Background: an optimization exercise with open tools, aiming at small area. Do not read the settings as production practice.
The RTL was checked by simulation tests, not by an equivalence proof against the original design.
Not every run is shown, and edits may drop behaviour that the tests do not exercise.

**Run 1: cell area per tile**

Scale: 1 px per um. The die is cut into 31 by 31 equal tiles; black is low, pale yellow is high, 0 to 100% covered.
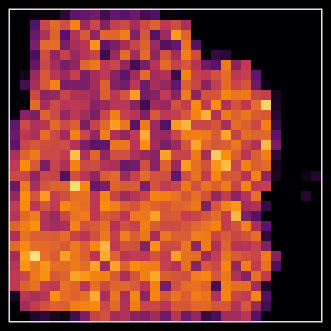
**Run 1: CTS result over the die**

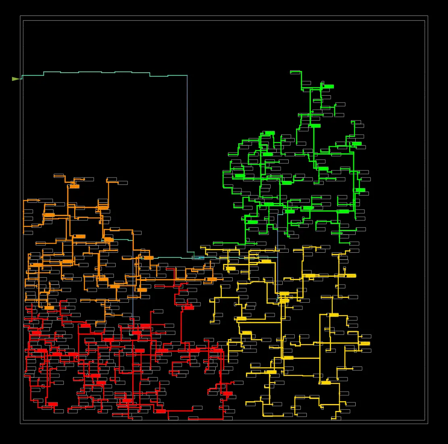
**Run 1: signal wires on met2**

Scale: 2 px per um.
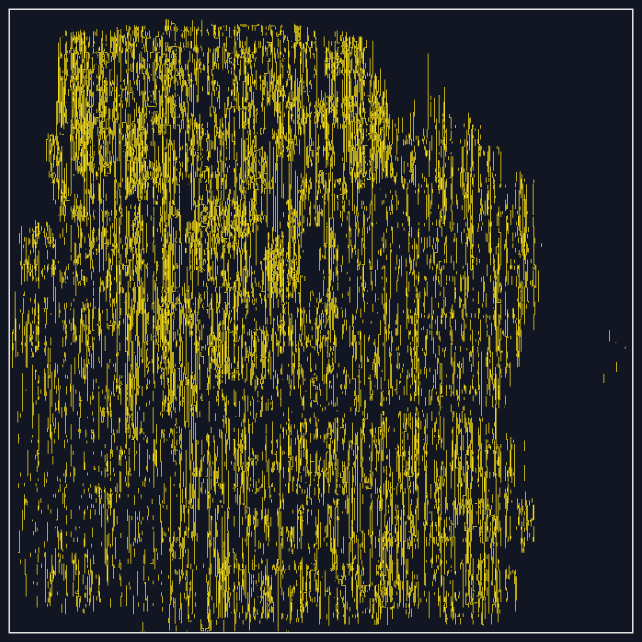
==> design.v <==
module HalfAdder_1b ( A, B, S, CO );
	input			A, B;
	output			S, CO;
	assign {CO, S} = A + B;
endmodule
module FullAdder_1b ( A, B, CI, S, CO );
	input			A, B, CI;
	output			S, CO;
	assign {CO, S} = A + B + CI;
endmodule
module HalfAdder_4b ( A, B, S, CO );
	input	[3:0]	A, B;
	output	[3:0]	S;
	output			CO;
	wire	[2:0]	C;
	HalfAdder_1b a0 ( .A(A[0]), .B(B[0]),            .S(S[0]), .CO(C[0]) );
	FullAdder_1b a1 ( .A(A[1]), .B(B[1]), .CI(C[0]), .S(S[1]), .CO(C[1]) );
	FullAdder_1b a2 ( .A(A[2]), .B(B[2]), .CI(C[1]), .S(S[2]), .CO(C[2]) );
	FullAdder_1b a7 ( .A(A[3]), .B(B[3]), .CI(C[2]), .S(S[3]), .CO(CO) );
endmodule
module HalfAdder
	# ( parameter N=8 )
(
	input	wire	[N-1:0]	A, B,
	output	wire	[N-1:0]	S,
	output	wire			CO
);
	assign {CO, S} = A + B;
endmodule
module FullAdder
	# ( parameter N=8 )
(
	input	wire	[N-1:0]	A, B,
	input	wire			CI,
	output	wire	[N-1:0]	S,
	output	wire			CO
);
	assign {CO, S} = A + B + CI;
endmodule
module Register
# ( parameter N=8 )
(
	output	reg		[N-1:0]	Q,
	input	wire	[N-1:0]	DI,
	input	wire	CP, CLR_, CE
);
always @ ( posedge CP )
	if ( ~CLR_ )
		Q <= 0;
	else if ( CE )
		Q <= DI;
endmodule
module ShiftReg
# ( parameter N=8 )
(
	output	reg		[N-1:0]	Q,
	input	wire	DI,
	input	wire	CP, CLR_
);
always @ ( posedge CP )
	if ( ~CLR_ )
		Q <= {N{1'b0}};
	else
	begin
		Q[0]     <= DI;
		Q[N-1:1] <= Q[N-2:0];
	end
endmodule
module Multiplier_Flow_8x8b
(
	input	wire	[7:0]	A, B,
	output	wire	[15:0]	P,
	input	wire			CP, CLR_, CE
);
	reg		[7:0]	A_reg [6:0];
	reg		[7:0]	B_reg [6:0];
	wire	[7:0]	PP [7:0];
	wire	[8:0]	PPSum [6:1];
	wire	[15:0]	PPSum_reg [6:1];
	always @ ( posedge CP )
		if ( ~CLR_ )
		begin
			A_reg[0] <= 8'b0;
			A_reg[1] <= 8'b0;
			A_reg[2] <= 8'b0;
			A_reg[3] <= 8'b0;
			A_reg[4] <= 8'b0;
			A_reg[5] <= 8'b0;
			A_reg[6] <= 8'b0;
		end
		else if ( CE )
		begin
			A_reg[0] <= A;
			A_reg[1] <= A_reg[0];
			A_reg[2] <= A_reg[1];
			A_reg[3] <= A_reg[2];
			A_reg[4] <= A_reg[3];
			A_reg[5] <= A_reg[4];
			A_reg[6] <= A_reg[5];
		end
	always @ ( posedge CP )
		if ( ~CLR_ )
		begin
			B_reg[0] <= 8'b0;
			B_reg[1] <= 8'b0;
			B_reg[2] <= 8'b0;
			B_reg[3] <= 8'b0;
			B_reg[4] <= 8'b0;
			B_reg[5] <= 8'b0;
			B_reg[6] <= 8'b0;
		end
		else if ( CE )
		begin
			B_reg[0] <= B;
			B_reg[1] <= B_reg[0];
			B_reg[2] <= B_reg[1];
			B_reg[3] <= B_reg[2];
			B_reg[4] <= B_reg[3];
			B_reg[5] <= B_reg[4];
			B_reg[6] <= B_reg[5];
		end
	assign PP[0] = A_reg[0] & {8{B_reg[0][0]}};
	assign PP[1] = A_reg[0] & {8{B_reg[0][1]}};
	assign PP[2] = A_reg[1] & {8{B_reg[1][2]}};
	assign PP[3] = A_reg[2] & {8{B_reg[2][3]}};
	assign PP[4] = A_reg[3] & {8{B_reg[3][4]}};
	assign PP[5] = A_reg[4] & {8{B_reg[4][5]}};
	assign PP[6] = A_reg[5] & {8{B_reg[5][6]}};
	assign PP[7] = A_reg[6] & {8{B_reg[6][7]}};
	HalfAdder #(8) HA_1 ( .A({1'b0,PP[0][7:1]}), .B(PP[1]), .S(PPSum[1][7:0]), .CO(PPSum[1][8]) );
	Register #(10) REG_1 ( .DI({PPSum[1], PP[0][0]}), .Q(PPSum_reg[1][9:0]), 
							.CP(CP), .CLR_(CLR_), .CE(CE) );
	HalfAdder #(8) HA_2 ( .A(PPSum_reg[1][9:2]), .B(PP[2]), .S(PPSum[2][7:0]), .CO(PPSum[2][8]) );
	Register #(11) REG_2 ( .DI({PPSum[2], PPSum_reg[1][1:0]}), .Q(PPSum_reg[2][10:0]), 
							.CP(CP), .CLR_(CLR_), .CE(CE) );
	HalfAdder #(8) HA_3 ( .A(PPSum_reg[2][10:3]), .B(PP[3]), .S(PPSum[3][7:0]), .CO(PPSum[3][8]) );
	Register #(12) REG_3 ( .DI({PPSum[3], PPSum_reg[2][2:0]}), .Q(PPSum_reg[3][11:0]), 
							.CP(CP), .CLR_(CLR_), .CE(CE) );
	HalfAdder #(8) HA_4 ( .A(PPSum_reg[3][11:4]), .B(PP[4]), .S(PPSum[4][7:0]), .CO(PPSum[4][8]) );
	Register #(13) REG_4 ( .DI({PPSum[4], PPSum_reg[3][3:0]}), .Q(PPSum_reg[4][12:0]), 
							.CP(CP), .CLR_(CLR_), .CE(CE) );
	HalfAdder #(8) HA_5 ( .A(PPSum_reg[4][12:5]), .B(PP[5]), .S(PPSum[5][7:0]), .CO(PPSum[5][8]) );
	Register #(14) REG_5 ( .DI({PPSum[5], PPSum_reg[4][4:0]}), .Q(PPSum_reg[5][13:0]), 
							.CP(CP), .CLR_(CLR_), .CE(CE) );
	HalfAdder #(8) HA_6 ( .A(PPSum_reg[5][13:6]), .B(PP[6]), .S(PPSum[6][7:0]), .CO(PPSum[6][8]) );
	Register #(15) REG_6 ( .DI({PPSum[6], PPSum_reg[5][5:0]}), .Q(PPSum_reg[6][14:0]), 
							.CP(CP), .CLR_(CLR_), .CE(CE) );
	HalfAdder #(8) HA_7 ( .A(PPSum_reg[6][14:7]), .B(PP[7]), .S(P[14:7]), .CO(P[15]) );
	assign P[6:0] = PPSum_reg[6][6:0];
endmodule
module clkdiv 
# ( parameter in_freq = 50000000,
              out_freq = 1,
              width = 32,
              N = in_freq/out_freq
)
(
    input   wire    clk_in,
    output  reg     clk_out,
    output  reg     tick,
    input   wire    rst_
);
reg     [width-1:0] cnt;
always @ (posedge clk_in) begin
    if ( ~rst_ ) begin
        cnt     <= 0;
        clk_out <= 1'b0;
        tick    <= 1'b0;
    end
    else if ( cnt == N/2 ) begin
        cnt     <= cnt+1;
        clk_out <= ~clk_out;
        tick    <= ~clk_out;
    end
    else if ( cnt == N-1 ) begin
        cnt     <= 0;
        clk_out <= ~clk_out;
        tick    <= ~clk_out;
    end
    else if ( cnt > N-1 ) begin
        cnt     <= 0;
        tick    <= 1'b0;
    end
    else begin
        cnt     <= cnt+1;
        clk_out <= clk_out;
        tick    <= 1'b0;
    end
end
endmodule
module key_handler
(
    input   wire    key_in,
    output  wire    key_out,
    input   wire    clk, rst_, ce
);
reg     [2:0]   sta;
and uAnd(key_out, sta[2], sta[1], sta[0]);   
always @ (posedge clk) begin
    if (~rst_) begin
        sta[2:0] <= 3'b000;
    end
    else if (ce) begin
        sta[2:1] <= sta[1:0];
        sta[0]   <= ~key_in;     
    end
end
endmodule
module bcd2seg_ca(
    input   wire    [4:0]   bcd_code,
    output  reg     [7:0]   seg_code
);
always @ (bcd_code) begin
    case (bcd_code)
        5'h1: seg_code <= 8'b1111_1001;
        5'h2: seg_code <= 8'b1010_0100;
        5'h3: seg_code <= 8'b1011_0000;
        5'h4: seg_code <= 8'b1001_1001;
        5'h5: seg_code <= 8'b1001_0010;
        5'h6: seg_code <= 8'b1000_0010;
        5'h7: seg_code <= 8'b1111_1000;
        5'h8: seg_code <= 8'b1000_0000;
        5'h9: seg_code <= 8'b1001_0000;
        5'ha: seg_code <= 8'b1000_1000;
        5'hb: seg_code <= 8'b1000_0011;
        5'hc: seg_code <= 8'b1100_0110;
        5'hd: seg_code <= 8'b1010_0001;
        5'he: seg_code <= 8'b1000_0110;
        5'hf: seg_code <= 8'b1000_1110;  
        5'h0: seg_code <= 8'b1100_0000;
        5'h10: seg_code <= 8'b1111_1111;
        default: seg_code <= 8'b1111_1111;
    endcase
end
endmodule
module seg_display
(
    input   wire    [29:0]  bcd_data,
    output  wire    [7:0]   seg_data,
    output  reg     [5:0]   seg_cs,
    input   wire    clk, rst_, ce
);
reg     [4:0]   bcd;
reg     [3:0]   cnt;
bcd2seg_ca segdec(bcd, seg_data);
always @ (posedge clk) begin
    if ( ~rst_ ) begin
        cnt <= 4'b0;
        bcd <= 5'h10;
        seg_cs <= 6'b111111;
    end
    else if ( ce )
        case (cnt)
            4'h0: begin 
                seg_cs <= 6'b011111; 
                bcd <= bcd_data[4:0];   
                cnt <= cnt+1; end
            4'h1: begin 
                seg_cs <= 6'b101111; 
                bcd <= bcd_data[9:5];   
                cnt <= cnt+1; end
            4'h2: begin 
                seg_cs <= 6'b110111; 
                bcd <= bcd_data[14:10];  
                cnt <= cnt+1; end
            4'h3: begin 
                seg_cs <= 6'b111011; 
                bcd <= bcd_data[19:15]; 
                cnt <= cnt+1; end
            4'h4: begin 
                seg_cs <= 6'b111101; 
                bcd <= bcd_data[24:20]; 
                cnt <= cnt+1; end
            4'h5: begin 
                seg_cs <= 6'b111110; 
                bcd <= bcd_data[29:25]; 
                cnt <= 0;     end
            default: cnt <= 0;
        endcase
end
endmodule
module cd_top
(
    input   wire    clk_50mhz ,
    input   wire    rst_n ,
    output  wire    [7:0]   seg_data ,
    output  wire    [5:0]   seg_cs ,
    input   wire    [7:0]   key ,
    output  reg     [7:0]   led
);
wire    rst_;
wire    clk_300hz, clk_100hz, clk_2hz, clk_32khz, clk_128hz;
wire    tick_300hz, tick_100hz, tick_2hz, tick_32khz, tick_128hz;
clkdiv #(.N(48))   div_50m_300 (clk_50mhz, clk_300hz, tick_300hz, rst_);
clkdiv #(.N(176))  div_50m_100 (clk_50mhz, clk_100hz, tick_100hz, rst_);
clkdiv #(.N(6000)) div_50m_2   (clk_50mhz, clk_2hz,   tick_2hz,   rst_);
clkdiv #(.N(3))    div_50m_32k (clk_50mhz, clk_32khz, tick_32khz, rst_);
clkdiv #(.N(200))  div_50m_128 (clk_50mhz, clk_128hz, tick_128hz, rst_);
reg     [29:0]  seg_bcd_data;
seg_display segdpy (seg_bcd_data, seg_data, seg_cs, clk_50mhz, rst_, tick_300hz);
reg     [1:0]   led_mode;
reg     [1:0]   led_mode_last;
reg     [9:0]   breath_counter_gate_next[8];
wire    key_rst, key_2, key_incx, key_incy, key_ans, key_autoinc, key_bcd, key_ledmode;
key_handler k_rst     (key[0], key_rst,     clk_50mhz, rst_, tick_100hz);
key_handler k_2       (key[1], key_2,       clk_50mhz, rst_, tick_100hz);
key_handler k_incx    (key[2], key_incx,    clk_50mhz, rst_, tick_100hz);
key_handler k_incy    (key[3], key_incy,    clk_50mhz, rst_, tick_100hz);
key_handler k_ans     (key[4], key_ans,     clk_50mhz, rst_, tick_100hz);
key_handler k_autoinc (key[5], key_autoinc, clk_50mhz, rst_, tick_100hz);
key_handler k_bcd     (key[6], key_bcd,     clk_50mhz, rst_, tick_100hz);
key_handler k_ledmode (key[7], key_ledmode, clk_50mhz, rst_, tick_100hz);
assign rst_ = rst_n & ~key_rst;
reg     [7:0]   px, py;
wire    [15:0]  ans;
Multiplier_Flow_8x8b u_mul (px, py, ans, clk_50mhz, rst_, tick_300hz);
reg     [1:0]   sta_current, sta_next;
parameter   S2 = 2'b01, S3 = 2'b11, S4 = 2'b10;
always @ (posedge clk_50mhz) begin
    if (~rst_) begin
        sta_current <= S2;
    end
    else if (tick_100hz) begin
        sta_current <= sta_next;
    end
end
reg     key_2_last, key_incx_last, key_incy_last, key_ans_last, key_autoinc_last, key_bcd_last, key_ledmode_last;
reg     [6:0]   autoinc_hold_time;
reg             bcd_mode;
always @ (posedge clk_50mhz) begin
    if (~rst_) begin
        key_2_last <= 1'b0;
        key_incx_last <= 1'b0;
        key_incy_last <= 1'b0;
        key_ans_last <= 1'b0;
        key_autoinc_last <= 1'b0;
        key_bcd_last <= 1'b0;
        key_ledmode_last <= 1'b0;
        autoinc_hold_time <= 4'b0;
        bcd_mode <= 1'b0;
        led_mode <= 2'b00;
        px <= 8'b0;
        py <= 8'b0;
        sta_next <= S2;
    end
    else if (tick_100hz) begin
        if (key_2) begin
            key_2_last <= 1'b1;
            if (~key_2_last) begin
                sta_next <= (sta_current==S2)?S3:S2;
            end
        end
        else begin
            key_2_last <= 1'b0;
        end
        if (key_incx) begin
            key_incx_last <= 1'b1;
            if (~key_incx_last && sta_current==S3) begin
                px <= px+1;
            end
        end
        else begin
            key_incx_last <= 1'b0;
        end
        if (key_incy) begin
            key_incy_last <= 1'b1;
            if (~key_incy_last && sta_current==S3) begin
                py <= py+1;
            end
        end
        else begin
            key_incy_last <= 1'b0;
        end
        if (key_ans) begin
            key_ans_last <= 1'b1;
            if (~key_ans_last && sta_current==S3) begin
                sta_next <= S4;
            end
            else if (~key_ans_last && sta_current==S4) begin
                sta_next <= S3;
            end
        end
        else begin
            key_ans_last <= 1'b0;
        end
        if (key_autoinc) begin
            key_autoinc_last <= 1'b1;
            if (key_autoinc_last && sta_current==S3) begin
                if (autoinc_hold_time > 100) begin
                    autoinc_hold_time <= 0;
                    sta_next <= S4;
                end
                else begin
                    autoinc_hold_time <= autoinc_hold_time+1;
                end
            end
            else if (key_autoinc_last && sta_current==S4) begin
                if (autoinc_hold_time > 100) begin
                    autoinc_hold_time <= 0;
                    px <= px+1;
                    py <= py+1;
                    sta_next <= S3;
                end
                else begin
                    autoinc_hold_time <= autoinc_hold_time+1;
                end
            end
        end
        else begin
            key_autoinc_last <= 1'b0;
        end
        if (key_bcd) begin
            key_bcd_last <= 1'b1;
            if (~key_bcd_last && (sta_current==S3 || sta_current==S4)) begin
                bcd_mode <= ~bcd_mode;
            end
        end
        else begin
            key_bcd_last <= 1'b0;
        end
        if (key_ledmode) begin
            key_ledmode_last <= 1'b1;
            if (~key_ledmode_last && sta_current==S2) begin
                if (led_mode == 2'b00) begin
                    breath_counter_gate_next[0] <= 10'd0;
                    breath_counter_gate_next[1] <= 10'd0;
                    breath_counter_gate_next[2] <= 10'd0;
                    breath_counter_gate_next[3] <= 10'd0;
                    breath_counter_gate_next[4] <= 10'd0;
                    breath_counter_gate_next[5] <= 10'd0;
                    breath_counter_gate_next[6] <= 10'd0;
                    breath_counter_gate_next[7] <= 10'd0;
                    led_mode <= 2'b01;
                end
                else if (led_mode == 2'b01) begin
                    breath_counter_gate_next[0] <= 10'd0;
                    breath_counter_gate_next[1] <= 10'd0;
                    breath_counter_gate_next[2] <= 10'd0;
                    breath_counter_gate_next[3] <= 10'd24;
                    breath_counter_gate_next[4] <= 10'd32;
                    breath_counter_gate_next[5] <= 10'd40;
                    breath_counter_gate_next[6] <= 10'd48;
                    breath_counter_gate_next[7] <= 10'd56;
                    led_mode <= 2'b11;
                end
                else if (led_mode == 2'b11) begin
                    breath_counter_gate_next[0] <= 10'd0;
                    breath_counter_gate_next[1] <= 10'd32;
                    breath_counter_gate_next[2] <= 10'd0;
                    breath_counter_gate_next[3] <= 10'd32;
                    breath_counter_gate_next[4] <= 10'd0;
                    breath_counter_gate_next[5] <= 10'd32;
                    breath_counter_gate_next[6] <= 10'd0;
                    breath_counter_gate_next[7] <= 10'd32;
                    led_mode <= 2'b10;
                end
                else if (led_mode == 2'b10) begin
                    breath_counter_gate_next[0] <= 10'd0;
                    breath_counter_gate_next[1] <= 10'd8;
                    breath_counter_gate_next[2] <= 10'd16;
                    breath_counter_gate_next[3] <= 10'd24;
                    breath_counter_gate_next[4] <= 10'd32;
                    breath_counter_gate_next[5] <= 10'd40;
                    breath_counter_gate_next[6] <= 10'd48;
                    breath_counter_gate_next[7] <= 10'd56;
                    led_mode <= 2'b00;
                end
            end
        end
        else begin
            key_ledmode_last <= 1'b0;
        end
    end
end
reg     [11:0]  px_bcd, py_bcd;
reg     [19:0]  ans_bcd;
reg     [11:0]   px_bcd_temp, py_bcd_temp;
reg     [19:0]  ans_bcd_temp;
always @ (*) begin
    px_bcd[3:0] = px%10;
    px_bcd_temp = px/10;
    px_bcd[7:4] = px_bcd_temp%10;
    px_bcd[11:8] = px_bcd_temp/10;
    py_bcd[3:0] = py%10;
    py_bcd_temp = py/10;
    py_bcd[7:4] = py_bcd_temp%10;
    py_bcd[11:8] = py_bcd_temp/10;
    ans_bcd[3:0] = ans%10;
    ans_bcd_temp = ans/10;
    ans_bcd[7:4] = ans_bcd_temp%10;
    ans_bcd_temp = ans_bcd_temp/10;
    ans_bcd[11:8] = ans_bcd_temp%10;
    ans_bcd_temp = ans_bcd_temp/10;
    ans_bcd[15:12] = ans_bcd_temp%10;
    ans_bcd[19:16] = ans_bcd_temp/10;
end
always @ (*) begin
    if (sta_current == S2 || sta_current == 2'b00) seg_bcd_data = {5'h3, 5'h3, 5'h4, 5'h0, 5'h1, 5'h8};
    else if (sta_current == S3 && bcd_mode==1'b0) seg_bcd_data = {5'h10, 1'h0, px[7:4], 1'h0, px[3:0], 5'h10, 1'h0, py[7:4], 1'h0, py[3:0]};
    else if (sta_current == S4 && bcd_mode==1'b0) seg_bcd_data = {5'h10, 5'h10, 1'h0, ans[15:12], 1'h0, ans[11:8], 1'h0, ans[7:4], 1'h0, ans[3:0]};
    else if (sta_current == S3 && bcd_mode==1'b1) begin
        seg_bcd_data = {1'h0, px_bcd[11:8], 1'h0, px_bcd[7:4], 1'h0, px_bcd[3:0], 1'h0, py_bcd[11:8], 1'h0, py_bcd[7:4], 1'h0, py_bcd[3:0]};
    end
    else begin
        seg_bcd_data = {5'h10, 1'h0, ans_bcd[19:16], 1'h0, ans_bcd[15:12], 1'h0, ans_bcd[11:8], 1'h0, ans_bcd[7:4], 1'h0, ans_bcd[3:0]};
    end 
end
reg     [7:0]   led_flow;
reg     [7:0]   led_breath;
always @ (*) begin
    if (sta_current == S2) begin
        if (led_mode == 2'b0) begin
            led = led_flow;
        end
        else begin
            led = led_breath;
        end
    end
    else begin
        led = 8'b1111_1111;
    end
end
reg     [2:0]   sta_led;
always @ (posedge clk_50mhz) begin
    if (~rst_) begin
        sta_led <= 3'b000;
        led_flow <= 8'b1111_1111;
    end
    else if (tick_2hz && sta_current == S2) begin
        case (sta_led)
            3'h0: begin
                led_flow <= 8'b0111_1111;
                sta_led <= 3'h1;
            end
            3'h1: begin
                led_flow <= 8'b1011_1111;
                sta_led <= 3'h2;
            end
            3'h2: begin
                led_flow <= 8'b1101_1111;
                sta_led <= 3'h3;
            end
            3'h3: begin
                led_flow <= 8'b1110_1111;
                sta_led <= 3'h4;
            end
            3'h4: begin
                led_flow <= 8'b1111_0111;
                sta_led <= 3'h5;
            end
            3'h5: begin
                led_flow <= 8'b1111_1011;
                sta_led <= 3'h6;
            end
            3'h6: begin
                led_flow <= 8'b1111_1101;
                sta_led <= 3'h7;
            end
            3'h7: begin
                led_flow <= 8'b1111_1110;
                sta_led <= 3'h0;
            end
        endcase
    end
    else if (tick_2hz && sta_current == S3) begin
        led_flow <= 8'b1111_1111;
    end
end
reg     [9:0]   breath_counter_max;
reg     [9:0]   breath_counter_current;
reg     [9:0]   breath_counter_gate[8];
always @ (posedge clk_50mhz) begin
    if (~rst_) begin
        breath_counter_max <= 10'd64;
        breath_counter_current <= 10'd0;
    end
    else if (tick_32khz && clk_300hz) begin
        if (breath_counter_current == breath_counter_max) begin
            breath_counter_current <= 10'd0;
        end
        else begin
            breath_counter_current <= breath_counter_current+1;
        end
    end
end
reg     [7:0]   breath_gate_control;         
always @ (posedge clk_50mhz) begin
    if (~rst_) begin
        breath_gate_control <= 8'b0000_0000;
        breath_counter_gate[0] <= 10'd0;
        breath_counter_gate[1] <= 10'd8;
        breath_counter_gate[2] <= 10'd16;
        breath_counter_gate[3] <= 10'd24;
        breath_counter_gate[4] <= 10'd32;
        breath_counter_gate[5] <= 10'd40;
        breath_counter_gate[6] <= 10'd48;
        breath_counter_gate[7] <= 10'd56;
        led_mode_last <= 2'b00;
    end
    else if (tick_128hz) begin
        led_mode_last <= led_mode;
        if (led_mode_last != led_mode) begin
            breath_counter_gate[0] <= breath_counter_gate_next[0];
            breath_counter_gate[1] <= breath_counter_gate_next[1];
            breath_counter_gate[2] <= breath_counter_gate_next[2];
            breath_counter_gate[3] <= breath_counter_gate_next[3];
            breath_counter_gate[4] <= breath_counter_gate_next[4];
            breath_counter_gate[5] <= breath_counter_gate_next[5];
            breath_counter_gate[6] <= breath_counter_gate_next[6];
            breath_counter_gate[7] <= breath_counter_gate_next[7];
        end
        else begin
            if (~breath_gate_control[0]) begin        
                if (breath_counter_gate[0] == breath_counter_max) begin      
                    breath_gate_control[0] <= 1'b1;      
                end
                else begin                                                   
                    breath_counter_gate[0] <= breath_counter_gate[0] + 1;
                end
            end
            else begin                               
                if (breath_counter_gate[0] == 0) begin                       
                    breath_gate_control[0] <= 1'b0;      
                end
                else begin
                    breath_counter_gate[0] <= breath_counter_gate[0] - 1;
                end
            end
            if (~breath_gate_control[1]) begin        
                if (breath_counter_gate[1] == breath_counter_max) begin      
                    breath_gate_control[1] <= 1'b1;      
                end
                else begin                                                   
                    breath_counter_gate[1] <= breath_counter_gate[1] + 1;
                end
            end
            else begin                               
                if (breath_counter_gate[1] == 0) begin                       
                    breath_gate_control[1] <= 1'b0;      
                end
                else begin
                    breath_counter_gate[1] <= breath_counter_gate[1] - 1;
                end
            end
            if (~breath_gate_control[2]) begin        
                if (breath_counter_gate[2] == breath_counter_max) begin      
                    breath_gate_control[2] <= 1'b1;      
                end
                else begin                                                   
                    breath_counter_gate[2] <= breath_counter_gate[2] + 1;
                end
            end
            else begin                               
                if (breath_counter_gate[2] == 0) begin                       
                    breath_gate_control[2] <= 1'b0;      
                end
                else begin
                    breath_counter_gate[2] <= breath_counter_gate[2] - 1;
                end
            end
            if (~breath_gate_control[3]) begin        
                if (breath_counter_gate[3] == breath_counter_max) begin      
                    breath_gate_control[3] <= 1'b1;      
                end
                else begin                                                   
                    breath_counter_gate[3] <= breath_counter_gate[3] + 1;
                end
            end
            else begin                               
                if (breath_counter_gate[3] == 0) begin                       
                    breath_gate_control[3] <= 1'b0;      
                end
                else begin
                    breath_counter_gate[3] <= breath_counter_gate[3] - 1;
                end
            end
            if (~breath_gate_control[4]) begin        
                if (breath_counter_gate[4] == breath_counter_max) begin      
                    breath_gate_control[4] <= 1'b1;      
                end
                else begin                                                   
                    breath_counter_gate[4] <= breath_counter_gate[4] + 1;
                end
            end
            else begin                               
                if (breath_counter_gate[4] == 0) begin                       
                    breath_gate_control[4] <= 1'b0;      
                end
                else begin
                    breath_counter_gate[4] <= breath_counter_gate[4] - 1;
                end
            end
            if (~breath_gate_control[5]) begin        
                if (breath_counter_gate[5] == breath_counter_max) begin      
                    breath_gate_control[5] <= 1'b1;      
                end
                else begin                                                   
                    breath_counter_gate[5] <= breath_counter_gate[5] + 1;
                end
            end
            else begin                               
                if (breath_counter_gate[5] == 0) begin                       
                    breath_gate_control[5] <= 1'b0;      
                end
                else begin
                    breath_counter_gate[5] <= breath_counter_gate[5] - 1;
                end
            end
            if (~breath_gate_control[6]) begin        
                if (breath_counter_gate[6] == breath_counter_max) begin      
                    breath_gate_control[6] <= 1'b1;      
                end
                else begin                                                   
                    breath_counter_gate[6] <= breath_counter_gate[6] + 1;
                end
            end
            else begin                               
                if (breath_counter_gate[6] == 0) begin                       
                    breath_gate_control[6] <= 1'b0;      
                end
                else begin
                    breath_counter_gate[6] <= breath_counter_gate[6] - 1;
                end
            end
            if (~breath_gate_control[7]) begin        
                if (breath_counter_gate[7] == breath_counter_max) begin      
                    breath_gate_control[7] <= 1'b1;      
                end
                else begin                                                   
                    breath_counter_gate[7] <= breath_counter_gate[7] + 1;
                end
            end
            else begin                               
                if (breath_counter_gate[7] == 0) begin                       
                    breath_gate_control[7] <= 1'b0;      
                end
                else begin
                    breath_counter_gate[7] <= breath_counter_gate[7] - 1;
                end
            end
        end
    end
end
always @ (*) begin
    led_breath[0] = (breath_counter_gate[0] > breath_counter_current) ? 1'b1 : 1'b0;
    led_breath[1] = (breath_counter_gate[1] > breath_counter_current) ? 1'b1 : 1'b0;
    led_breath[2] = (breath_counter_gate[2] > breath_counter_current) ? 1'b1 : 1'b0;
    led_breath[3] = (breath_counter_gate[3] > breath_counter_current) ? 1'b1 : 1'b0;
    led_breath[4] = (breath_counter_gate[4] > breath_counter_current) ? 1'b1 : 1'b0;
    led_breath[5] = (breath_counter_gate[5] > breath_counter_current) ? 1'b1 : 1'b0;
    led_breath[6] = (breath_counter_gate[6] > breath_counter_current) ? 1'b1 : 1'b0;
    led_breath[7] = (breath_counter_gate[7] > breath_counter_current) ? 1'b1 : 1'b0;
end
endmodule
==> run.sh <==
#!/bin/bash
# synth_recipe.tcl (not shown) runs the flow's synth.tcl, then flattens the netlist and writes it again
# the make line also repeats each setting of config.mk as NAME=value (left out here)
make -C /OpenROAD-flow-scripts/flow DESIGN_CONFIG=/design/flow/config.mk WORK_HOME=/design/flow/orfs CLKGATE_MAP_FILE= SYNTH_SCRIPT=/design/flow/synth_recipe.tcl finish
==> config.mk <==
export PLATFORM = sky130hd
export DESIGN_NAME = cd_top
export DESIGN_NICKNAME = cd_top
export VERILOG_FILES = /design/flow/design.v
export SDC_FILE = /design/flow/constraint.sdc
export NUM_CORES = 4
export LEC_CHECK = 0
export CAP_MARGIN = 20
export CORE_MARGIN = 2
export CORE_UTILIZATION = 40
export SLEW_MARGIN = 20
==> constraint.sdc <==
create_clock -name core_clock -period 25.0 [get_ports {clk_50mhz}]
set_input_delay 5.0000 -clock core_clock [delete_from_list [all_inputs] [get_ports {clk_50mhz}]]
set_output_delay 5.0000 -clock core_clock [all_outputs]
set_load 0.01 [all_outputs]
==> summary.txt, run 1 <==
Status
  – Status: complete, no violations

Layout
  – Final Instance Count excl. Fillers: 6029
  – Number of flip-flops in the largest register: 80
  – Final core occ: 44.71%
  – Fin area: 0.04173 mm2
  – Share of layout cells above drive strength 1: 5.927%
  – Layout area overhead: 10.65%
  – Ant. Diodes: 0
  – Final net count: 5017

Floorplan
  – Die width: 311.0 um
  – I/O pins: 32
  – Core area: 0.09333 mm2
  – Initial Util: 40.40%
  – Rows: 112
  – Die H: 311.0 um
  – Die area: 0.09674 mm2

Critical path
  – Worst Path Max Fanout: 18
  – Worst Setup EP: seg_data[1]
  – R2r setup slk: 3.40 ns
  – CP required: 25.55 ns
  – Crit end category: register
  – Crit. Startpoint: u_mul.B_reg[6][7]
  – Worst endpoint data arrival time: 22.16 ns
  – Max incr delay on CP: 0.88 ns
  – Reg2Reg Depth: 75
  – Critical Path Source Type: register
  – WS Path Type: register to register
  – Most frequent cell on the critical path: ha_1
  – CP max-delay cell: a211oi_2
  – Reg-to-reg endpoint: seg_data[1]
  – Worst r2r src: u_mul.B_reg[6][7]

Route
  – Starting DRT DRC Count: 2519
  – Initial DRT Pass Iterations: 6
  – Post-DRT Antenna Nets: 0
  – WL per Instance: 16.72 um
  – Routed vias/inst: 5.612
  – # DRC: 0

CTS
  – Clk slew on worst S/H paths: 0.06 ns
  – Post-CTS Hold Buffers: 0
  – Clock buffer count from CTS: 60
  – Post-CTS repair timing setup buffer count: 0
  – CTS Buffer Depth: 3
  – Clock Latency Late Sink: 0.64 ns
  – H-tree Lvls: 2
  – PostCTS Resize Cnt: 0
  – CTS tree: done

Placement
  – Placer Congestion: 0.9504
  – DP Worst Slack: 3.969 ns
  – Hpwl dp: 73230 um
  – Area post-placement: 0.03953 mm2
  – Port Buffers: 30
  – Placed cells: 5919

STA
  – Final Hold Slack: 0.4376 ns
  – Worst slew margin: 15.48%
  – Slew Limit Fails: 0
  – Final Skew: 0.02821 ns
  – RSZ-0062 raised after global routing: no
  – Final WS setup: 3.396 ns
  – Tcrit/Tclk final: 86.42%
  – Final setup violation count: 0
  – Fin crit period: 21.60 ns
  – Worst-Margin Slew: 1.255 ns
  – Setup TNS: 0 ns
  – Final Hold Fails: 0
  – Max Freq: 0.04629 GHz

Yosys
  – Synth Instances: 4680
  – Area fraction of the dominant cell type after synthesis: 28.40%
  – Async SR Flop Fraction: 0%
  – Ranking of synthesized cells by area: dfxtp_1 (28%), ha_1 (8.8%), nor2_1 (6.1%)
  – Most frequent cell after synthesis: nor2_1
  – Netlist Area Pre-Place: 0.03771 mm2
  – Synthesized flop and latch total: 539
  – Dominant synthesized flop cell: dfxtp_1
  – Commonest cells in the netlist: nor2_1 (617), dfxtp_1 (535), a21oi_1 (361)
  – Average cell area after synthesis: 8.057 um2
  – Yosys top cell by area: dfxtp_1
  – Sequential cell area fraction in the yosys report: 28.72%
  – Ys Warns: 22
  – Post-synthesis cell type count: 143
  – Post-synth EDFFs: 4

Global routing
  – Overflow after GRT: 0
  – Largest net degree at the start of global routing: 213
  – Initial antenna violation count: 0
  – Vias in the first global route: 30750
  – Gr usage total: 20.00%
  – Global-route wire length before repair: 163500 um

Run
  – Max_cap viols: 0

Hold path
  – Hold Path Class: register to register
About 'cell area per tile':
mean over tiles	42%
fullest tile	93%
tiles over 75% full	4.9%
nearly empty tiles	21%
emptiest ninth of the die	upper right

About 'CTS result over the die':
clk root buf: clkbuf_16
Seq cells: 539
Sink Count: 539

About 'signal wires on met2':
wire length on this layer	43.1 mm
longest straight run	73.3 um
final wirelength: 100800 um
M2 GR Usage: 30.52%
DR vias: 33830

[run 1: cell type report]
cell class | instances | area (um2)
inverter | 177 | 669.4
timing repair buffer | 73 | 635.6
clock buffer | 89 | 1810
fill | 9436 | 51600
multi-input combinational | 3876 | 25830
sequential | 539 | 10840
clock inverter | 21 | 372.9
tap | 1254 | 1569
[run 1: worst min-delay path by stage]
| stage | end | depth (start not counted) | startpoint | slack [ns] |
|---|---|---|---|---|
| after floorplan | div_50m_32k.tick | 1 | div_50m_32k.clk_out | 0.42 |
| after global placement | div_50m_100.tick | 1 | div_50m_100.clk_out | 0.42 |
| after detailed placement | div_50m_100.tick | 1 | div_50m_100.clk_out | 0.43 |
| after CTS | div_50m_100.tick | 1 | div_50m_100.clk_out | 0.44 |
| after global routing | div_50m_100.tick | 1 | div_50m_100.clk_out | 0.46 |
| final | div_50m_100.tick | 1 | div_50m_100.clk_out | 0.44 |
[run 1: cell usage in the layout, fill, tap and decap left out, drive strengths merged, types with 89 or more instances in the layout]
master,n
a21o,126
a21oi,366
and2,106
clkbuf,89
conb,123
dfxtp,535
ha,265
inv,174
mux2i,208
nand2,328
nand3,119
nor2,624
nor3,105
o21ai,245
xnor2,183
[run 1: layer usage]
layer	GRT usage [%]	part of all wire, %	wire [um]	vias to the layer above
met2	30.52	43	43130	821
met4	4.205	1.5	1560	0
met1	29.69	50	50430	15920
met3	2.799	5.7	5702	114
met5	0	0	0	-
li1	-	-	-	16980
[run 1: critical path: cells and delay by family (launching register included)]
family | cells | cell delay (ns)
multiplexers | 3 | 1.12
AO/OA/AOI/OAI | 27 | 9.07
XOR/XNOR | 4 | 1.10
adder cells (fa/ha/maj) | 6 | 1.55
buffers and inverters | 6 | 0.83
flip-flops | 1 | 0.37
AND/OR/NAND/NOR | 29 | 7.43
[run 1: cell families (layout without fill, tap and decap cells)]
logic type      count (synthesis)  count (layout)  synth area share (%)
fa+ha+maj                     292             292                 9.908
xor+xnor                      264             264                 6.202
simple gates                 1651            1651                 21.15
mux                           219             219                 5.956
buf+inv                       386             360                 4.048
other cells                     2             123               0.01992
flops                         539             539                 28.72
compound gates               1327            1327                 24.00
**Run 1: where the registers sit**

Scale: 2 px per um. Other sequential cells in the stronger gray, the rest of the logic in the fainter gray.
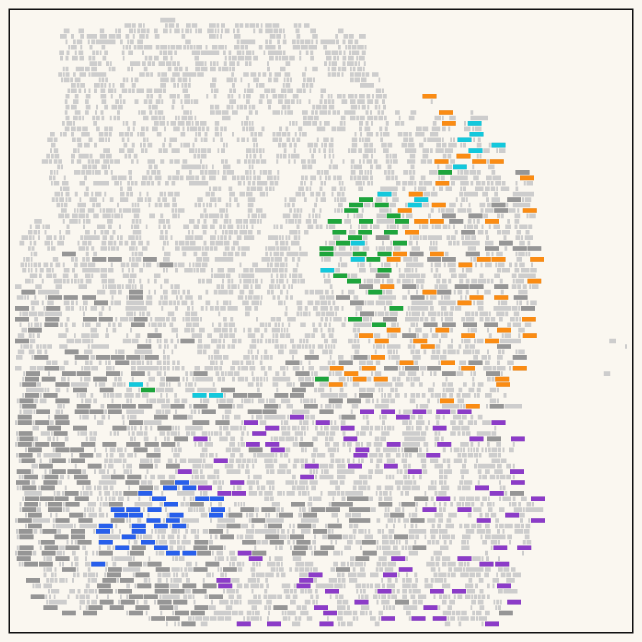

==> run 2: a larger rewrite; changed files in full <==
==> design.v <==
module cd_top
(
    input   wire    clk_50mhz ,
    input   wire    rst_n ,
    output  wire    [7:0]   seg_data ,
    output  wire    [5:0]   seg_cs ,
    input   wire    [7:0]   key ,
    output  wire    [7:0]   led
);
localparam [1:0] S2 = 2'b01, S3 = 2'b11, S4 = 2'b10;
wire rst_;
reg [5:0] ta;
reg [3:0] tb;
reg [6:0] tc;
always @ (posedge clk_50mhz) begin
    if (~rst_) begin
        ta <= 6'd0;
        tb <= 4'd0;
        tc <= 7'd0;
    end
    else begin
        ta <= (ta == 6'd47) ? 6'd0 : ta + 6'd1;
        if (ta == 6'd47)
            tb <= (tb == 4'd10) ? 4'd0 : tb + 4'd1;
        tc <= (tc == 7'd124) ? 7'd0 : tc + 7'd1;
    end
end
wire tick_300hz = (ta == 6'd25);
wire tick_100hz = (tb == 4'd1 && ta == 6'd41) || (tb == 4'd5 && ta == 6'd25) || (tb == 4'd9 && ta == 6'd9);
wire tick_2hz   = (ta == 6'd25) && (tc == 7'd1);
wire tick_128hz = (ta[2:0] == 3'd5) && (tc == 7'd1 || tc == 7'd26 || tc == 7'd51 || tc == 7'd76 || tc == 7'd101);
wire breath_en  = (ta == 6'd26) || (ta == 6'd29) || (ta == 6'd32) || (ta == 6'd35) ||
                  (ta == 6'd38) || (ta == 6'd41) || (ta == 6'd44) || (ta == 6'd47);
reg [1:0] run_rst;
reg [2:0] run [1:7];
wire key_rst = (run_rst == 2'd3);
assign rst_ = rst_n & ~key_rst;
always @ (posedge clk_50mhz) begin
    if (~rst_)
        run_rst <= 2'd0;
    else if (tick_100hz)
        run_rst <= key[0] ? 2'd0 : (run_rst == 2'd3 ? 2'd3 : run_rst + 2'd1);
end
genvar gi;
generate
    for (gi = 1; gi < 8; gi = gi + 1) begin : g_key
        always @ (posedge clk_50mhz) begin
            if (~rst_)
                run[gi] <= 3'd0;
            else if (tick_100hz)
                run[gi] <= key[gi] ? 3'd0 : (run[gi][2] ? 3'd4 : run[gi] + 3'd1);
        end
    end
endgenerate
wire [7:1] kd, kl;
generate
    for (gi = 1; gi < 8; gi = gi + 1) begin : g_kd
        assign kd[gi] = run[gi][2] | (run[gi][1] & run[gi][0]);
        assign kl[gi] = run[gi][2];
    end
endgenerate
wire [7:1] kedge = kd & ~kl;
reg [1:0] sta_current, sta_next;
reg [6:0] hold;
reg       bcd_mode;
reg [1:0] led_mode;
reg [7:0] px, py;
reg       fx0, fx1, fy0, fy1;    
wire s2 = ~sta_current[1];
wire s3 = (sta_current == S3);
wire s4 = (sta_current == S4);
wire auto_act  = kd[5] & kl[5] & (s3 | s4);
wire auto_fire = auto_act & (hold > 7'd100);
wire inc_x = (kedge[2] & s3) | (auto_fire & s4);
wire inc_y = (kedge[3] & s3) | (auto_fire & s4);
wire led_chg = kedge[7] & s2;
reg [1:0] n1, n2;
always @ (*) begin
    n1 = kedge[1] ? (s2 ? S3 : S2) : sta_next;
    n2 = (kedge[4] & s3) ? S4 : (kedge[4] & s4) ? S3 : n1;
end
always @ (posedge clk_50mhz) begin
    if (~rst_)
        sta_current <= S2;
    else if (tick_100hz)
        sta_current <= sta_next;
end
always @ (posedge clk_50mhz) begin
    if (~rst_) begin
        sta_next <= S2;
        hold <= 7'd0;
        bcd_mode <= 1'b0;
        led_mode <= 2'b00;
        px <= 8'd0;
        py <= 8'd0;
        fx0 <= 1'b0; fx1 <= 1'b0;
        fy0 <= 1'b0; fy1 <= 1'b0;
    end
    else if (tick_100hz) begin
        sta_next <= auto_fire ? (s3 ? S4 : S3) : n2;
        if (auto_act)
            hold <= auto_fire ? 7'd0 : hold + 7'd1;
        if (kedge[6] & (s3 | s4))
            bcd_mode <= ~bcd_mode;
        if (led_chg)
            led_mode <= {led_mode[0], ~led_mode[1]};
        px <= px + {7'd0, inc_x};
        py <= py + {7'd0, inc_y};
        fx0 <= inc_x; fx1 <= fx0;
        fy0 <= inc_y; fy1 <= fy0;
    end
end
wire old_in = ~((tb == 4'd1 && ta >= 6'd26 && ta <= 6'd41) ||
                (tb == 4'd4 && ta >= 6'd26) ||
                (tb == 4'd5 && ta <= 6'd25) ||
                (tb == 4'd8 && ta >= 6'd26) ||
                (tb == 4'd9 && ta <= 6'd9));
wire [7:0] mx = px - {6'd0, fx0 & fx1 & old_in, fx0 ^ (fx1 & old_in)};
wire [7:0] my = py - {6'd0, fy0 & fy1 & old_in, fy0 ^ (fy1 & old_in)};
wire [15:0] ans = mx * my;
function [19:0] bin2bcd;
    input [15:0] v;
    integer i;
    reg [35:0] s;
    begin
        s = {20'd0, v};
        for (i = 0; i < 16; i = i + 1) begin
            if (s[19:16] >= 4'd5) s[19:16] = s[19:16] + 4'd3;
            if (s[23:20] >= 4'd5) s[23:20] = s[23:20] + 4'd3;
            if (s[27:24] >= 4'd5) s[27:24] = s[27:24] + 4'd3;
            if (s[31:28] >= 4'd5) s[31:28] = s[31:28] + 4'd3;
            if (s[35:32] >= 4'd5) s[35:32] = s[35:32] + 4'd3;
            s = s << 1;
        end
        bin2bcd = s[35:16];
    end
endfunction
reg [2:0] seg_k;         
reg [4:0] bcd;
wire [2:0] nk = (seg_k >= 3'd5) ? 3'd0 : seg_k + 3'd1;
wire        hi  = (nk >= 3'd3);
wire [15:0] dv  = s4 ? ans : {8'd0, hi ? px : py};
wire [2:0]  idx = s4 ? nk : (hi ? nk - 3'd3 : nk);
wire [19:0] dbcd = bcd_mode ? bin2bcd(dv) : {4'd0, dv};
wire [3:0]  dig = dbcd[idx*4 +: 4];
wire        dig_ok = bcd_mode ? (s4 ? (idx <= 3'd4) : (idx <= 3'd2))
                              : (s4 ? (idx <= 3'd3) : (idx <= 3'd1));
reg [4:0] code;
always @ (*) begin
    if (s2)
        case (nk)
            3'd0: code = 5'h8;
            3'd1: code = 5'h1;
            3'd2: code = 5'h0;
            3'd3: code = 5'h4;
            default: code = 5'h3;
        endcase
    else
        code = dig_ok ? {1'b0, dig} : 5'h10;
end
always @ (posedge clk_50mhz) begin
    if (~rst_) begin
        seg_k <= 3'd7;
        bcd <= 5'h10;
    end
    else if (tick_300hz) begin
        seg_k <= nk;
        bcd <= code;
    end
end
assign seg_cs = (seg_k == 3'd7) ? 6'b111111 : ~(6'b100000 >> seg_k);
reg [7:0] seg_code;
always @ (*) begin
    case (bcd)
        5'h1: seg_code = 8'b1111_1001;
        5'h2: seg_code = 8'b1010_0100;
        5'h3: seg_code = 8'b1011_0000;
        5'h4: seg_code = 8'b1001_1001;
        5'h5: seg_code = 8'b1001_0010;
        5'h6: seg_code = 8'b1000_0010;
        5'h7: seg_code = 8'b1111_1000;
        5'h8: seg_code = 8'b1000_0000;
        5'h9: seg_code = 8'b1001_0000;
        5'ha: seg_code = 8'b1000_1000;
        5'hb: seg_code = 8'b1000_0011;
        5'hc: seg_code = 8'b1100_0110;
        5'hd: seg_code = 8'b1010_0001;
        5'he: seg_code = 8'b1000_0110;
        5'hf: seg_code = 8'b1000_1110;
        5'h0: seg_code = 8'b1100_0000;
        default: seg_code = 8'b1111_1111;
    endcase
end
assign seg_data = seg_code;
reg       flow_blank;
reg [2:0] flow_pos;
always @ (posedge clk_50mhz) begin
    if (~rst_) begin
        flow_blank <= 1'b1;
        flow_pos <= 3'd0;
    end
    else if (tick_2hz && sta_current == S2) begin
        flow_blank <= 1'b0;
        flow_pos <= flow_pos + 3'd1;
    end
    else if (tick_2hz && s3) begin
        flow_blank <= 1'b1;
    end
end
wire [7:0] led_flow = flow_blank ? 8'hff : ~(8'h80 >> (flow_pos - 3'd1));
reg [6:0] bc;            
reg       reload;        
reg [6:0] g [0:7];       
reg [7:0] gdown;
always @ (posedge clk_50mhz) begin
    if (~rst_)
        bc <= 7'd0;
    else if (breath_en)
        bc <= (bc == 7'd64) ? 7'd0 : bc + 7'd1;
end
wire led_chg_now = tick_100hz & led_chg;
always @ (posedge clk_50mhz) begin
    if (~rst_)
        reload <= 1'b0;
    else if (tick_128hz)
        reload <= led_chg_now;
    else if (led_chg_now)
        reload <= 1'b1;
end
function [6:0] ramp_init;
    input [1:0] mode;
    input [2:0] ch;
    begin
        case (mode)
            2'b01: ramp_init = 7'd0;
            2'b11: ramp_init = (ch < 3'd3) ? 7'd0 : {1'b0, ch, 3'b000};
            2'b10: ramp_init = ch[0] ? 7'd32 : 7'd0;
            default: ramp_init = {1'b0, ch, 3'b000};
        endcase
    end
endfunction
wire [7:0] led_breath;
generate
    for (gi = 0; gi < 8; gi = gi + 1) begin : g_ch
        always @ (posedge clk_50mhz) begin
            if (~rst_) begin
                g[gi] <= gi * 8;
                gdown[gi] <= 1'b0;
            end
            else if (tick_128hz) begin
                if (reload)
                    g[gi] <= ramp_init(led_mode, gi);
                else if (~gdown[gi]) begin
                    if (g[gi] == 7'd64) gdown[gi] <= 1'b1;
                    else g[gi] <= g[gi] + 7'd1;
                end
                else begin
                    if (g[gi] == 7'd0) gdown[gi] <= 1'b0;
                    else g[gi] <= g[gi] - 7'd1;
                end
            end
        end
        assign led_breath[gi] = (g[gi] > bc);
    end
endgenerate
assign led = s2 ? ((led_mode == 2'b00) ? led_flow : led_breath) : 8'hff;
endmodule
**Run 2: where the registers sit**

Scale: 2 px per um. Other sequential cells in the stronger gray, the rest of the logic in the fainter gray.
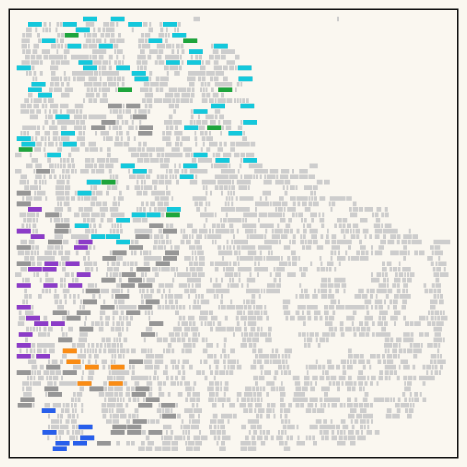
name in the netlist	color	sequential cells
tc	blue	7
run	purple	21
gdown	green	8
ta	orange	6
g	cyan	56
Seq. cell area: 0.003303 mm2
sequential cell area share: 15.96%
final core occ: 43.44%

**Run 2: met1 routing**

Scale: 2 px per um. Supply wires on this layer in gray.
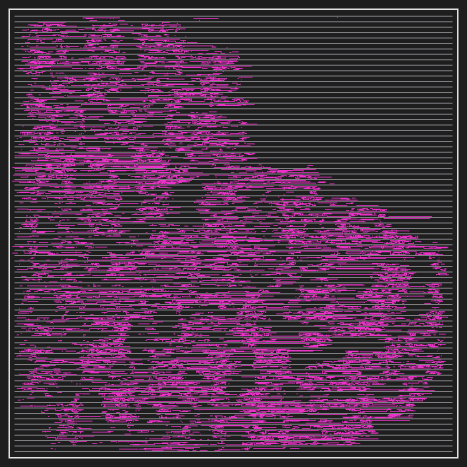
nets with wire on the layer	2606
longest straight run	55.2 um
share of all routed wire	49%
main direction	horizontal

==> run 2 against run 1 <==
Net effect:
- critical path depth is 21 higher
- global-route usage is 0.61 points lower
- utilization is 1.3 points lower
- fmax is 1.8% lower
==> summary.txt, run 2 <==
Status
  – Status: complete, no violations

Critical path
  – Crit path buffers/inverters: 13 (+7)
  – CP required: 25.36 ns (-0.19 ns)
  – CP max-delay cell: mux2i_1
  – WS Path Type: register to register
  – Crit end category: register
  – Max incr delay on CP: 0.63 ns (-0.25 ns)
  – Worst path depth: 96 (+28%)
  – Critical Path Source Type: register
  – Top delay family on crit path: compound AO/OA/AOI/OAI gates
  – Most frequent cell on the critical path: ha_1
  – Worst endpoint data arrival time: 22.36 ns (+0.20 ns)

Yosys
  – Commonest cells in the netlist: nor2_1 (293), ha_1 (229), nand2_1 (188)
  – Synth Instances: 2498 (-47%)
  – Yosys top cell by area: dfxtp_1
  – Most frequent cell after synthesis: nor2_1
  – Synthesized flop and latch total: 165 (-69%)
  – Post-synth EDFFs: 0 (-4)
  – Average cell area after synthesis: 7.712 um2 (-4.3%)
  – Netlist Area Pre-Place: 0.01926 mm2 (-49%)
  – Sequential cell area fraction in the yosys report: 17.15% (-12 points)
  – Ranking of synthesized cells by area: dfxtp_1 (17%), ha_1 (15%), nor2_1 (5.7%)
  – Async SR Flop Fraction: 0% (unchanged)
  – Area fraction of the dominant cell type after synthesis: 17.15% (-11 points)
  – Dominant synthesized flop cell: dfxtp_1
  – Post-synthesis cell type count: 120 (-16%)

Global routing
  – Vias in the first global route: 16860 (-45%)
  – Initial antenna violation count: 2 (+2)
  – Overflow after GRT: 0 (unchanged)
  – Gr usage total: 19.38% (-0.61 points)
  – Global-route wire length before repair: 81920 um (-50%)
  – Largest net degree at the start of global routing: 64 (-70%)

STA
  – Worst-Margin Slew: 1.177 ns (-0.07748 ns)
  – Tcrit/Tclk final: 88.00% (+1.6 points)
  – Slew Limit Fails: 0 (unchanged)
  – Max Freq: 0.04546 GHz (-1.8%)
  – Setup TNS: 0 ns (unchanged)
  – Final Hold Slack: 0.4512 ns (+0.01359 ns)
  – Fin crit period: 22.00 ns (+0.3950 ns)
  – Worst slew margin: 21.24% (+5.8 points)
  – Final setup violation count: 0 (unchanged)
  – Final Skew: 0.008398 ns (-0.01981 ns)
  – Final Hold Fails: 0 (unchanged)

Layout
  – Number of flip-flops in the largest register: 56 (-30%)
  – Fin area: 0.02070 mm2 (-50%)
  – Commonest non-fill, non-tap cells in the layout: nor2_1 (292), ha_1 (229), nand2_1 (187)
  – Share of layout cells above drive strength 1: 6.859% (+0.93 points)
  – Final net count: 2765 (-45%)
  – Commonest non-fill, non-tap cell in the layout: nor2_1
  – Layout area overhead: 7.437%
  – Final Instance Count excl. Fillers: 3109 (-48%)

CTS
  – CTS tree: done
  – Clock buffer count from CTS: 17 (-72%)
  – H-tree Lvls: 4 (+2)
  – Clk root buf: clkbuf_16
  – Clk slew on worst S/H paths: 0.07 ns (about the same)
  – PostCTS Resize Cnt: 0 (unchanged)
  – Post-CTS Hold Buffers: 0 (unchanged)
  – Post-CTS repair timing setup buffer count: 0 (unchanged)

Run
  – Max_cap viols: 0 (unchanged)

Route
  – Routed vias/inst: 5.726 (+2.0%)
  – Final wirelength: 48790 um (-52%)
  – Post-DRT Antenna Nets: 0 (unchanged)
  – # DRC: 0 (unchanged)
  – Initial DRT Pass Iterations: 5 (-1)
  – WL per Instance: 15.69 um (-6.2%)
  – DR vias: 17800 (-47%)
  – Starting DRT DRC Count: 1032 (-59%)

Hold path
  – Hold Path Class: register to register
  – Worst Hold Depth: 2 (+1)

Floorplan
  – I/O pins: 32 (unchanged)
  – Die area: 0.04993 mm2 (-48%)
  – Initial Util: 40.43% (about the same)
  – Die width: 223.5 um (-28%)
  – Die H: 223.5 um (-28%)
  – Core area: 0.04765 mm2 (-49%)
  – Rows: 80 (-29%)

Placement
  – Area post-placement: 0.02011 mm2 (-49%)
  – DP Worst Slack: 3.329 ns (-0.6394 ns)
  – Placed cells: 3075 (-48%)
  – Port Buffers: 30 (unchanged)
  – Placer Congestion: 0.8769 (-7.7%)
run 2: cell count changes after synthesis, sizes merged, moves of 99 or more:
| cell | change |
|---|---|
| nor2 | -328 |
| xnor2 | -112 |
| clkbuf | -99 |
| o21ai | -118 |
| dfxtp | -370 |
| mux2i | -156 |
| a21oi | -178 |
| nand2 | -138 |
run 2: area by class of cell:
type	instances	area, um2
Antenna cell	1	2.502
Clock buffer	18	429.2
Clock inverter	14	142.6
Fill cell	4833	26950
Inverter	174	655.6
Multi-Input combinational cell	2078	14990
Sequential cell	165	3303
Tap cell	615	769.5
Timing Repair Buffer	44	405.4
run 2: worst paths after layout:
kind	startpoint	endpoint	slack [ns]
worst max-delay path	ta[1]	register	3.00
worst min-delay path	fx1	fx1	0.45
worst max register to register	ta[1]	register	3.00
worst min register to register	fx1	fx1	0.45
run 2: cell families (layout without fill, tap and decap cells):
logic type / after synthesis / after routing / synth area share, %
xor+xnor: 127 / 127 / 6.112
other cells: 1 / 2 / 0.01947
mux: 69 / 69 / 3.865
flops: 165 / 165 / 17.15
simple gates: 901 / 901 / 22.82
compound gates: 703 / 703 / 25.13
buf+inv: 255 / 250 / 5.151
fa+ha+maj: 277 / 277 / 19.76
run 2: layer usage:
layer / vias to the layer above / wire, um / track usage [%]
met5: - / 0 / 0
met4: 0 / 894 / 5.742
met3: 58 / 1631 / 2.226
met2: 312 / 22440 / 32.32
met1: 8439 / 23820 / 26.28
li1: 8994 / - / -
run 2: worst register-to-register path: cells and delay by family (launching register included):
kind,cells,cell delay [ns]
buffers and inverters,13,1.24
AO/OA/AOI/OAI,30,6.58
flip-flops,1,0.35
AND/OR/NAND/NOR,25,5.34
adder cells (fa/ha/maj),19,5.73
multiplexers,4,1.39
XOR/XNOR,5,1.28
**Run 2: signal wires on met2**

Scale: 2 px per um.
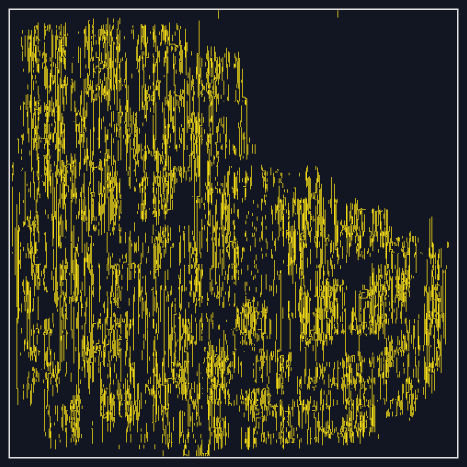

--- run 3 (changed files replaced; the others as in run 2) ---
==> design.v <==
module cd_top
(
    input   wire    clk_50mhz ,
    input   wire    rst_n ,
    output  wire    [7:0]   seg_data ,
    output  wire    [5:0]   seg_cs ,
    input   wire    [7:0]   key ,
    output  wire    [7:0]   led
);
localparam [1:0] S2 = 2'b01, S3 = 2'b11, S4 = 2'b10;
wire rst_;
localparam [127:0] DBL_TABLE = {
    4'he, 4'hb, 4'hc, 4'hf, 4'hc, 4'hb, 4'hc, 4'hb,
    4'ha, 4'h9, 4'h8, 4'h4, 4'h3, 4'h2, 4'h1, 4'h0,
    4'hf, 4'he, 4'hd, 4'hc, 4'hb, 4'ha, 4'h9, 4'h8,
    4'h7, 4'h6, 4'h5, 4'h4, 4'h3, 4'h2, 4'h1, 4'h0};
localparam [319:0] ADJ_TABLE = {
    5'h15, 5'h14, 5'h13, 5'h12, 5'h11, 5'h10, 5'h1f, 5'h1e,
    5'h1d, 5'h1c, 5'h1b, 5'h1a, 5'h19, 5'h18, 5'h17, 5'h16,
    5'h15, 5'h14, 5'h13, 5'h12, 5'h11, 5'h10, 5'h09, 5'h08,
    5'h07, 5'h06, 5'h05, 5'h04, 5'h03, 5'h02, 5'h01, 5'h00,
    5'h1f, 5'h1e, 5'h1d, 5'h1c, 5'h1b, 5'h1a, 5'h19, 5'h18,
    5'h17, 5'h16, 5'h15, 5'h14, 5'h13, 5'h12, 5'h11, 5'h10,
    5'h0f, 5'h0e, 5'h0d, 5'h0c, 5'h0b, 5'h0a, 5'h09, 5'h08,
    5'h07, 5'h06, 5'h05, 5'h04, 5'h03, 5'h02, 5'h01, 5'h00};
localparam [47:0] RUN_TABLE = {
    3'h0, 3'h0, 3'h0, 3'h0, 3'h0, 3'h0, 3'h0, 3'h0,
    3'h4, 3'h4, 3'h4, 3'h4, 3'h4, 3'h3, 3'h2, 3'h1};
function gt7;
    input [6:0] a, b;
    integer i;
    reg r;
    begin
        r = 1'b0;
        for (i = 0; i < 7; i = i + 1)
            r = (a[i] & ~b[i]) | ((a[i] | ~b[i]) & r);
        gt7 = r;
    end
endfunction
reg [5:0] ta;
reg [3:0] tb;
reg [6:0] tc;
wire ta_end = (ta[5:4] == 2'b10) & (ta[3:0] == 4'hf);      
wire tb_end = tb[3] & tb[1];                                
wire tc_end = (tc == 7'd124);
always @ (posedge clk_50mhz) begin
    if (~rst_) begin
        ta <= 6'd0;
        tb <= 4'd0;
        tc <= 7'd0;
    end
    else begin
        ta <= ta_end ? 6'd0 : ta + 6'd1;
        if (ta_end)
            tb <= tb_end ? 4'd0 : tb + 4'd1;
        tc <= tc_end ? 7'd0 : tc + 7'd1;
    end
end
wire tick_300hz = (ta == 6'd25);
wire tick_100hz = (tb == 4'd1 && ta == 6'd41) || (tb == 4'd5 && ta == 6'd25) || (tb == 4'd9 && ta == 6'd9);
wire tick_2hz   = tick_300hz && (tc == 7'd1);
wire tick_128hz = (ta[2:0] == 3'd5) && (tc == 7'd1 || tc == 7'd26 || tc == 7'd51 || tc == 7'd76 || tc == 7'd101);
wire breath_en  = (ta == 6'd26) || (ta == 6'd29) || (ta == 6'd32) || (ta == 6'd35) ||
                  (ta == 6'd38) || (ta == 6'd41) || (ta == 6'd44) || (ta == 6'd47);
reg [1:0] run_rst;
reg [2:0] run [1:7];
wire key_rst = run_rst[1] & run_rst[0];
assign rst_ = rst_n & ~key_rst;
always @ (posedge clk_50mhz) begin
    if (~rst_)
        run_rst <= 2'd0;
    else if (tick_100hz)
        run_rst <= key[0] ? 2'd0 : {run_rst[1] | run_rst[0], run_rst[1] | ~run_rst[0]};
end
genvar gi;
generate
    for (gi = 1; gi < 8; gi = gi + 1) begin : g_key
        always @ (posedge clk_50mhz) begin
            if (~rst_)
                run[gi] <= 3'd0;
            else if (tick_100hz)
                run[gi] <= RUN_TABLE[{key[gi], run[gi]}*3 +: 3];
        end
    end
endgenerate
wire [7:1] kd, kl;
generate
    for (gi = 1; gi < 8; gi = gi + 1) begin : g_kd
        assign kd[gi] = run[gi][2] | (run[gi][1] & run[gi][0]);
        assign kl[gi] = run[gi][2];
    end
endgenerate
wire [7:1] kedge = kd & ~kl;
reg [1:0] sta_current, sta_next;
reg [6:0] hold;
reg       bcd_mode;
reg [1:0] led_mode;
reg [7:0] px, py;
reg       fx0, fx1, fy0, fy1;    
wire s2 = ~sta_current[1];
wire s3 = sta_current[1] & sta_current[0];
wire s4 = sta_current[1] & ~sta_current[0];
wire auto_act  = kd[5] & kl[5] & sta_current[1];
wire auto_fire = auto_act & hold[6] & hold[5] & hold[2] & hold[0];
wire inc_x = (kedge[2] & s3) | (auto_fire & s4);
wire inc_y = (kedge[3] & s3) | (auto_fire & s4);
wire led_chg = kedge[7] & s2;
reg [1:0] n1, n2;
always @ (*) begin
    n1 = kedge[1] ? (s2 ? S3 : S2) : sta_next;
    n2 = (kedge[4] & s3) ? S4 : (kedge[4] & s4) ? S3 : n1;
end
always @ (posedge clk_50mhz) begin
    if (~rst_)
        sta_current <= S2;
    else if (tick_100hz)
        sta_current <= sta_next;
end
always @ (posedge clk_50mhz) begin
    if (~rst_) begin
        sta_next <= S2;
        hold <= 7'd0;
        bcd_mode <= 1'b0;
        led_mode <= 2'b00;
        px <= 8'd0;
        py <= 8'd0;
        fx0 <= 1'b0; fx1 <= 1'b0;
        fy0 <= 1'b0; fy1 <= 1'b0;
    end
    else if (tick_100hz) begin
        sta_next <= auto_fire ? (s3 ? S4 : S3) : n2;
        if (auto_act)
            hold <= auto_fire ? 7'd0 : hold + 7'd1;
        if (kedge[6] & sta_current[1])
            bcd_mode <= ~bcd_mode;
        if (led_chg)
            led_mode <= {led_mode[0], ~led_mode[1]};
        px <= px + {7'd0, inc_x};
        py <= py + {7'd0, inc_y};
        fx0 <= inc_x; fx1 <= fx0;
        fy0 <= inc_y; fy1 <= fy0;
    end
end
function [9:0] bin2bcd8;
    input [7:0] v;
    integer i;
    reg [3:0] t0, t1, t2;
    reg [11:0] s;
    begin
        s = 12'd0;
        for (i = 7; i >= 0; i = i - 1) begin
            t0 = DBL_TABLE[{1'b1, s[3:0]}*4 +: 4];
            t1 = DBL_TABLE[{1'b1, s[7:4]}*4 +: 4];
            t2 = DBL_TABLE[{1'b1, s[11:8]}*4 +: 4];
            s = {t2[2:0], t1[3], t1[2:0], t0[3], t0[2:0], v[i]};
        end
        bin2bcd8 = s[9:0];
    end
endfunction
reg [2:0] seg_k;         
reg [4:0] bcd;
wire [2:0] nk = (seg_k == 3'd5 || seg_k == 3'd7) ? 3'd0 : seg_k + 3'd1;
wire       hi = (nk >= 3'd3);
wire [7:0] mx = px - {6'd0, fx0 & fx1 & (tb != 4'd5), fx0 ^ (fx1 & (tb != 4'd5))};
wire [7:0] my = py - {6'd0, fy0 & fy1 & (tb != 4'd5), fy0 ^ (fy1 & (tb != 4'd5))};
wire [7:0] ex = s4 ? mx : (hi ? px : py);
wire [7:0] ey = s4 ? my : 8'd1;
wire [11:0] xr = bcd_mode ? {2'b00, bin2bcd8(ex)} : {4'd0, ex};
reg  [18:0] R;
wire        first = (ta == 6'd17);
reg         ybit;
always @ (*) begin
    case (ta[4:0])
        5'd17: ybit = ey[7];
        5'd18: ybit = ey[6];
        5'd19: ybit = ey[5];
        5'd20: ybit = ey[4];
        5'd21: ybit = ey[3];
        5'd22: ybit = ey[2];
        5'd23: ybit = ey[1];
        default: ybit = ey[0];
    endcase
end
reg [19:0] rn;
reg [3:0]  t, dd;
reg [4:0]  ds, adj;
reg        co, cy;
integer    di;
always @ (*) begin
    co = 1'b0;
    cy = 1'b0;
    for (di = 0; di < 5; di = di + 1) begin
        t  = DBL_TABLE[{bcd_mode, (di == 4) ? {1'b0, R[18:16]} : R[di*4 +: 4]}*4 +: 4];
        dd = first ? 4'd0 : {t[2:0], co};
        co = t[3];
        ds = {1'b0, dd} + {4'd0, cy} + ((ybit && di < 3) ? {1'b0, xr[di*4 +: 4]} : 5'd0);
        adj = ADJ_TABLE[{bcd_mode, ds}*5 +: 5];
        rn[di*4 +: 4] = adj[3:0];
        cy = adj[4];
    end
end
always @ (posedge clk_50mhz)
    R <= rn[18:0];
wire [2:0] idx = s4 ? nk : (hi ? nk - 3'd3 : nk);
wire [19:0] rr = {1'b0, R};
wire [3:0] dig = rr[idx*4 +: 4];
wire dig_ok = bcd_mode ? (s4 ? (idx <= 3'd4) : (idx <= 3'd2))
                       : (s4 ? (idx <= 3'd3) : (idx <= 3'd1));
reg [4:0] code;
always @ (*) begin
    if (s2)
        case (nk)
            3'd0: code = 5'h8;
            3'd1: code = 5'h1;
            3'd2: code = 5'h0;
            3'd3: code = 5'h4;
            default: code = 5'h3;
        endcase
    else
        code = dig_ok ? {1'b0, dig} : 5'h10;
end
always @ (posedge clk_50mhz) begin
    if (~rst_) begin
        seg_k <= 3'd7;
        bcd <= 5'h10;
    end
    else if (tick_300hz) begin
        seg_k <= nk;
        bcd <= code;
    end
end
assign seg_cs = (seg_k == 3'd7) ? 6'b111111 : ~(6'b100000 >> seg_k);
localparam [255:0] SEG_TABLE = {
    8'b1111_1111, 8'b1111_1111, 8'b1111_1111, 8'b1111_1111,
    8'b1111_1111, 8'b1111_1111, 8'b1111_1111, 8'b1111_1111,
    8'b1111_1111, 8'b1111_1111, 8'b1111_1111, 8'b1111_1111,
    8'b1111_1111, 8'b1111_1111, 8'b1111_1111, 8'b1111_1111,
    8'b1000_1110, 8'b1000_0110, 8'b1010_0001, 8'b1100_0110,
    8'b1000_0011, 8'b1000_1000, 8'b1001_0000, 8'b1000_0000,
    8'b1111_1000, 8'b1000_0010, 8'b1001_0010, 8'b1001_1001,
    8'b1011_0000, 8'b1010_0100, 8'b1111_1001, 8'b1100_0000};
wire [7:0] seg_code = SEG_TABLE[bcd*8 +: 8];
assign seg_data = seg_code;
reg       flow_blank;
reg [2:0] flow_pos;
always @ (posedge clk_50mhz) begin
    if (~rst_) begin
        flow_blank <= 1'b1;
        flow_pos <= 3'd0;
    end
    else if (tick_2hz && s2) begin
        flow_blank <= 1'b0;
        flow_pos <= flow_pos + 3'd1;
    end
    else if (tick_2hz && s3) begin
        flow_blank <= 1'b1;
    end
end
wire [7:0] led_flow = ~(8'h80 >> (flow_pos - 3'd1)) | {8{flow_blank}};
reg [6:0] bc;            
reg       reload;        
reg [6:0] g [0:7];       
reg [7:0] gdown;
always @ (posedge clk_50mhz) begin
    if (~rst_)
        bc <= 7'd0;
    else if (breath_en)
        bc <= bc[6] ? 7'd0 : bc + 7'd1;
end
wire led_chg_now = tick_100hz & led_chg;
always @ (posedge clk_50mhz) begin
    if (~rst_)
        reload <= 1'b0;
    else if (tick_128hz)
        reload <= led_chg_now;
    else if (led_chg_now)
        reload <= 1'b1;
end
function [6:0] ramp_init;
    input [1:0] mode;
    input [2:0] ch;
    begin
        case (mode)
            2'b01: ramp_init = 7'd0;
            2'b11: ramp_init = (ch < 3'd3) ? 7'd0 : {1'b0, ch, 3'b000};
            2'b10: ramp_init = ch[0] ? 7'd32 : 7'd0;
            default: ramp_init = {1'b0, ch, 3'b000};
        endcase
    end
endfunction
wire       br_load = ~rst_ | (tick_128hz & reload);
wire       br_step = rst_ & tick_128hz & ~reload;
wire [1:0] br_mode = led_mode & {2{rst_}};
wire [7:0] led_breath;
generate
    for (gi = 0; gi < 8; gi = gi + 1) begin : g_ch
        wire at_end = gdown[gi] ? ~|g[gi] : g[gi][6];
        wire [6:0] init = ramp_init(br_mode, gi);
        reg [6:0] gn;
        reg       c;
        integer   j;
        always @ (*) begin
            c = br_step & ~at_end;
            for (j = 0; j < 7; j = j + 1) begin
                gn[j] = br_load ? init[j] : g[gi][j] ^ c;
                c = c & (g[gi][j] ^ gdown[gi]);
            end
        end
        always @ (posedge clk_50mhz) begin
            g[gi] <= gn;
            gdown[gi] <= rst_ & (gdown[gi] ^ (br_step & at_end));
        end
        assign led_breath[gi] = gt7(g[gi], bc);
    end
endgenerate
assign led = s2 ? ((led_mode == 2'b00) ? led_flow : led_breath) : 8'hff;
endmodule
==> config.mk <==
export PLATFORM = sky130hd
export DESIGN_NAME = cd_top
export DESIGN_NICKNAME = cd_top
export VERILOG_FILES = /design/flow/design.v
export SDC_FILE = /design/flow/constraint.sdc
export NUM_CORES = 4
export LEC_CHECK = 0
export ABC_AREA = 1
export CAP_MARGIN = 20
export CORE_MARGIN = 2
export CORE_UTILIZATION = 40
export SLEW_MARGIN = 20
**Run 3: signal wires on met2**

Scale: 3 px per um.
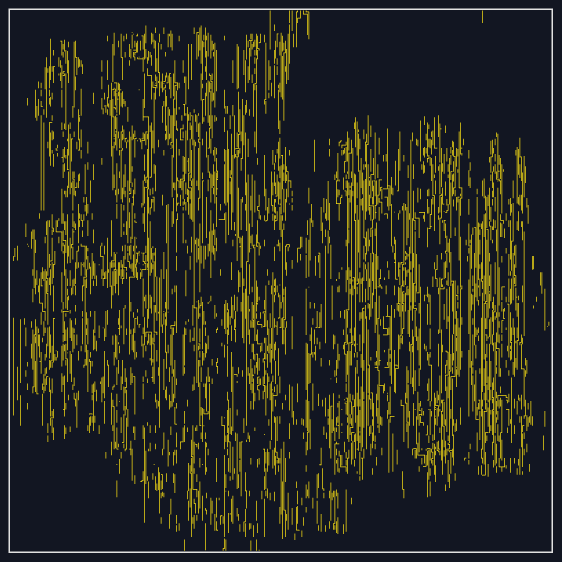
nets with wire on the layer	1527
share of all routed wire	46%
wire length on this layer	14400 um
main direction	vertical
longest straight run	55.9 um
final wirelength: 31610 um
M2 GR Usage: 32.84%
DR vias: 12010

==> run 3 against run 2 <==
Net effect:
- still clean on timing, DRC and antenna
- die area down 35%
- via count decreased by 33%
- register-to-register slack better by 12 ns
- first-iteration DRC count is 21% lower
- largest cell class unchanged
==> summary.txt, run 3 <==
Layout
  – Layout area overhead: 9.557%
  – Final net count: 1967 (-29%)
  – Share of layout cells above drive strength 1: 6.233% (-0.63 points)
  – Commonest non-fill, non-tap cell in the layout: nand2_1
  – Commonest non-fill, non-tap cells in the layout: nand2_1 (333), inv_1 (267), o21ai_0 (181)
  – Final core occ: 44.52% (+1.1 points)
  – Fillers: 3163 (-35%)
  – Fin area: 0.01365 mm2 (-34%)
  – Ant. Diodes: 0 (-1)
  – Number of flip-flops in the largest register: 56 (unchanged)
  – Largest Register: g

Placement
  – Hpwl dp: 22410 um
  – Placer Congestion: 0.8812 (+0.49%)
  – Area post-placement: 0.01308 mm2 (-35%)
  – DP Worst Slack: 15.03 ns (+11.70 ns)
  – Port Buffers: 30 (unchanged)

Route
  – Starting DRT DRC Count: 815 (-21%)
  – Initial DRT Pass Iterations: 9 (+4)
  – # DRC: 0 (unchanged)
  – Post-DRT Antenna Nets: 0 (unchanged)
  – Routed vias/inst: 5.285 (-7.7%)
  – WL per Instance: 13.91 um (-11%)

CTS
  – Post-CTS Hold Buffers: 0 (unchanged)
  – CTS Buffer Depth: 2
  – Clock buffer count from CTS: 17 (unchanged)
  – Sink Count: 177
  – Clk root buf: clkbuf_16
  – Clock Latency Late Sink: 0.45 ns
  – Post-CTS repair timing setup buffer count: 0 (unchanged)
  – CTS tree: done
  – H-tree Lvls: 4 (unchanged)
  – PostCTS Resize Cnt: 0 (unchanged)
  – Clk slew on worst S/H paths: 0.07 ns (about the same)

STA
  – Tcrit/Tclk final: 39.86% (-48 points)
  – Final Skew: 0.01359 ns (+0.005195 ns)
  – Slew Limit Fails: 0 (unchanged)
  – Worst-Margin Slew: 1.011 ns (-0.1664 ns)
  – Final WS setup: 15.04 ns
  – Final setup violation count: 0 (unchanged)
  – Final Hold Fails: 0 (unchanged)
  – Max Freq: 0.1004 GHz (+120%)
  – Fin crit period: 9.965 ns (-12.03 ns)
  – Setup TNS: 0 ns (unchanged)
  – Worst slew margin: 32.37% (+11 points)
  – RSZ-0062 raised after global routing: no

Floorplan
  – I/O pins: 32 (unchanged)
  – Core area: 0.03067 mm2 (-36%)
  – Die area: 0.03259 mm2 (-35%)
  – Initial Util: 40.64% (+0.21 points)
  – Die H: 180.5 um (-19%)
  – Rows: 64 (-20%)
  – Die width: 180.5 um (-19%)

Yosys
  – Ys Warns: 5
  – Post-synth EDFFs: 0 (unchanged)
  – Synthesized flop and latch total: 177 (+7.3%)
  – Netlist Area Pre-Place: 0.01246 mm2 (-35%)
  – Commonest cells in the netlist: nand2_1 (334), inv_1 (267), o21ai_0 (182)
  – Yosys top cell by area: dfxtp_1
  – Dominant synthesized flop cell: dfxtp_1
  – Area fraction of the dominant cell type after synthesis: 28.43% (+11 points)
  – Synth Instances: 1860 (-26%)
  – Most frequent cell after synthesis: nand2_1
  – Average cell area after synthesis: 6.701 um2 (-13%)
  – Ranking of synthesized cells by area: dfxtp_1 (28%), nand2_1 (10%), ha_1 (8.7%)
  – Async SR Flop Fraction: 0% (unchanged)
  – Sequential cell area fraction in the yosys report: 28.43% (+11 points)
  – Post-synthesis cell type count: 62 (-48%)

Critical path
  – Critical Path Source Type: register
  – CP required: 25.37 ns (about the same)
  – Max incr delay on CP: 0.46 ns (-0.17 ns)
  – Worst Path Max Fanout: 5
  – Crit end category: register
  – CP max-delay cell: fa_1
  – Worst endpoint data arrival time: 10.34 ns (-12.02 ns)
  – Most frequent cell on the critical path: ha_1
  – WS Path Type: register to register

Global routing
  – Vias in the first global route: 11090 (-34%)
  – Overflow after GRT: 0 (unchanged)
  – Largest net degree at the start of global routing: 52 (-19%)
  – Global-route wire length before repair: 52970 um (-35%)
  – Initial antenna violation count: 0 (-2)
  – Gr usage total: 19.40% (+0.020 points)

Status
  – Status: complete, no violations

Hold path
  – Hold Path Class: register to register

Run
  – Max_cap viols: 0 (unchanged)
**Run 3: met1 routing**

Scale: 2 px per um. Supply wires on this layer in gray.
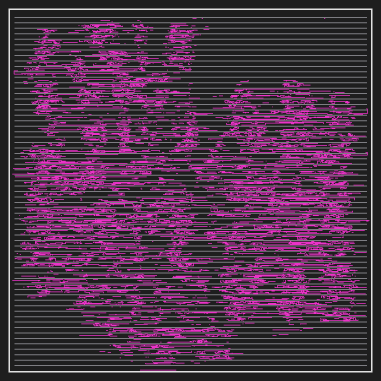
longest straight run	44.8 um
main direction	horizontal
share of all routed wire	49%
nets with wire on the layer	1850
GR Util met1: 25.08%

==> run 3: worst max-delay path: cells and delay by family (launching register included) <==
| family | cells | cell delay (ns) |
|---|---|---|
| XOR/XNOR | 3 | 0.80 |
| flip-flops | 1 | 0.36 |
| AO/OA/AOI/OAI | 7 | 1.11 |
| adder cells (fa/ha/maj) | 16 | 4.19 |
| AND/OR/NAND/NOR | 23 | 2.67 |
| buffers and inverters | 10 | 0.79 |
==> run 3: layer usage <==
metal  global-route usage (%)  part of all wire (%)  vias up
li1                         -                     -     6231
met1                    25.08                    49     5501
met2                    32.84                    46      228
met3                    2.809                   3.2       53
met4                    7.065                   2.6        0
met5                        0                     0        -
==> run 3: metrics by stage <==
stage | hold WS [ns] | instances
2_1_floorplan | 0.4332 | 1860
3_3_place_gp | 0.4494 | 2241
3_5_place_dp | 0.4522 | 2241
4_1_cts | 0.4681 | 2273
5_1_grt | 0.4909 | 2273
6_report | 0.4655 | 2273
==> run 3: worst paths after layout <==
path	to	from	slack, ns	cells past startpoint
worst max-delay path	R[17]	tb[1]	15.04	59
worst min-delay path	sta_next[0]	sta_next[0]	0.47	2
worst max register to register	R[17]	tb[1]	15.04	59
worst min register to register	sta_next[0]	sta_next[0]	0.47	2
==> run 3: kinds of logic (layout without fill, tap and decap cells) <==
| family | count (synthesis) | count (layout) | synth area share, % |
|---|---|---|---|
| compound gates | 485 | 485 | 22.58 |
| xor+xnor | 30 | 30 | 2.108 |
| fa+ha+maj | 93 | 93 | 9.698 |
| buf+inv | 334 | 351 | 10.42 |
| flops | 177 | 177 | 28.43 |
| other cells | 1 | 1 | 0.03009 |
| simple gates | 740 | 740 | 26.73 |
==> run 3: final cells by class <==
type / instances / area (um2) / share of cell area [%]
Tap cell: 396 / 495.5 / 3.629
Sequential cell: 177 / 3543 / 25.95
Multi-Input combinational cell: 1349 / 7624 / 55.83
Timing Repair Buffer: 37 / 352.8 / 2.584
Clock buffer: 17 / 425.4 / 3.116
Clock inverter: 15 / 150.1 / 1.100
Inverter: 282 / 1064 / 7.789
**Run 3: CTS result over the die**

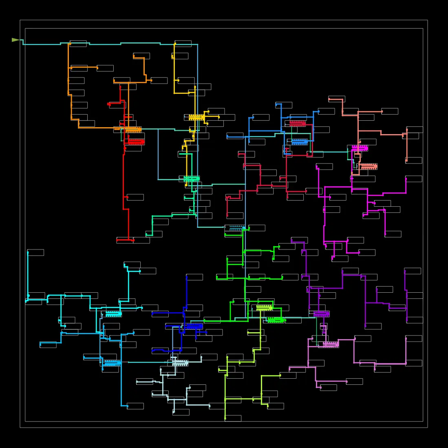

## Run 4: files that changed since run 3, shown whole
==> design.v <==
module cd_breath
(
    input   wire            clk, rst_,
    input   wire            breath_en, tick_128hz,
    input   wire            led_chg_now,
    input   wire    [1:0]   led_mode,
    output  wire    [7:0]   led_breath
);
function gt7;
    input [6:0] a, b;
    integer i;
    reg r;
    begin
        r = 1'b0;
        for (i = 0; i < 7; i = i + 1)
            r = (a[i] & ~b[i]) | ((a[i] | ~b[i]) & r);
        gt7 = r;
    end
endfunction
reg [6:0] bc;            
reg       reload;        
reg [6:0] g [0:7];       
reg [7:0] gdown;
always @ (posedge clk) begin
    if (~rst_)
        bc <= 7'd0;
    else if (breath_en)
        bc <= bc[6] ? 7'd0 : bc + 7'd1;
end
always @ (posedge clk) begin
    if (~rst_)
        reload <= 1'b0;
    else if (tick_128hz)
        reload <= led_chg_now;
    else if (led_chg_now)
        reload <= 1'b1;
end
function [6:0] ramp_init;
    input [1:0] mode;
    input [2:0] ch;
    begin
        case (mode)
            2'b01: ramp_init = 7'd0;
            2'b11: ramp_init = (ch < 3'd3) ? 7'd0 : {1'b0, ch, 3'b000};
            2'b10: ramp_init = ch[0] ? 7'd32 : 7'd0;
            default: ramp_init = {1'b0, ch, 3'b000};
        endcase
    end
endfunction
wire       br_load = ~rst_ | (tick_128hz & reload);
wire       br_step = rst_ & tick_128hz & ~reload;
wire [1:0] br_mode = led_mode & {2{rst_}};
genvar gi;
generate
    for (gi = 0; gi < 8; gi = gi + 1) begin : g_ch
        wire at_end = gdown[gi] ? ~|g[gi] : g[gi][6];
        wire [6:0] init = ramp_init(br_mode, gi);
        reg [6:0] gn;
        reg       c;
        integer   j;
        always @ (*) begin
            c = br_step & ~at_end;
            for (j = 0; j < 7; j = j + 1) begin
                gn[j] = br_load ? init[j] : g[gi][j] ^ c;
                c = c & (g[gi][j] ^ gdown[gi]);
            end
        end
        always @ (posedge clk) begin
            g[gi] <= gn;
            gdown[gi] <= rst_ & (gdown[gi] ^ (br_step & at_end));
        end
        assign led_breath[gi] = gt7(g[gi], bc);
    end
endgenerate
endmodule
module cd_engine
(
    input   wire            clk,
    input   wire    [5:0]   ta,
    input   wire            dec,
    input   wire    [7:0]   ex, ey,
    output  reg     [18:0]  R
);
function [3:0] dbl;
    input       dec;
    input [3:0] d;
    begin
        if (dec)
            dbl = { d[3] | (d[2] & (d[1] | d[0])),
                    (d[3] & d[0]) | (d[2] & ~d[1] & ~d[0]),
                    (~d[3] & ~d[2] & d[1]) | (d[2] & d[1] & d[0]) | (d[3] & ~d[0]),
                    (~d[3] & ~d[2] & d[0]) | (d[2] & d[1] & ~d[0]) | (d[3] & ~d[0]) };
        else
            dbl = d;
    end
endfunction
function [9:0] bin2bcd8;
    input [7:0] v;
    integer i;
    reg [3:0] t0, t1, t2;
    reg [11:0] s;
    begin
        s = 12'd0;
        for (i = 7; i >= 0; i = i - 1) begin
            t0 = dbl(1'b1, s[3:0]);
            t1 = dbl(1'b1, s[7:4]);
            t2 = dbl(1'b1, s[11:8]);
            s = {t2[2:0], t1[3], t1[2:0], t0[3], t0[2:0], v[i]};
        end
        bin2bcd8 = s[9:0];
    end
endfunction
wire [11:0] xr = dec ? {2'b00, bin2bcd8(ex)} : {4'd0, ex};
wire        first = (ta == 6'd17);
reg         ybit;
always @ (*) begin
    case (ta[4:0])
        5'd17: ybit = ey[7];
        5'd18: ybit = ey[6];
        5'd19: ybit = ey[5];
        5'd20: ybit = ey[4];
        5'd21: ybit = ey[3];
        5'd22: ybit = ey[2];
        5'd23: ybit = ey[1];
        default: ybit = ey[0];
    endcase
end
wire [11:0] xa = xr & {12{ybit}};
reg [19:0] rn;
reg [3:0]  t, dd, xd, s;
reg        co, cy, c, k;
integer    di, bi;
always @ (*) begin
    co = 1'b0;
    cy = 1'b0;
    for (di = 0; di < 5; di = di + 1) begin
        t  = dbl(dec, (di == 4) ? {1'b0, R[18:16]} : R[di*4 +: 4]);
        dd = {t[2:0], co} & {4{~first}};
        co = t[3];
        xd = (di < 3) ? xa[di*4 +: 4] : 4'd0;
        c  = cy;
        for (bi = 0; bi < 4; bi = bi + 1) begin
            s[bi] = dd[bi] ^ xd[bi] ^ c;
            c = (dd[bi] & xd[bi]) | (c & (dd[bi] ^ xd[bi]));
        end
        k = c | (dec & s[3] & (s[2] | s[1]));
        rn[di*4]     = s[0];
        rn[di*4 + 1] = s[1] ^ (dec & k);
        rn[di*4 + 2] = s[2] ^ (dec & k & ~s[1]);
        rn[di*4 + 3] = s[3] ^ (dec & k & (s[2] | s[1]));
        cy = k;
    end
end
always @ (posedge clk)
    R <= rn[18:0];
endmodule
module cd_top
(
    input   wire    clk_50mhz ,
    input   wire    rst_n ,
    output  wire    [7:0]   seg_data ,
    output  wire    [5:0]   seg_cs ,
    input   wire    [7:0]   key ,
    output  wire    [7:0]   led
);
localparam [1:0] S2 = 2'b01, S3 = 2'b11, S4 = 2'b10;
wire rst_;
localparam [47:0] RUN_TABLE = {
    3'h0, 3'h0, 3'h0, 3'h0, 3'h0, 3'h0, 3'h0, 3'h0,
    3'h4, 3'h4, 3'h4, 3'h4, 3'h4, 3'h3, 3'h2, 3'h1};
function gt7;
    input [6:0] a, b;
    integer i;
    reg r;
    begin
        r = 1'b0;
        for (i = 0; i < 7; i = i + 1)
            r = (a[i] & ~b[i]) | ((a[i] | ~b[i]) & r);
        gt7 = r;
    end
endfunction
reg [5:0] ta;
reg [3:0] tb;
reg [6:0] tc;
wire ta_end = (ta[5:4] == 2'b10) & (ta[3:0] == 4'hf);      
wire tb_end = tb[3] & tb[1];                                
wire tc_end = (tc == 7'd124);
always @ (posedge clk_50mhz) begin
    if (~rst_) begin
        ta <= 6'd0;
        tb <= 4'd0;
        tc <= 7'd0;
    end
    else begin
        ta <= ta_end ? 6'd0 : ta + 6'd1;
        if (ta_end)
            tb <= tb_end ? 4'd0 : tb + 4'd1;
        tc <= tc_end ? 7'd0 : tc + 7'd1;
    end
end
wire tick_300hz = (ta == 6'd25);
wire tick_100hz = (tb == 4'd1 && ta == 6'd41) || (tb == 4'd5 && ta == 6'd25) || (tb == 4'd9 && ta == 6'd9);
wire tick_2hz   = tick_300hz && (tc == 7'd1);
wire tick_128hz = (ta[2:0] == 3'd5) && (tc == 7'd1 || tc == 7'd26 || tc == 7'd51 || tc == 7'd76 || tc == 7'd101);
wire breath_en  = (ta == 6'd26) || (ta == 6'd29) || (ta == 6'd32) || (ta == 6'd35) ||
                  (ta == 6'd38) || (ta == 6'd41) || (ta == 6'd44) || (ta == 6'd47);
reg [1:0] run_rst;
reg [2:0] run [1:7];
wire key_rst = run_rst[1] & run_rst[0];
assign rst_ = rst_n & ~key_rst;
always @ (posedge clk_50mhz) begin
    if (~rst_)
        run_rst <= 2'd0;
    else if (tick_100hz)
        run_rst <= key[0] ? 2'd0 : {run_rst[1] | run_rst[0], run_rst[1] | ~run_rst[0]};
end
genvar gi;
generate
    for (gi = 1; gi < 8; gi = gi + 1) begin : g_key
        always @ (posedge clk_50mhz) begin
            if (~rst_)
                run[gi] <= 3'd0;
            else if (tick_100hz)
                run[gi] <= RUN_TABLE[{key[gi], run[gi]}*3 +: 3];
        end
    end
endgenerate
wire [7:1] kd, kl;
generate
    for (gi = 1; gi < 8; gi = gi + 1) begin : g_kd
        assign kd[gi] = run[gi][2] | (run[gi][1] & run[gi][0]);
        assign kl[gi] = run[gi][2];
    end
endgenerate
wire [7:1] kedge = kd & ~kl;
reg [1:0] sta_current, sta_next;
reg [6:0] hold;
reg       bcd_mode;
reg [1:0] led_mode;
reg [7:0] px, py;
reg       fx0, fx1, fy0, fy1;    
wire s2 = ~sta_current[1];
wire s3 = sta_current[1] & sta_current[0];
wire s4 = sta_current[1] & ~sta_current[0];
wire auto_act  = kd[5] & kl[5] & sta_current[1];
wire auto_fire = auto_act & hold[6] & hold[5] & hold[2] & hold[0];
wire inc_x = (kedge[2] & s3) | (auto_fire & s4);
wire inc_y = (kedge[3] & s3) | (auto_fire & s4);
wire led_chg = kedge[7] & s2;
reg [1:0] n1, n2;
always @ (*) begin
    n1 = kedge[1] ? (s2 ? S3 : S2) : sta_next;
    n2 = (kedge[4] & s3) ? S4 : (kedge[4] & s4) ? S3 : n1;
end
always @ (posedge clk_50mhz) begin
    if (~rst_)
        sta_current <= S2;
    else if (tick_100hz)
        sta_current <= sta_next;
end
always @ (posedge clk_50mhz) begin
    if (~rst_) begin
        sta_next <= S2;
        hold <= 7'd0;
        bcd_mode <= 1'b0;
        led_mode <= 2'b00;
        px <= 8'd0;
        py <= 8'd0;
        fx0 <= 1'b0; fx1 <= 1'b0;
        fy0 <= 1'b0; fy1 <= 1'b0;
    end
    else if (tick_100hz) begin
        sta_next <= auto_fire ? (s3 ? S4 : S3) : n2;
        if (auto_act)
            hold <= auto_fire ? 7'd0 : hold + 7'd1;
        if (kedge[6] & sta_current[1])
            bcd_mode <= ~bcd_mode;
        if (led_chg)
            led_mode <= {led_mode[0], ~led_mode[1]};
        px <= px + {7'd0, inc_x};
        py <= py + {7'd0, inc_y};
        fx0 <= inc_x; fx1 <= fx0;
        fy0 <= inc_y; fy1 <= fy0;
    end
end
reg [2:0] seg_k;         
reg [4:0] bcd;
reg [2:0] nk;
always @ (*) begin
    case (seg_k)
        3'b000: nk = 3'b001;
        3'b001: nk = 3'b010;
        3'b010: nk = 3'b100;
        3'b100: nk = 3'b101;
        3'b101: nk = 3'b110;
        default: nk = 3'b000;
    endcase
end
wire       hi = nk[2];
function [7:0] sub012;
    input [7:0] v;
    input       n1, n0;
    integer i;
    reg b;
    begin
        sub012[0] = v[0] ^ n0;
        b = (~v[0] & n0) | n1;
        for (i = 1; i < 8; i = i + 1) begin
            sub012[i] = v[i] ^ b;
            b = ~v[i] & b;
        end
    end
endfunction
wire old_in = (tb != 4'd5);
wire [7:0] mx = sub012(px, fx0 & fx1 & old_in, fx0 ^ (fx1 & old_in));
wire [7:0] my = sub012(py, fy0 & fy1 & old_in, fy0 ^ (fy1 & old_in));
wire [7:0] ex = s4 ? mx : (hi ? px : py);
wire [7:0] ey = s4 ? my : 8'd1;
wire [18:0] R;
cd_engine u_eng (.clk(clk_50mhz), .ta(ta), .dec(bcd_mode), .ex(ex), .ey(ey), .R(R));
reg [4:0] code;
always @ (*) begin
    if (s2)
        case (nk)
            3'b000: code = 5'h8;
            3'b001: code = 5'h1;
            3'b010: code = 5'h0;
            3'b100: code = 5'h4;
            default: code = 5'h3;
        endcase
    else if (~s4)
        case ({bcd_mode, nk[1:0]})
            3'b000, 3'b100: code = {1'b0, R[3:0]};
            3'b001, 3'b101: code = {1'b0, R[7:4]};
            3'b110:         code = {1'b0, R[11:8]};
            default:        code = 5'h10;
        endcase
    else
        case ({bcd_mode, nk})
            4'b0000, 4'b1000: code = {1'b0, R[3:0]};
            4'b0001, 4'b1001: code = {1'b0, R[7:4]};
            4'b0010, 4'b1010: code = {1'b0, R[11:8]};
            4'b0100, 4'b1100: code = {1'b0, R[15:12]};
            4'b1101:          code = {2'b00, R[18:16]};
            default:          code = 5'h10;
        endcase
end
always @ (posedge clk_50mhz) begin
    if (~rst_) begin
        seg_k <= 3'b111;
        bcd <= 5'h10;
    end
    else if (tick_300hz) begin
        seg_k <= nk;
        bcd <= code;
    end
end
reg [5:0] cs;
always @ (*) begin
    case (seg_k)
        3'b000: cs = 6'b011111;
        3'b001: cs = 6'b101111;
        3'b010: cs = 6'b110111;
        3'b100: cs = 6'b111011;
        3'b101: cs = 6'b111101;
        3'b110: cs = 6'b111110;
        default: cs = 6'b111111;
    endcase
end
assign seg_cs = cs;
localparam [255:0] SEG_TABLE = {
    8'b1111_1111, 8'b1111_1111, 8'b1111_1111, 8'b1111_1111,
    8'b1111_1111, 8'b1111_1111, 8'b1111_1111, 8'b1111_1111,
    8'b1111_1111, 8'b1111_1111, 8'b1111_1111, 8'b1111_1111,
    8'b1111_1111, 8'b1111_1111, 8'b1111_1111, 8'b1111_1111,
    8'b1000_1110, 8'b1000_0110, 8'b1010_0001, 8'b1100_0110,
    8'b1000_0011, 8'b1000_1000, 8'b1001_0000, 8'b1000_0000,
    8'b1111_1000, 8'b1000_0010, 8'b1001_0010, 8'b1001_1001,
    8'b1011_0000, 8'b1010_0100, 8'b1111_1001, 8'b1100_0000};
wire [7:0] seg_code = SEG_TABLE[bcd*8 +: 8];
assign seg_data = seg_code;
reg       flow_blank;
reg [2:0] flow_pos;      
always @ (posedge clk_50mhz) begin
    if (~rst_) begin
        flow_blank <= 1'b1;
        flow_pos <= 3'd7;
    end
    else if (tick_2hz && s2) begin
        flow_blank <= 1'b0;
        flow_pos <= flow_pos + 3'd1;
    end
    else if (tick_2hz && s3) begin
        flow_blank <= 1'b1;
    end
end
wire [7:0] led_flow = ~(8'h80 >> flow_pos) | {8{flow_blank}};
wire [7:0] led_breath;
cd_breath u_br (.clk(clk_50mhz), .rst_(rst_), .breath_en(breath_en), .tick_128hz(tick_128hz),
                .led_chg_now(tick_100hz & led_chg), .led_mode(led_mode), .led_breath(led_breath));
assign led = s2 ? ((led_mode == 2'b00) ? led_flow : led_breath) : 8'hff;
endmodule
==> config.mk <==
export PLATFORM = sky130hd
export DESIGN_NAME = cd_top
export DESIGN_NICKNAME = cd_top
export VERILOG_FILES = /design/flow/design.v
export SDC_FILE = /design/flow/constraint.sdc
export NUM_CORES = 4
export LEC_CHECK = 0
export ABC_AREA = 1
export CAP_MARGIN = 20
export CORE_MARGIN = 2
export CORE_UTILIZATION = 40
export CTS_BUF_LIST = sky130_fd_sc_hd__clkbuf_8
export CTS_CLUSTER_DIAMETER = 150
export CTS_CLUSTER_SIZE = 40
export SLEW_MARGIN = 20
**Run 4: CTS result over the die**

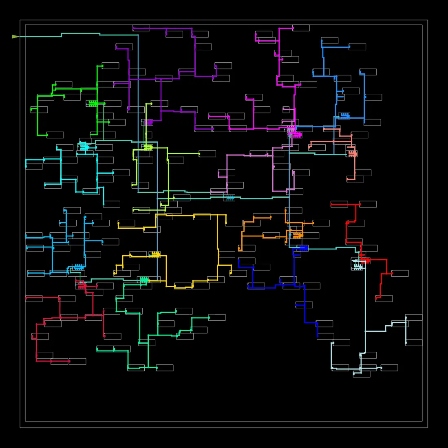
Sink Count: 177
Seq cells: 177
H-tree Lvls: 4
clk root buf: clkbuf_8

**Run 4: where the registers sit**

Scale: 3 px per um. Other sequential cells in the stronger gray, the rest of the logic in the fainter gray.
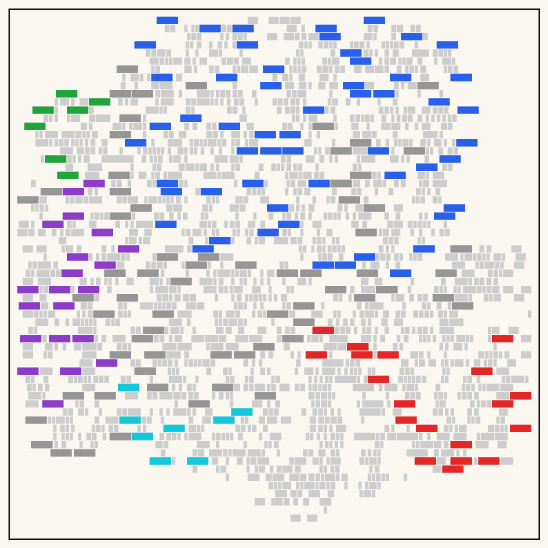
name in the netlist	color	sequential cells
run	purple	21
u_eng.R	red	19
px	cyan	8
tc	green	7
u_br.g	blue	56
not colored	66
Seq. cell area: 0.003543 mm2
final core occ: 43.74%
sequential cell area share: 27.55%

==> run 4 against run 3 <==
Net effect:
- setup slack lost 1.2 ns
- register-to-register slack lost 1.2 ns
- flip-flop and latch count is the same
- global-route usage up 0.46 points
- wire length decreased by 5.1%
- first-iteration DRC count grew 5.8%
- highest routed layer unchanged
- synthesized cell count fell by 6.5%
==> summary.txt, run 4 <==
Global routing
  – Global-route wire length before repair: 50710 um (-4.3%)
  – Vias in the first global route: 10520 (-5.1%)
  – Largest net degree at the start of global routing: 51 (-1.9%)
  – Overflow after GRT: 0 (unchanged)
  – Initial antenna violation count: 0 (unchanged)
  – Gr usage total: 19.86% (+0.46 points)

Route
  – DR vias: 11280 (-6.1%)
  – # DRC: 0 (unchanged)
  – WL per Instance: 13.99 um (+0.57%)
  – Initial DRT Pass Iterations: 5 (-4)
  – Final wirelength: 30000 um (-5.1%)
  – Routed vias/inst: 5.259 (-0.50%)

Yosys
  – Sequential cell area fraction in the yosys report: 29.89% (+1.5 points)
  – Synthesized flop and latch total: 177 (unchanged)
  – Ranking of synthesized cells by area: dfxtp_1 (30%), nand2_1 (9.8%), ha_1 (7.8%)
  – Netlist Area Pre-Place: 0.01186 mm2 (-4.9%)
  – Ys Warns: 5 (unchanged)
  – Most frequent cell after synthesis: nand2_1
  – Post-synth EDFFs: 0 (unchanged)
  – Synth Instances: 1739 (-6.5%)
  – Commonest cells in the netlist: nand2_1 (308), inv_1 (241), dfxtp_1 (177)
  – Yosys top cell by area: dfxtp_1
  – Average cell area after synthesis: 6.818 um2 (+1.8%)
  – Area fraction of the dominant cell type after synthesis: 29.89% (+1.5 points)
  – Post-synthesis cell type count: 59 (-4.8%)
  – Async SR Flop Fraction: 0% (unchanged)
  – Dominant synthesized flop cell: dfxtp_1

STA
  – Setup TNS: 0 ns (unchanged)
  – Final Hold Fails: 0 (unchanged)
  – Max Freq: 0.08969 GHz (-11%)
  – Fin crit period: 11.15 ns (+1.184 ns)
  – Final setup violation count: 0 (unchanged)
  – RSZ-0062 raised after global routing: no
  – Final WS setup: 13.85 ns (-1.184 ns)
  – Worst-Margin Slew: 1.048 ns (+0.03756 ns)
  – Final Hold Slack: 0.4606 ns (-0.004905 ns)
  – Final Skew: 0.02393 ns (+0.01034 ns)
  – Worst slew margin: 29.85% (-2.5 points)

Critical path
  – Critical Path Source Type: register
  – WS Path Type: register to register
  – Most frequent cell on the critical path: ha_1
  – Crit path buffers/inverters: 8 (-2)
  – R2r setup slk: 13.85 ns (-1.18 ns)
  – CP required: 25.38 ns (about the same)
  – Crit end category: register
  – Worst endpoint data arrival time: 11.52 ns (+1.18 ns)
  – CP max-delay cell: fa_1
  – Max incr delay on CP: 0.51 ns (+0.05 ns)
  – Reg2Reg Depth: 67 (+14%)
  – Top delay family on crit path: adder cells

Placement
  – DP Worst Slack: 13.83 ns (-1.194 ns)
  – Area post-placement: 0.01247 mm2 (-4.7%)
  – Placer Congestion: 0.8156 (-7.4%)
  – Hpwl dp: 21270 um (-5.1%)
  – Port Buffers: 30 (unchanged)

CTS
  – CTS tree: done
  – CTS Buffer Depth: 2 (unchanged)
  – PostCTS Resize Cnt: 0 (unchanged)
  – Clock Latency Late Sink: 0.49 ns (+0.04 ns)
  – Post-CTS repair timing setup buffer count: 0 (unchanged)
  – Clk slew on worst S/H paths: 0.09 ns (+0.02 ns)
  – Clock buffer count from CTS: 17 (unchanged)
  – Post-CTS Hold Buffers: 0 (unchanged)

Layout
  – Layout area overhead: 8.463%
  – Share of layout cells above drive strength 1: 6.496% (+0.26 points)
  – Commonest non-fill, non-tap cells in the layout: nand2_1 (307), inv_1 (242), dfxtp_1 (177)
  – Largest Register: u_br.g
  – Ant. Diodes: 0 (unchanged)
  – Commonest non-fill, non-tap cell in the layout: nand2_1
  – Final net count: 1835 (-6.7%)

Floorplan
  – I/O pins: 32 (unchanged)
  – Core area: 0.02940 mm2 (-4.1%)
  – Initial Util: 40.33% (-0.31 points)
  – Die H: 176.2 um (-2.4%)
  – Rows: 63 (-1.6%)

Run
  – Max_cap viols: 0 (unchanged)

Status
  – Status: complete, no violations

Hold path
  – Worst Hold Depth: 1 (-1)
  – Hold Path Class: register to register
[run 4: worst reg2reg max path, delay by kind of cell, from the launching register on]
family          cells  cell delay, ns
fa+ha+maj          27            6.49
flops               1            0.40
simple gates       27            3.24
buf+inv             8            0.46
xor+xnor            1            0.14
compound gates      4            0.36
[run 4: final timing paths]
kind | start | end
min | hold[6] | hold[6]
max | tb[1] | u_eng.R[18]
max reg2reg | tb[1] | u_eng.R[18]
min reg2reg | hold[6] | hold[6]
[run 4: per-stage QoR]
stage | std cells
2_1_floorplan | 1739
3_3_place_gp | 2114
3_5_place_dp | 2114
4_1_cts | 2145
5_1_grt | 2145
6_report | 2145
[run 4: cells by family after synthesis]
family | Yosys count | share of synthesized area, %
simple gates | 669 | 25.63
compound gates | 470 | 22.95
buf+inv | 314 | 10.42
flops | 177 | 29.89
fa+ha+maj | 82 | 9.160
xor+xnor | 26 | 1.921
other cells | 1 | 0.03163
[run 4: cell type report]
| type | count | area (um2) |
|---|---|---|
| Clock buffer | 21 | 289.0 |
| Clock inverter | 10 | 102.6 |
| Fill cell | 3002 | 16540 |
| Inverter | 259 | 975.9 |
| Multi-Input combinational cell | 1248 | 7086 |
| Sequential cell | 177 | 3543 |
| Tap cell | 390 | 488.0 |
| Timing Repair Buffer | 40 | 375.4 |
[run 4: per-layer routing]
layer / up-vias / part of all wire, % / GRT usage (%)
met3: 32 / 5.3 / 3.295
met4: 0 / 1.3 / 4.580
met1: 5134 / 49 / 27.32
li1: 5859 / - / -
met5: - / 0 / 0
met2: 255 / 44 / 32.57
**Run 4: cell area per tile**

Scale: 2 px per um. The die is cut into 18 by 18 equal tiles; black is low, pale yellow is high, 0 to 100% covered.
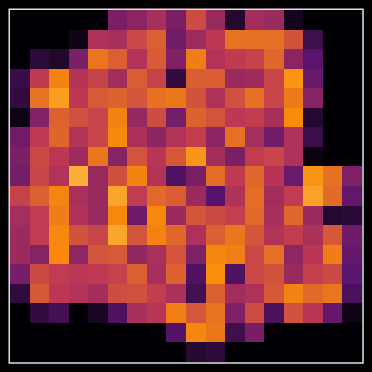

==> run 5: changes to the inputs <==
--- a/config.mk
+++ b/config.mk
@@ -10,6 +10,3 @@
 export CORE_MARGIN = 2
 export CORE_UTILIZATION = 40
-export CTS_BUF_LIST = sky130_fd_sc_hd__clkbuf_8
-export CTS_CLUSTER_DIAMETER = 150
-export CTS_CLUSTER_SIZE = 40
 export SLEW_MARGIN = 20
**Run 5: cell area per tile**

Scale: 2 px per um. The die is cut into 18 by 18 equal tiles; black is low, pale yellow is high, 0 to 100% covered.
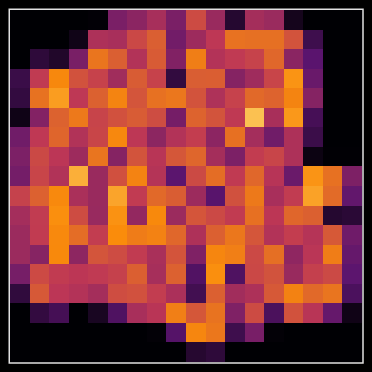
mean over tiles	41%
emptiest ninth of the die	lower left
fullest tile	87%
tiles over 75% full	3.7%
nearly empty tiles	18%

==> run 5 against run 4 <==
Net effect:
- worst hold slack worse by 0.0037 ns
- cell count did not move
- register-to-register slack about the same
- die area did not move
- clock skew fell by 0.0086 ns
- wire length increased by 0.28%
- global-route usage grew 0.050 points
- synthesized cell count unchanged
- flip-flop and latch count is the same
- largest cell class unchanged
==> summary.txt, run 5 <==
CTS
  – Post-CTS Hold Buffers: 0 (unchanged)
  – Clk slew on worst S/H paths: 0.07 ns (-0.02 ns)
  – H-tree Lvls: 4 (unchanged)
  – Sink Count: 177 (unchanged)
  – Clock Latency Late Sink: 0.44 ns (-0.05 ns)
  – CTS tree: done

Critical path
  – R2r setup slk: 13.87 ns (about the same)
  – Worst r2r src: tb[1]
  – CP required: 25.32 ns (-0.06 ns)
  – Critical Path Source Type: register
  – Worst endpoint data arrival time: 11.46 ns (-0.06 ns)
  – WS Path Type: register to register
  – CP max-delay cell: fa_1

Placement
  – Port Buffers: 30 (unchanged)
  – Placer Congestion: 0.8156 (unchanged)
  – Hpwl dp: 21270 um (unchanged)
  – Placed cells: 2114 (unchanged)

STA
  – Final Hold Fails: 0 (unchanged)
  – Max Freq: 0.08981 GHz (+0.13%)
  – Worst-Margin Slew: 1.068 ns (+0.02011 ns)
  – Worst slew margin: 28.51% (-1.3 points)
  – RSZ-0062 raised after global routing: no
  – Final setup violation count: 0 (unchanged)

Hold path
  – Hold Crit Endpoint: hold[6]
  – Hold Path Class: register to register
  – Hold path start: hold[6]
  – Worst Hold Depth: 1 (unchanged)

Yosys
  – Ranking of synthesized cells by area: dfxtp_1 (30%), nand2_1 (9.8%), ha_1 (7.8%)
  – Area fraction of the dominant cell type after synthesis: 29.89% (unchanged)
  – Yosys top cell by area: dfxtp_1
  – Synth Instances: 1739 (unchanged)
  – Dominant synthesized flop cell: dfxtp_1
  – Sequential cell area fraction in the yosys report: 29.89% (unchanged)
  – Most frequent cell after synthesis: nand2_1
  – Post-synthesis cell type count: 59 (unchanged)
  – Average cell area after synthesis: 6.818 um2 (unchanged)
  – Netlist Area Pre-Place: 0.01186 mm2 (unchanged)

Layout
  – Largest Register: u_br.g
  – Commonest non-fill, non-tap cell in the layout: nand2_1
  – Final Instance Count excl. Fillers: 2145 (unchanged)
  – Ant. Diodes: 0 (unchanged)
  – Share of layout cells above drive strength 1: 6.496% (unchanged)
  – Fillers: 2985 (-0.57%)

Global routing
  – Largest net degree at the start of global routing: 51 (unchanged)
  – Initial antenna violation count: 0 (unchanged)
  – Gr usage total: 19.91% (+0.050 points)
  – Overflow after GRT: 0 (unchanged)
  – Global-route wire length before repair: 50770 um (+0.12%)
  – Vias in the first global route: 10540 (+0.12%)

Status
  – Status: complete, no violations

Route
  – Initial DRT Pass Iterations: 5 (unchanged)
  – Routed vias/inst: 5.239 (-0.37%)
  – # DRC: 0 (unchanged)
  – DR vias: 11240 (-0.37%)

Floorplan
  – Initial Util: 40.33% (unchanged)
  – Core area: 0.02940 mm2 (unchanged)
  – I/O pins: 32 (unchanged)
  – Die H: 176.2 um (unchanged)
  – Rows: 63 (unchanged)

Run
  – Max_cap viols: 0 (unchanged)
**Run 5: CTS result over the die**

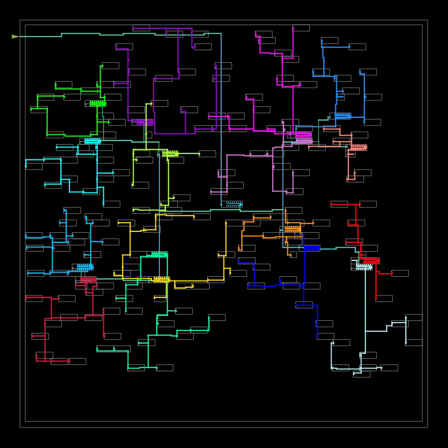
clk root buf: clkbuf_16
clock buffer count from CTS: 17

-- run 5: cell counts after synthesis --
Identical to the previous run, type by type.
-- run 5: how the worst max path moves through the flow --
stage	startpoint	slack, ns	to	cells past startpoint
5_1_grt	tb[1]	13.03	u_eng.R[18]	69
4_1_cts	tb[1]	13.83	u_eng.R[18]	67
6_report	tb[1]	13.87	u_eng.R[18]	67
2_1_floorplan	tb[1]	14.71	u_eng.R[18]	69
3_3_place_gp	tb[1]	14.19	u_eng.R[18]	69
3_5_place_dp	tb[1]	13.83	u_eng.R[18]	67
-- run 5: layout make-up --
class / count / area [um2] / share of cell area, %
Clock buffer: 22 / 484.2 / 3.710
Sequential cell: 177 / 3543 / 27.15
Tap cell: 390 / 488.0 / 3.739
Multi-Input combinational cell: 1248 / 7086 / 54.29
Timing Repair Buffer: 40 / 375.4 / 2.876
Clock inverter: 9 / 98.84 / 0.7574
Inverter: 259 / 975.9 / 7.478
-- run 5: metal layers --
metal  vias up  global-route usage, %  part of all wire (%)
met2       225                  32.53                    45
met3        27                  3.359                   4.7
li1       5872                      -                     -
met1      5114                  27.38                    49
met5         -                      0                     0
met4         0                  4.752                   1.2
-- run 5: critical path: cells and delay by family (launching register included) --
| family | cells | cell delay [ns] |
|---|---|---|
| AO/OA/AOI/OAI | 4 | 0.36 |
| XOR/XNOR | 1 | 0.14 |
| adder cells (fa/ha/maj) | 27 | 6.48 |
| buffers and inverters | 8 | 0.45 |
| flip-flops | 1 | 0.39 |
| AND/OR/NAND/NOR | 27 | 3.22 |
-- run 5: per-stage QoR --
step           worst slack, ns  cell area (um2)  hold WS [ns]
3_3_place_gp             14.19            12470        0.4344
3_5_place_dp             13.83            12470        0.4484
2_1_floorplan            14.71            11860        0.4226
5_1_grt                  13.03            13050        0.4920
4_1_cts                  13.83            13050        0.4614
6_report                 13.87            13050        0.4569
-- run 5: cells by family (layout without fill, tap and decap cells) --
| kind of cell | Yosys count | after routing | share of synthesized area, % |
|---|---|---|---|
| other | 1 | 1 | 0.03163 |
| DFF | 177 | 177 | 29.89 |
| adders and majority gates | 82 | 82 | 9.160 |
| AOI/OAI and AO/OA | 470 | 470 | 22.95 |
| buffers and inverters | 314 | 330 | 10.42 |
| and+or+nand+nor | 669 | 669 | 25.63 |
| xor gates and xnor gates | 26 | 26 | 1.921 |

==> gallery <==
Met1 routing.
image #1
Scale: 1.5 px per um. Supply wires on this layer in gray.
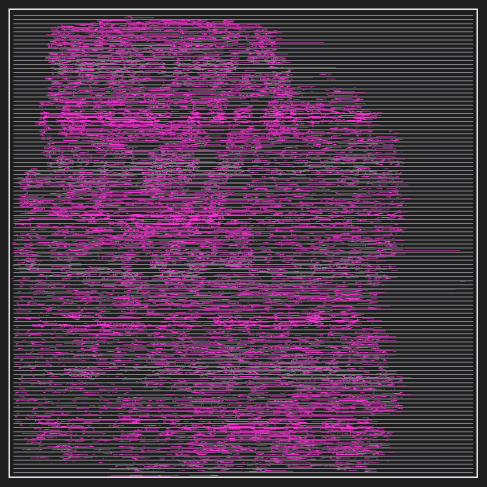
image #2
Scale: 3 px per um. Supply wires on this layer in gray.
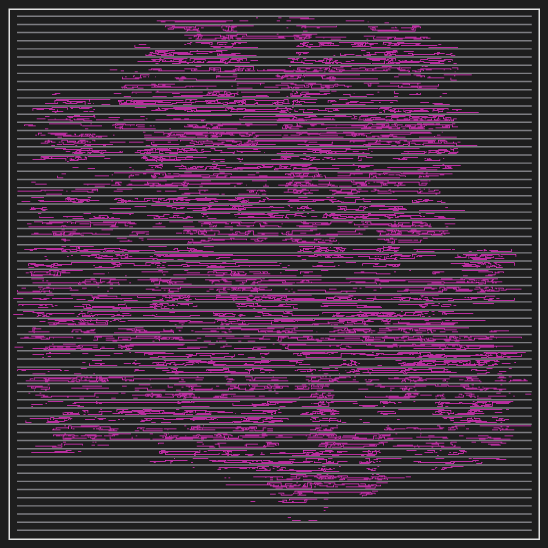
Run 4 is image #2.
Run 1 is image #1.
- largest die: image #1

Key to image #1:
main direction	horizontal
longest straight run	84.6 um
wire length on this layer	50.4 mm
share of all routed wire	50%

==> re-timing with driven ports <==
The results above use ideal ports. As a check the final layouts listed here were re-extracted and re-timed, cells and wires unchanged.
Step 1, drivers: a clkbuf_16 drives clk_50mhz and a buf_2 each remaining input, both assumed.
Step 2 also shifts input and output timing later by t, the mid clock arrival at the registers, as if the neighbouring blocks saw the same clock.
Slacks: ideal ports / drivers / drivers and shift; pairs: ideal ports / drivers.
run	shift t [ns]	setup WS [ns]	latest minus earliest clock arrival (ns)	slew at the worst register clock pin (ns)	worst slew at a driven data input, ns
run 1	0.699	3.396 / 3.396 / 3.396	0.031 / 0.031	0.06 / 0.06	0.07
run 2	0.496	3.001 / 3.001 / 3.001	0.010 / 0.010	0.07 / 0.07	0.06
run 3	0.496	15.035 / 15.035 / 15.035	0.014 / 0.014	0.08 / 0.08	0.04
run 4	0.518	13.851 / 13.851 / 13.851	0.025 / 0.025	0.11 / 0.11	0.03
run 5	0.481	13.866 / 13.866 / 13.866	0.020 / 0.020	0.08 / 0.08	0.03
After both steps setup and hold are still met in every run listed.
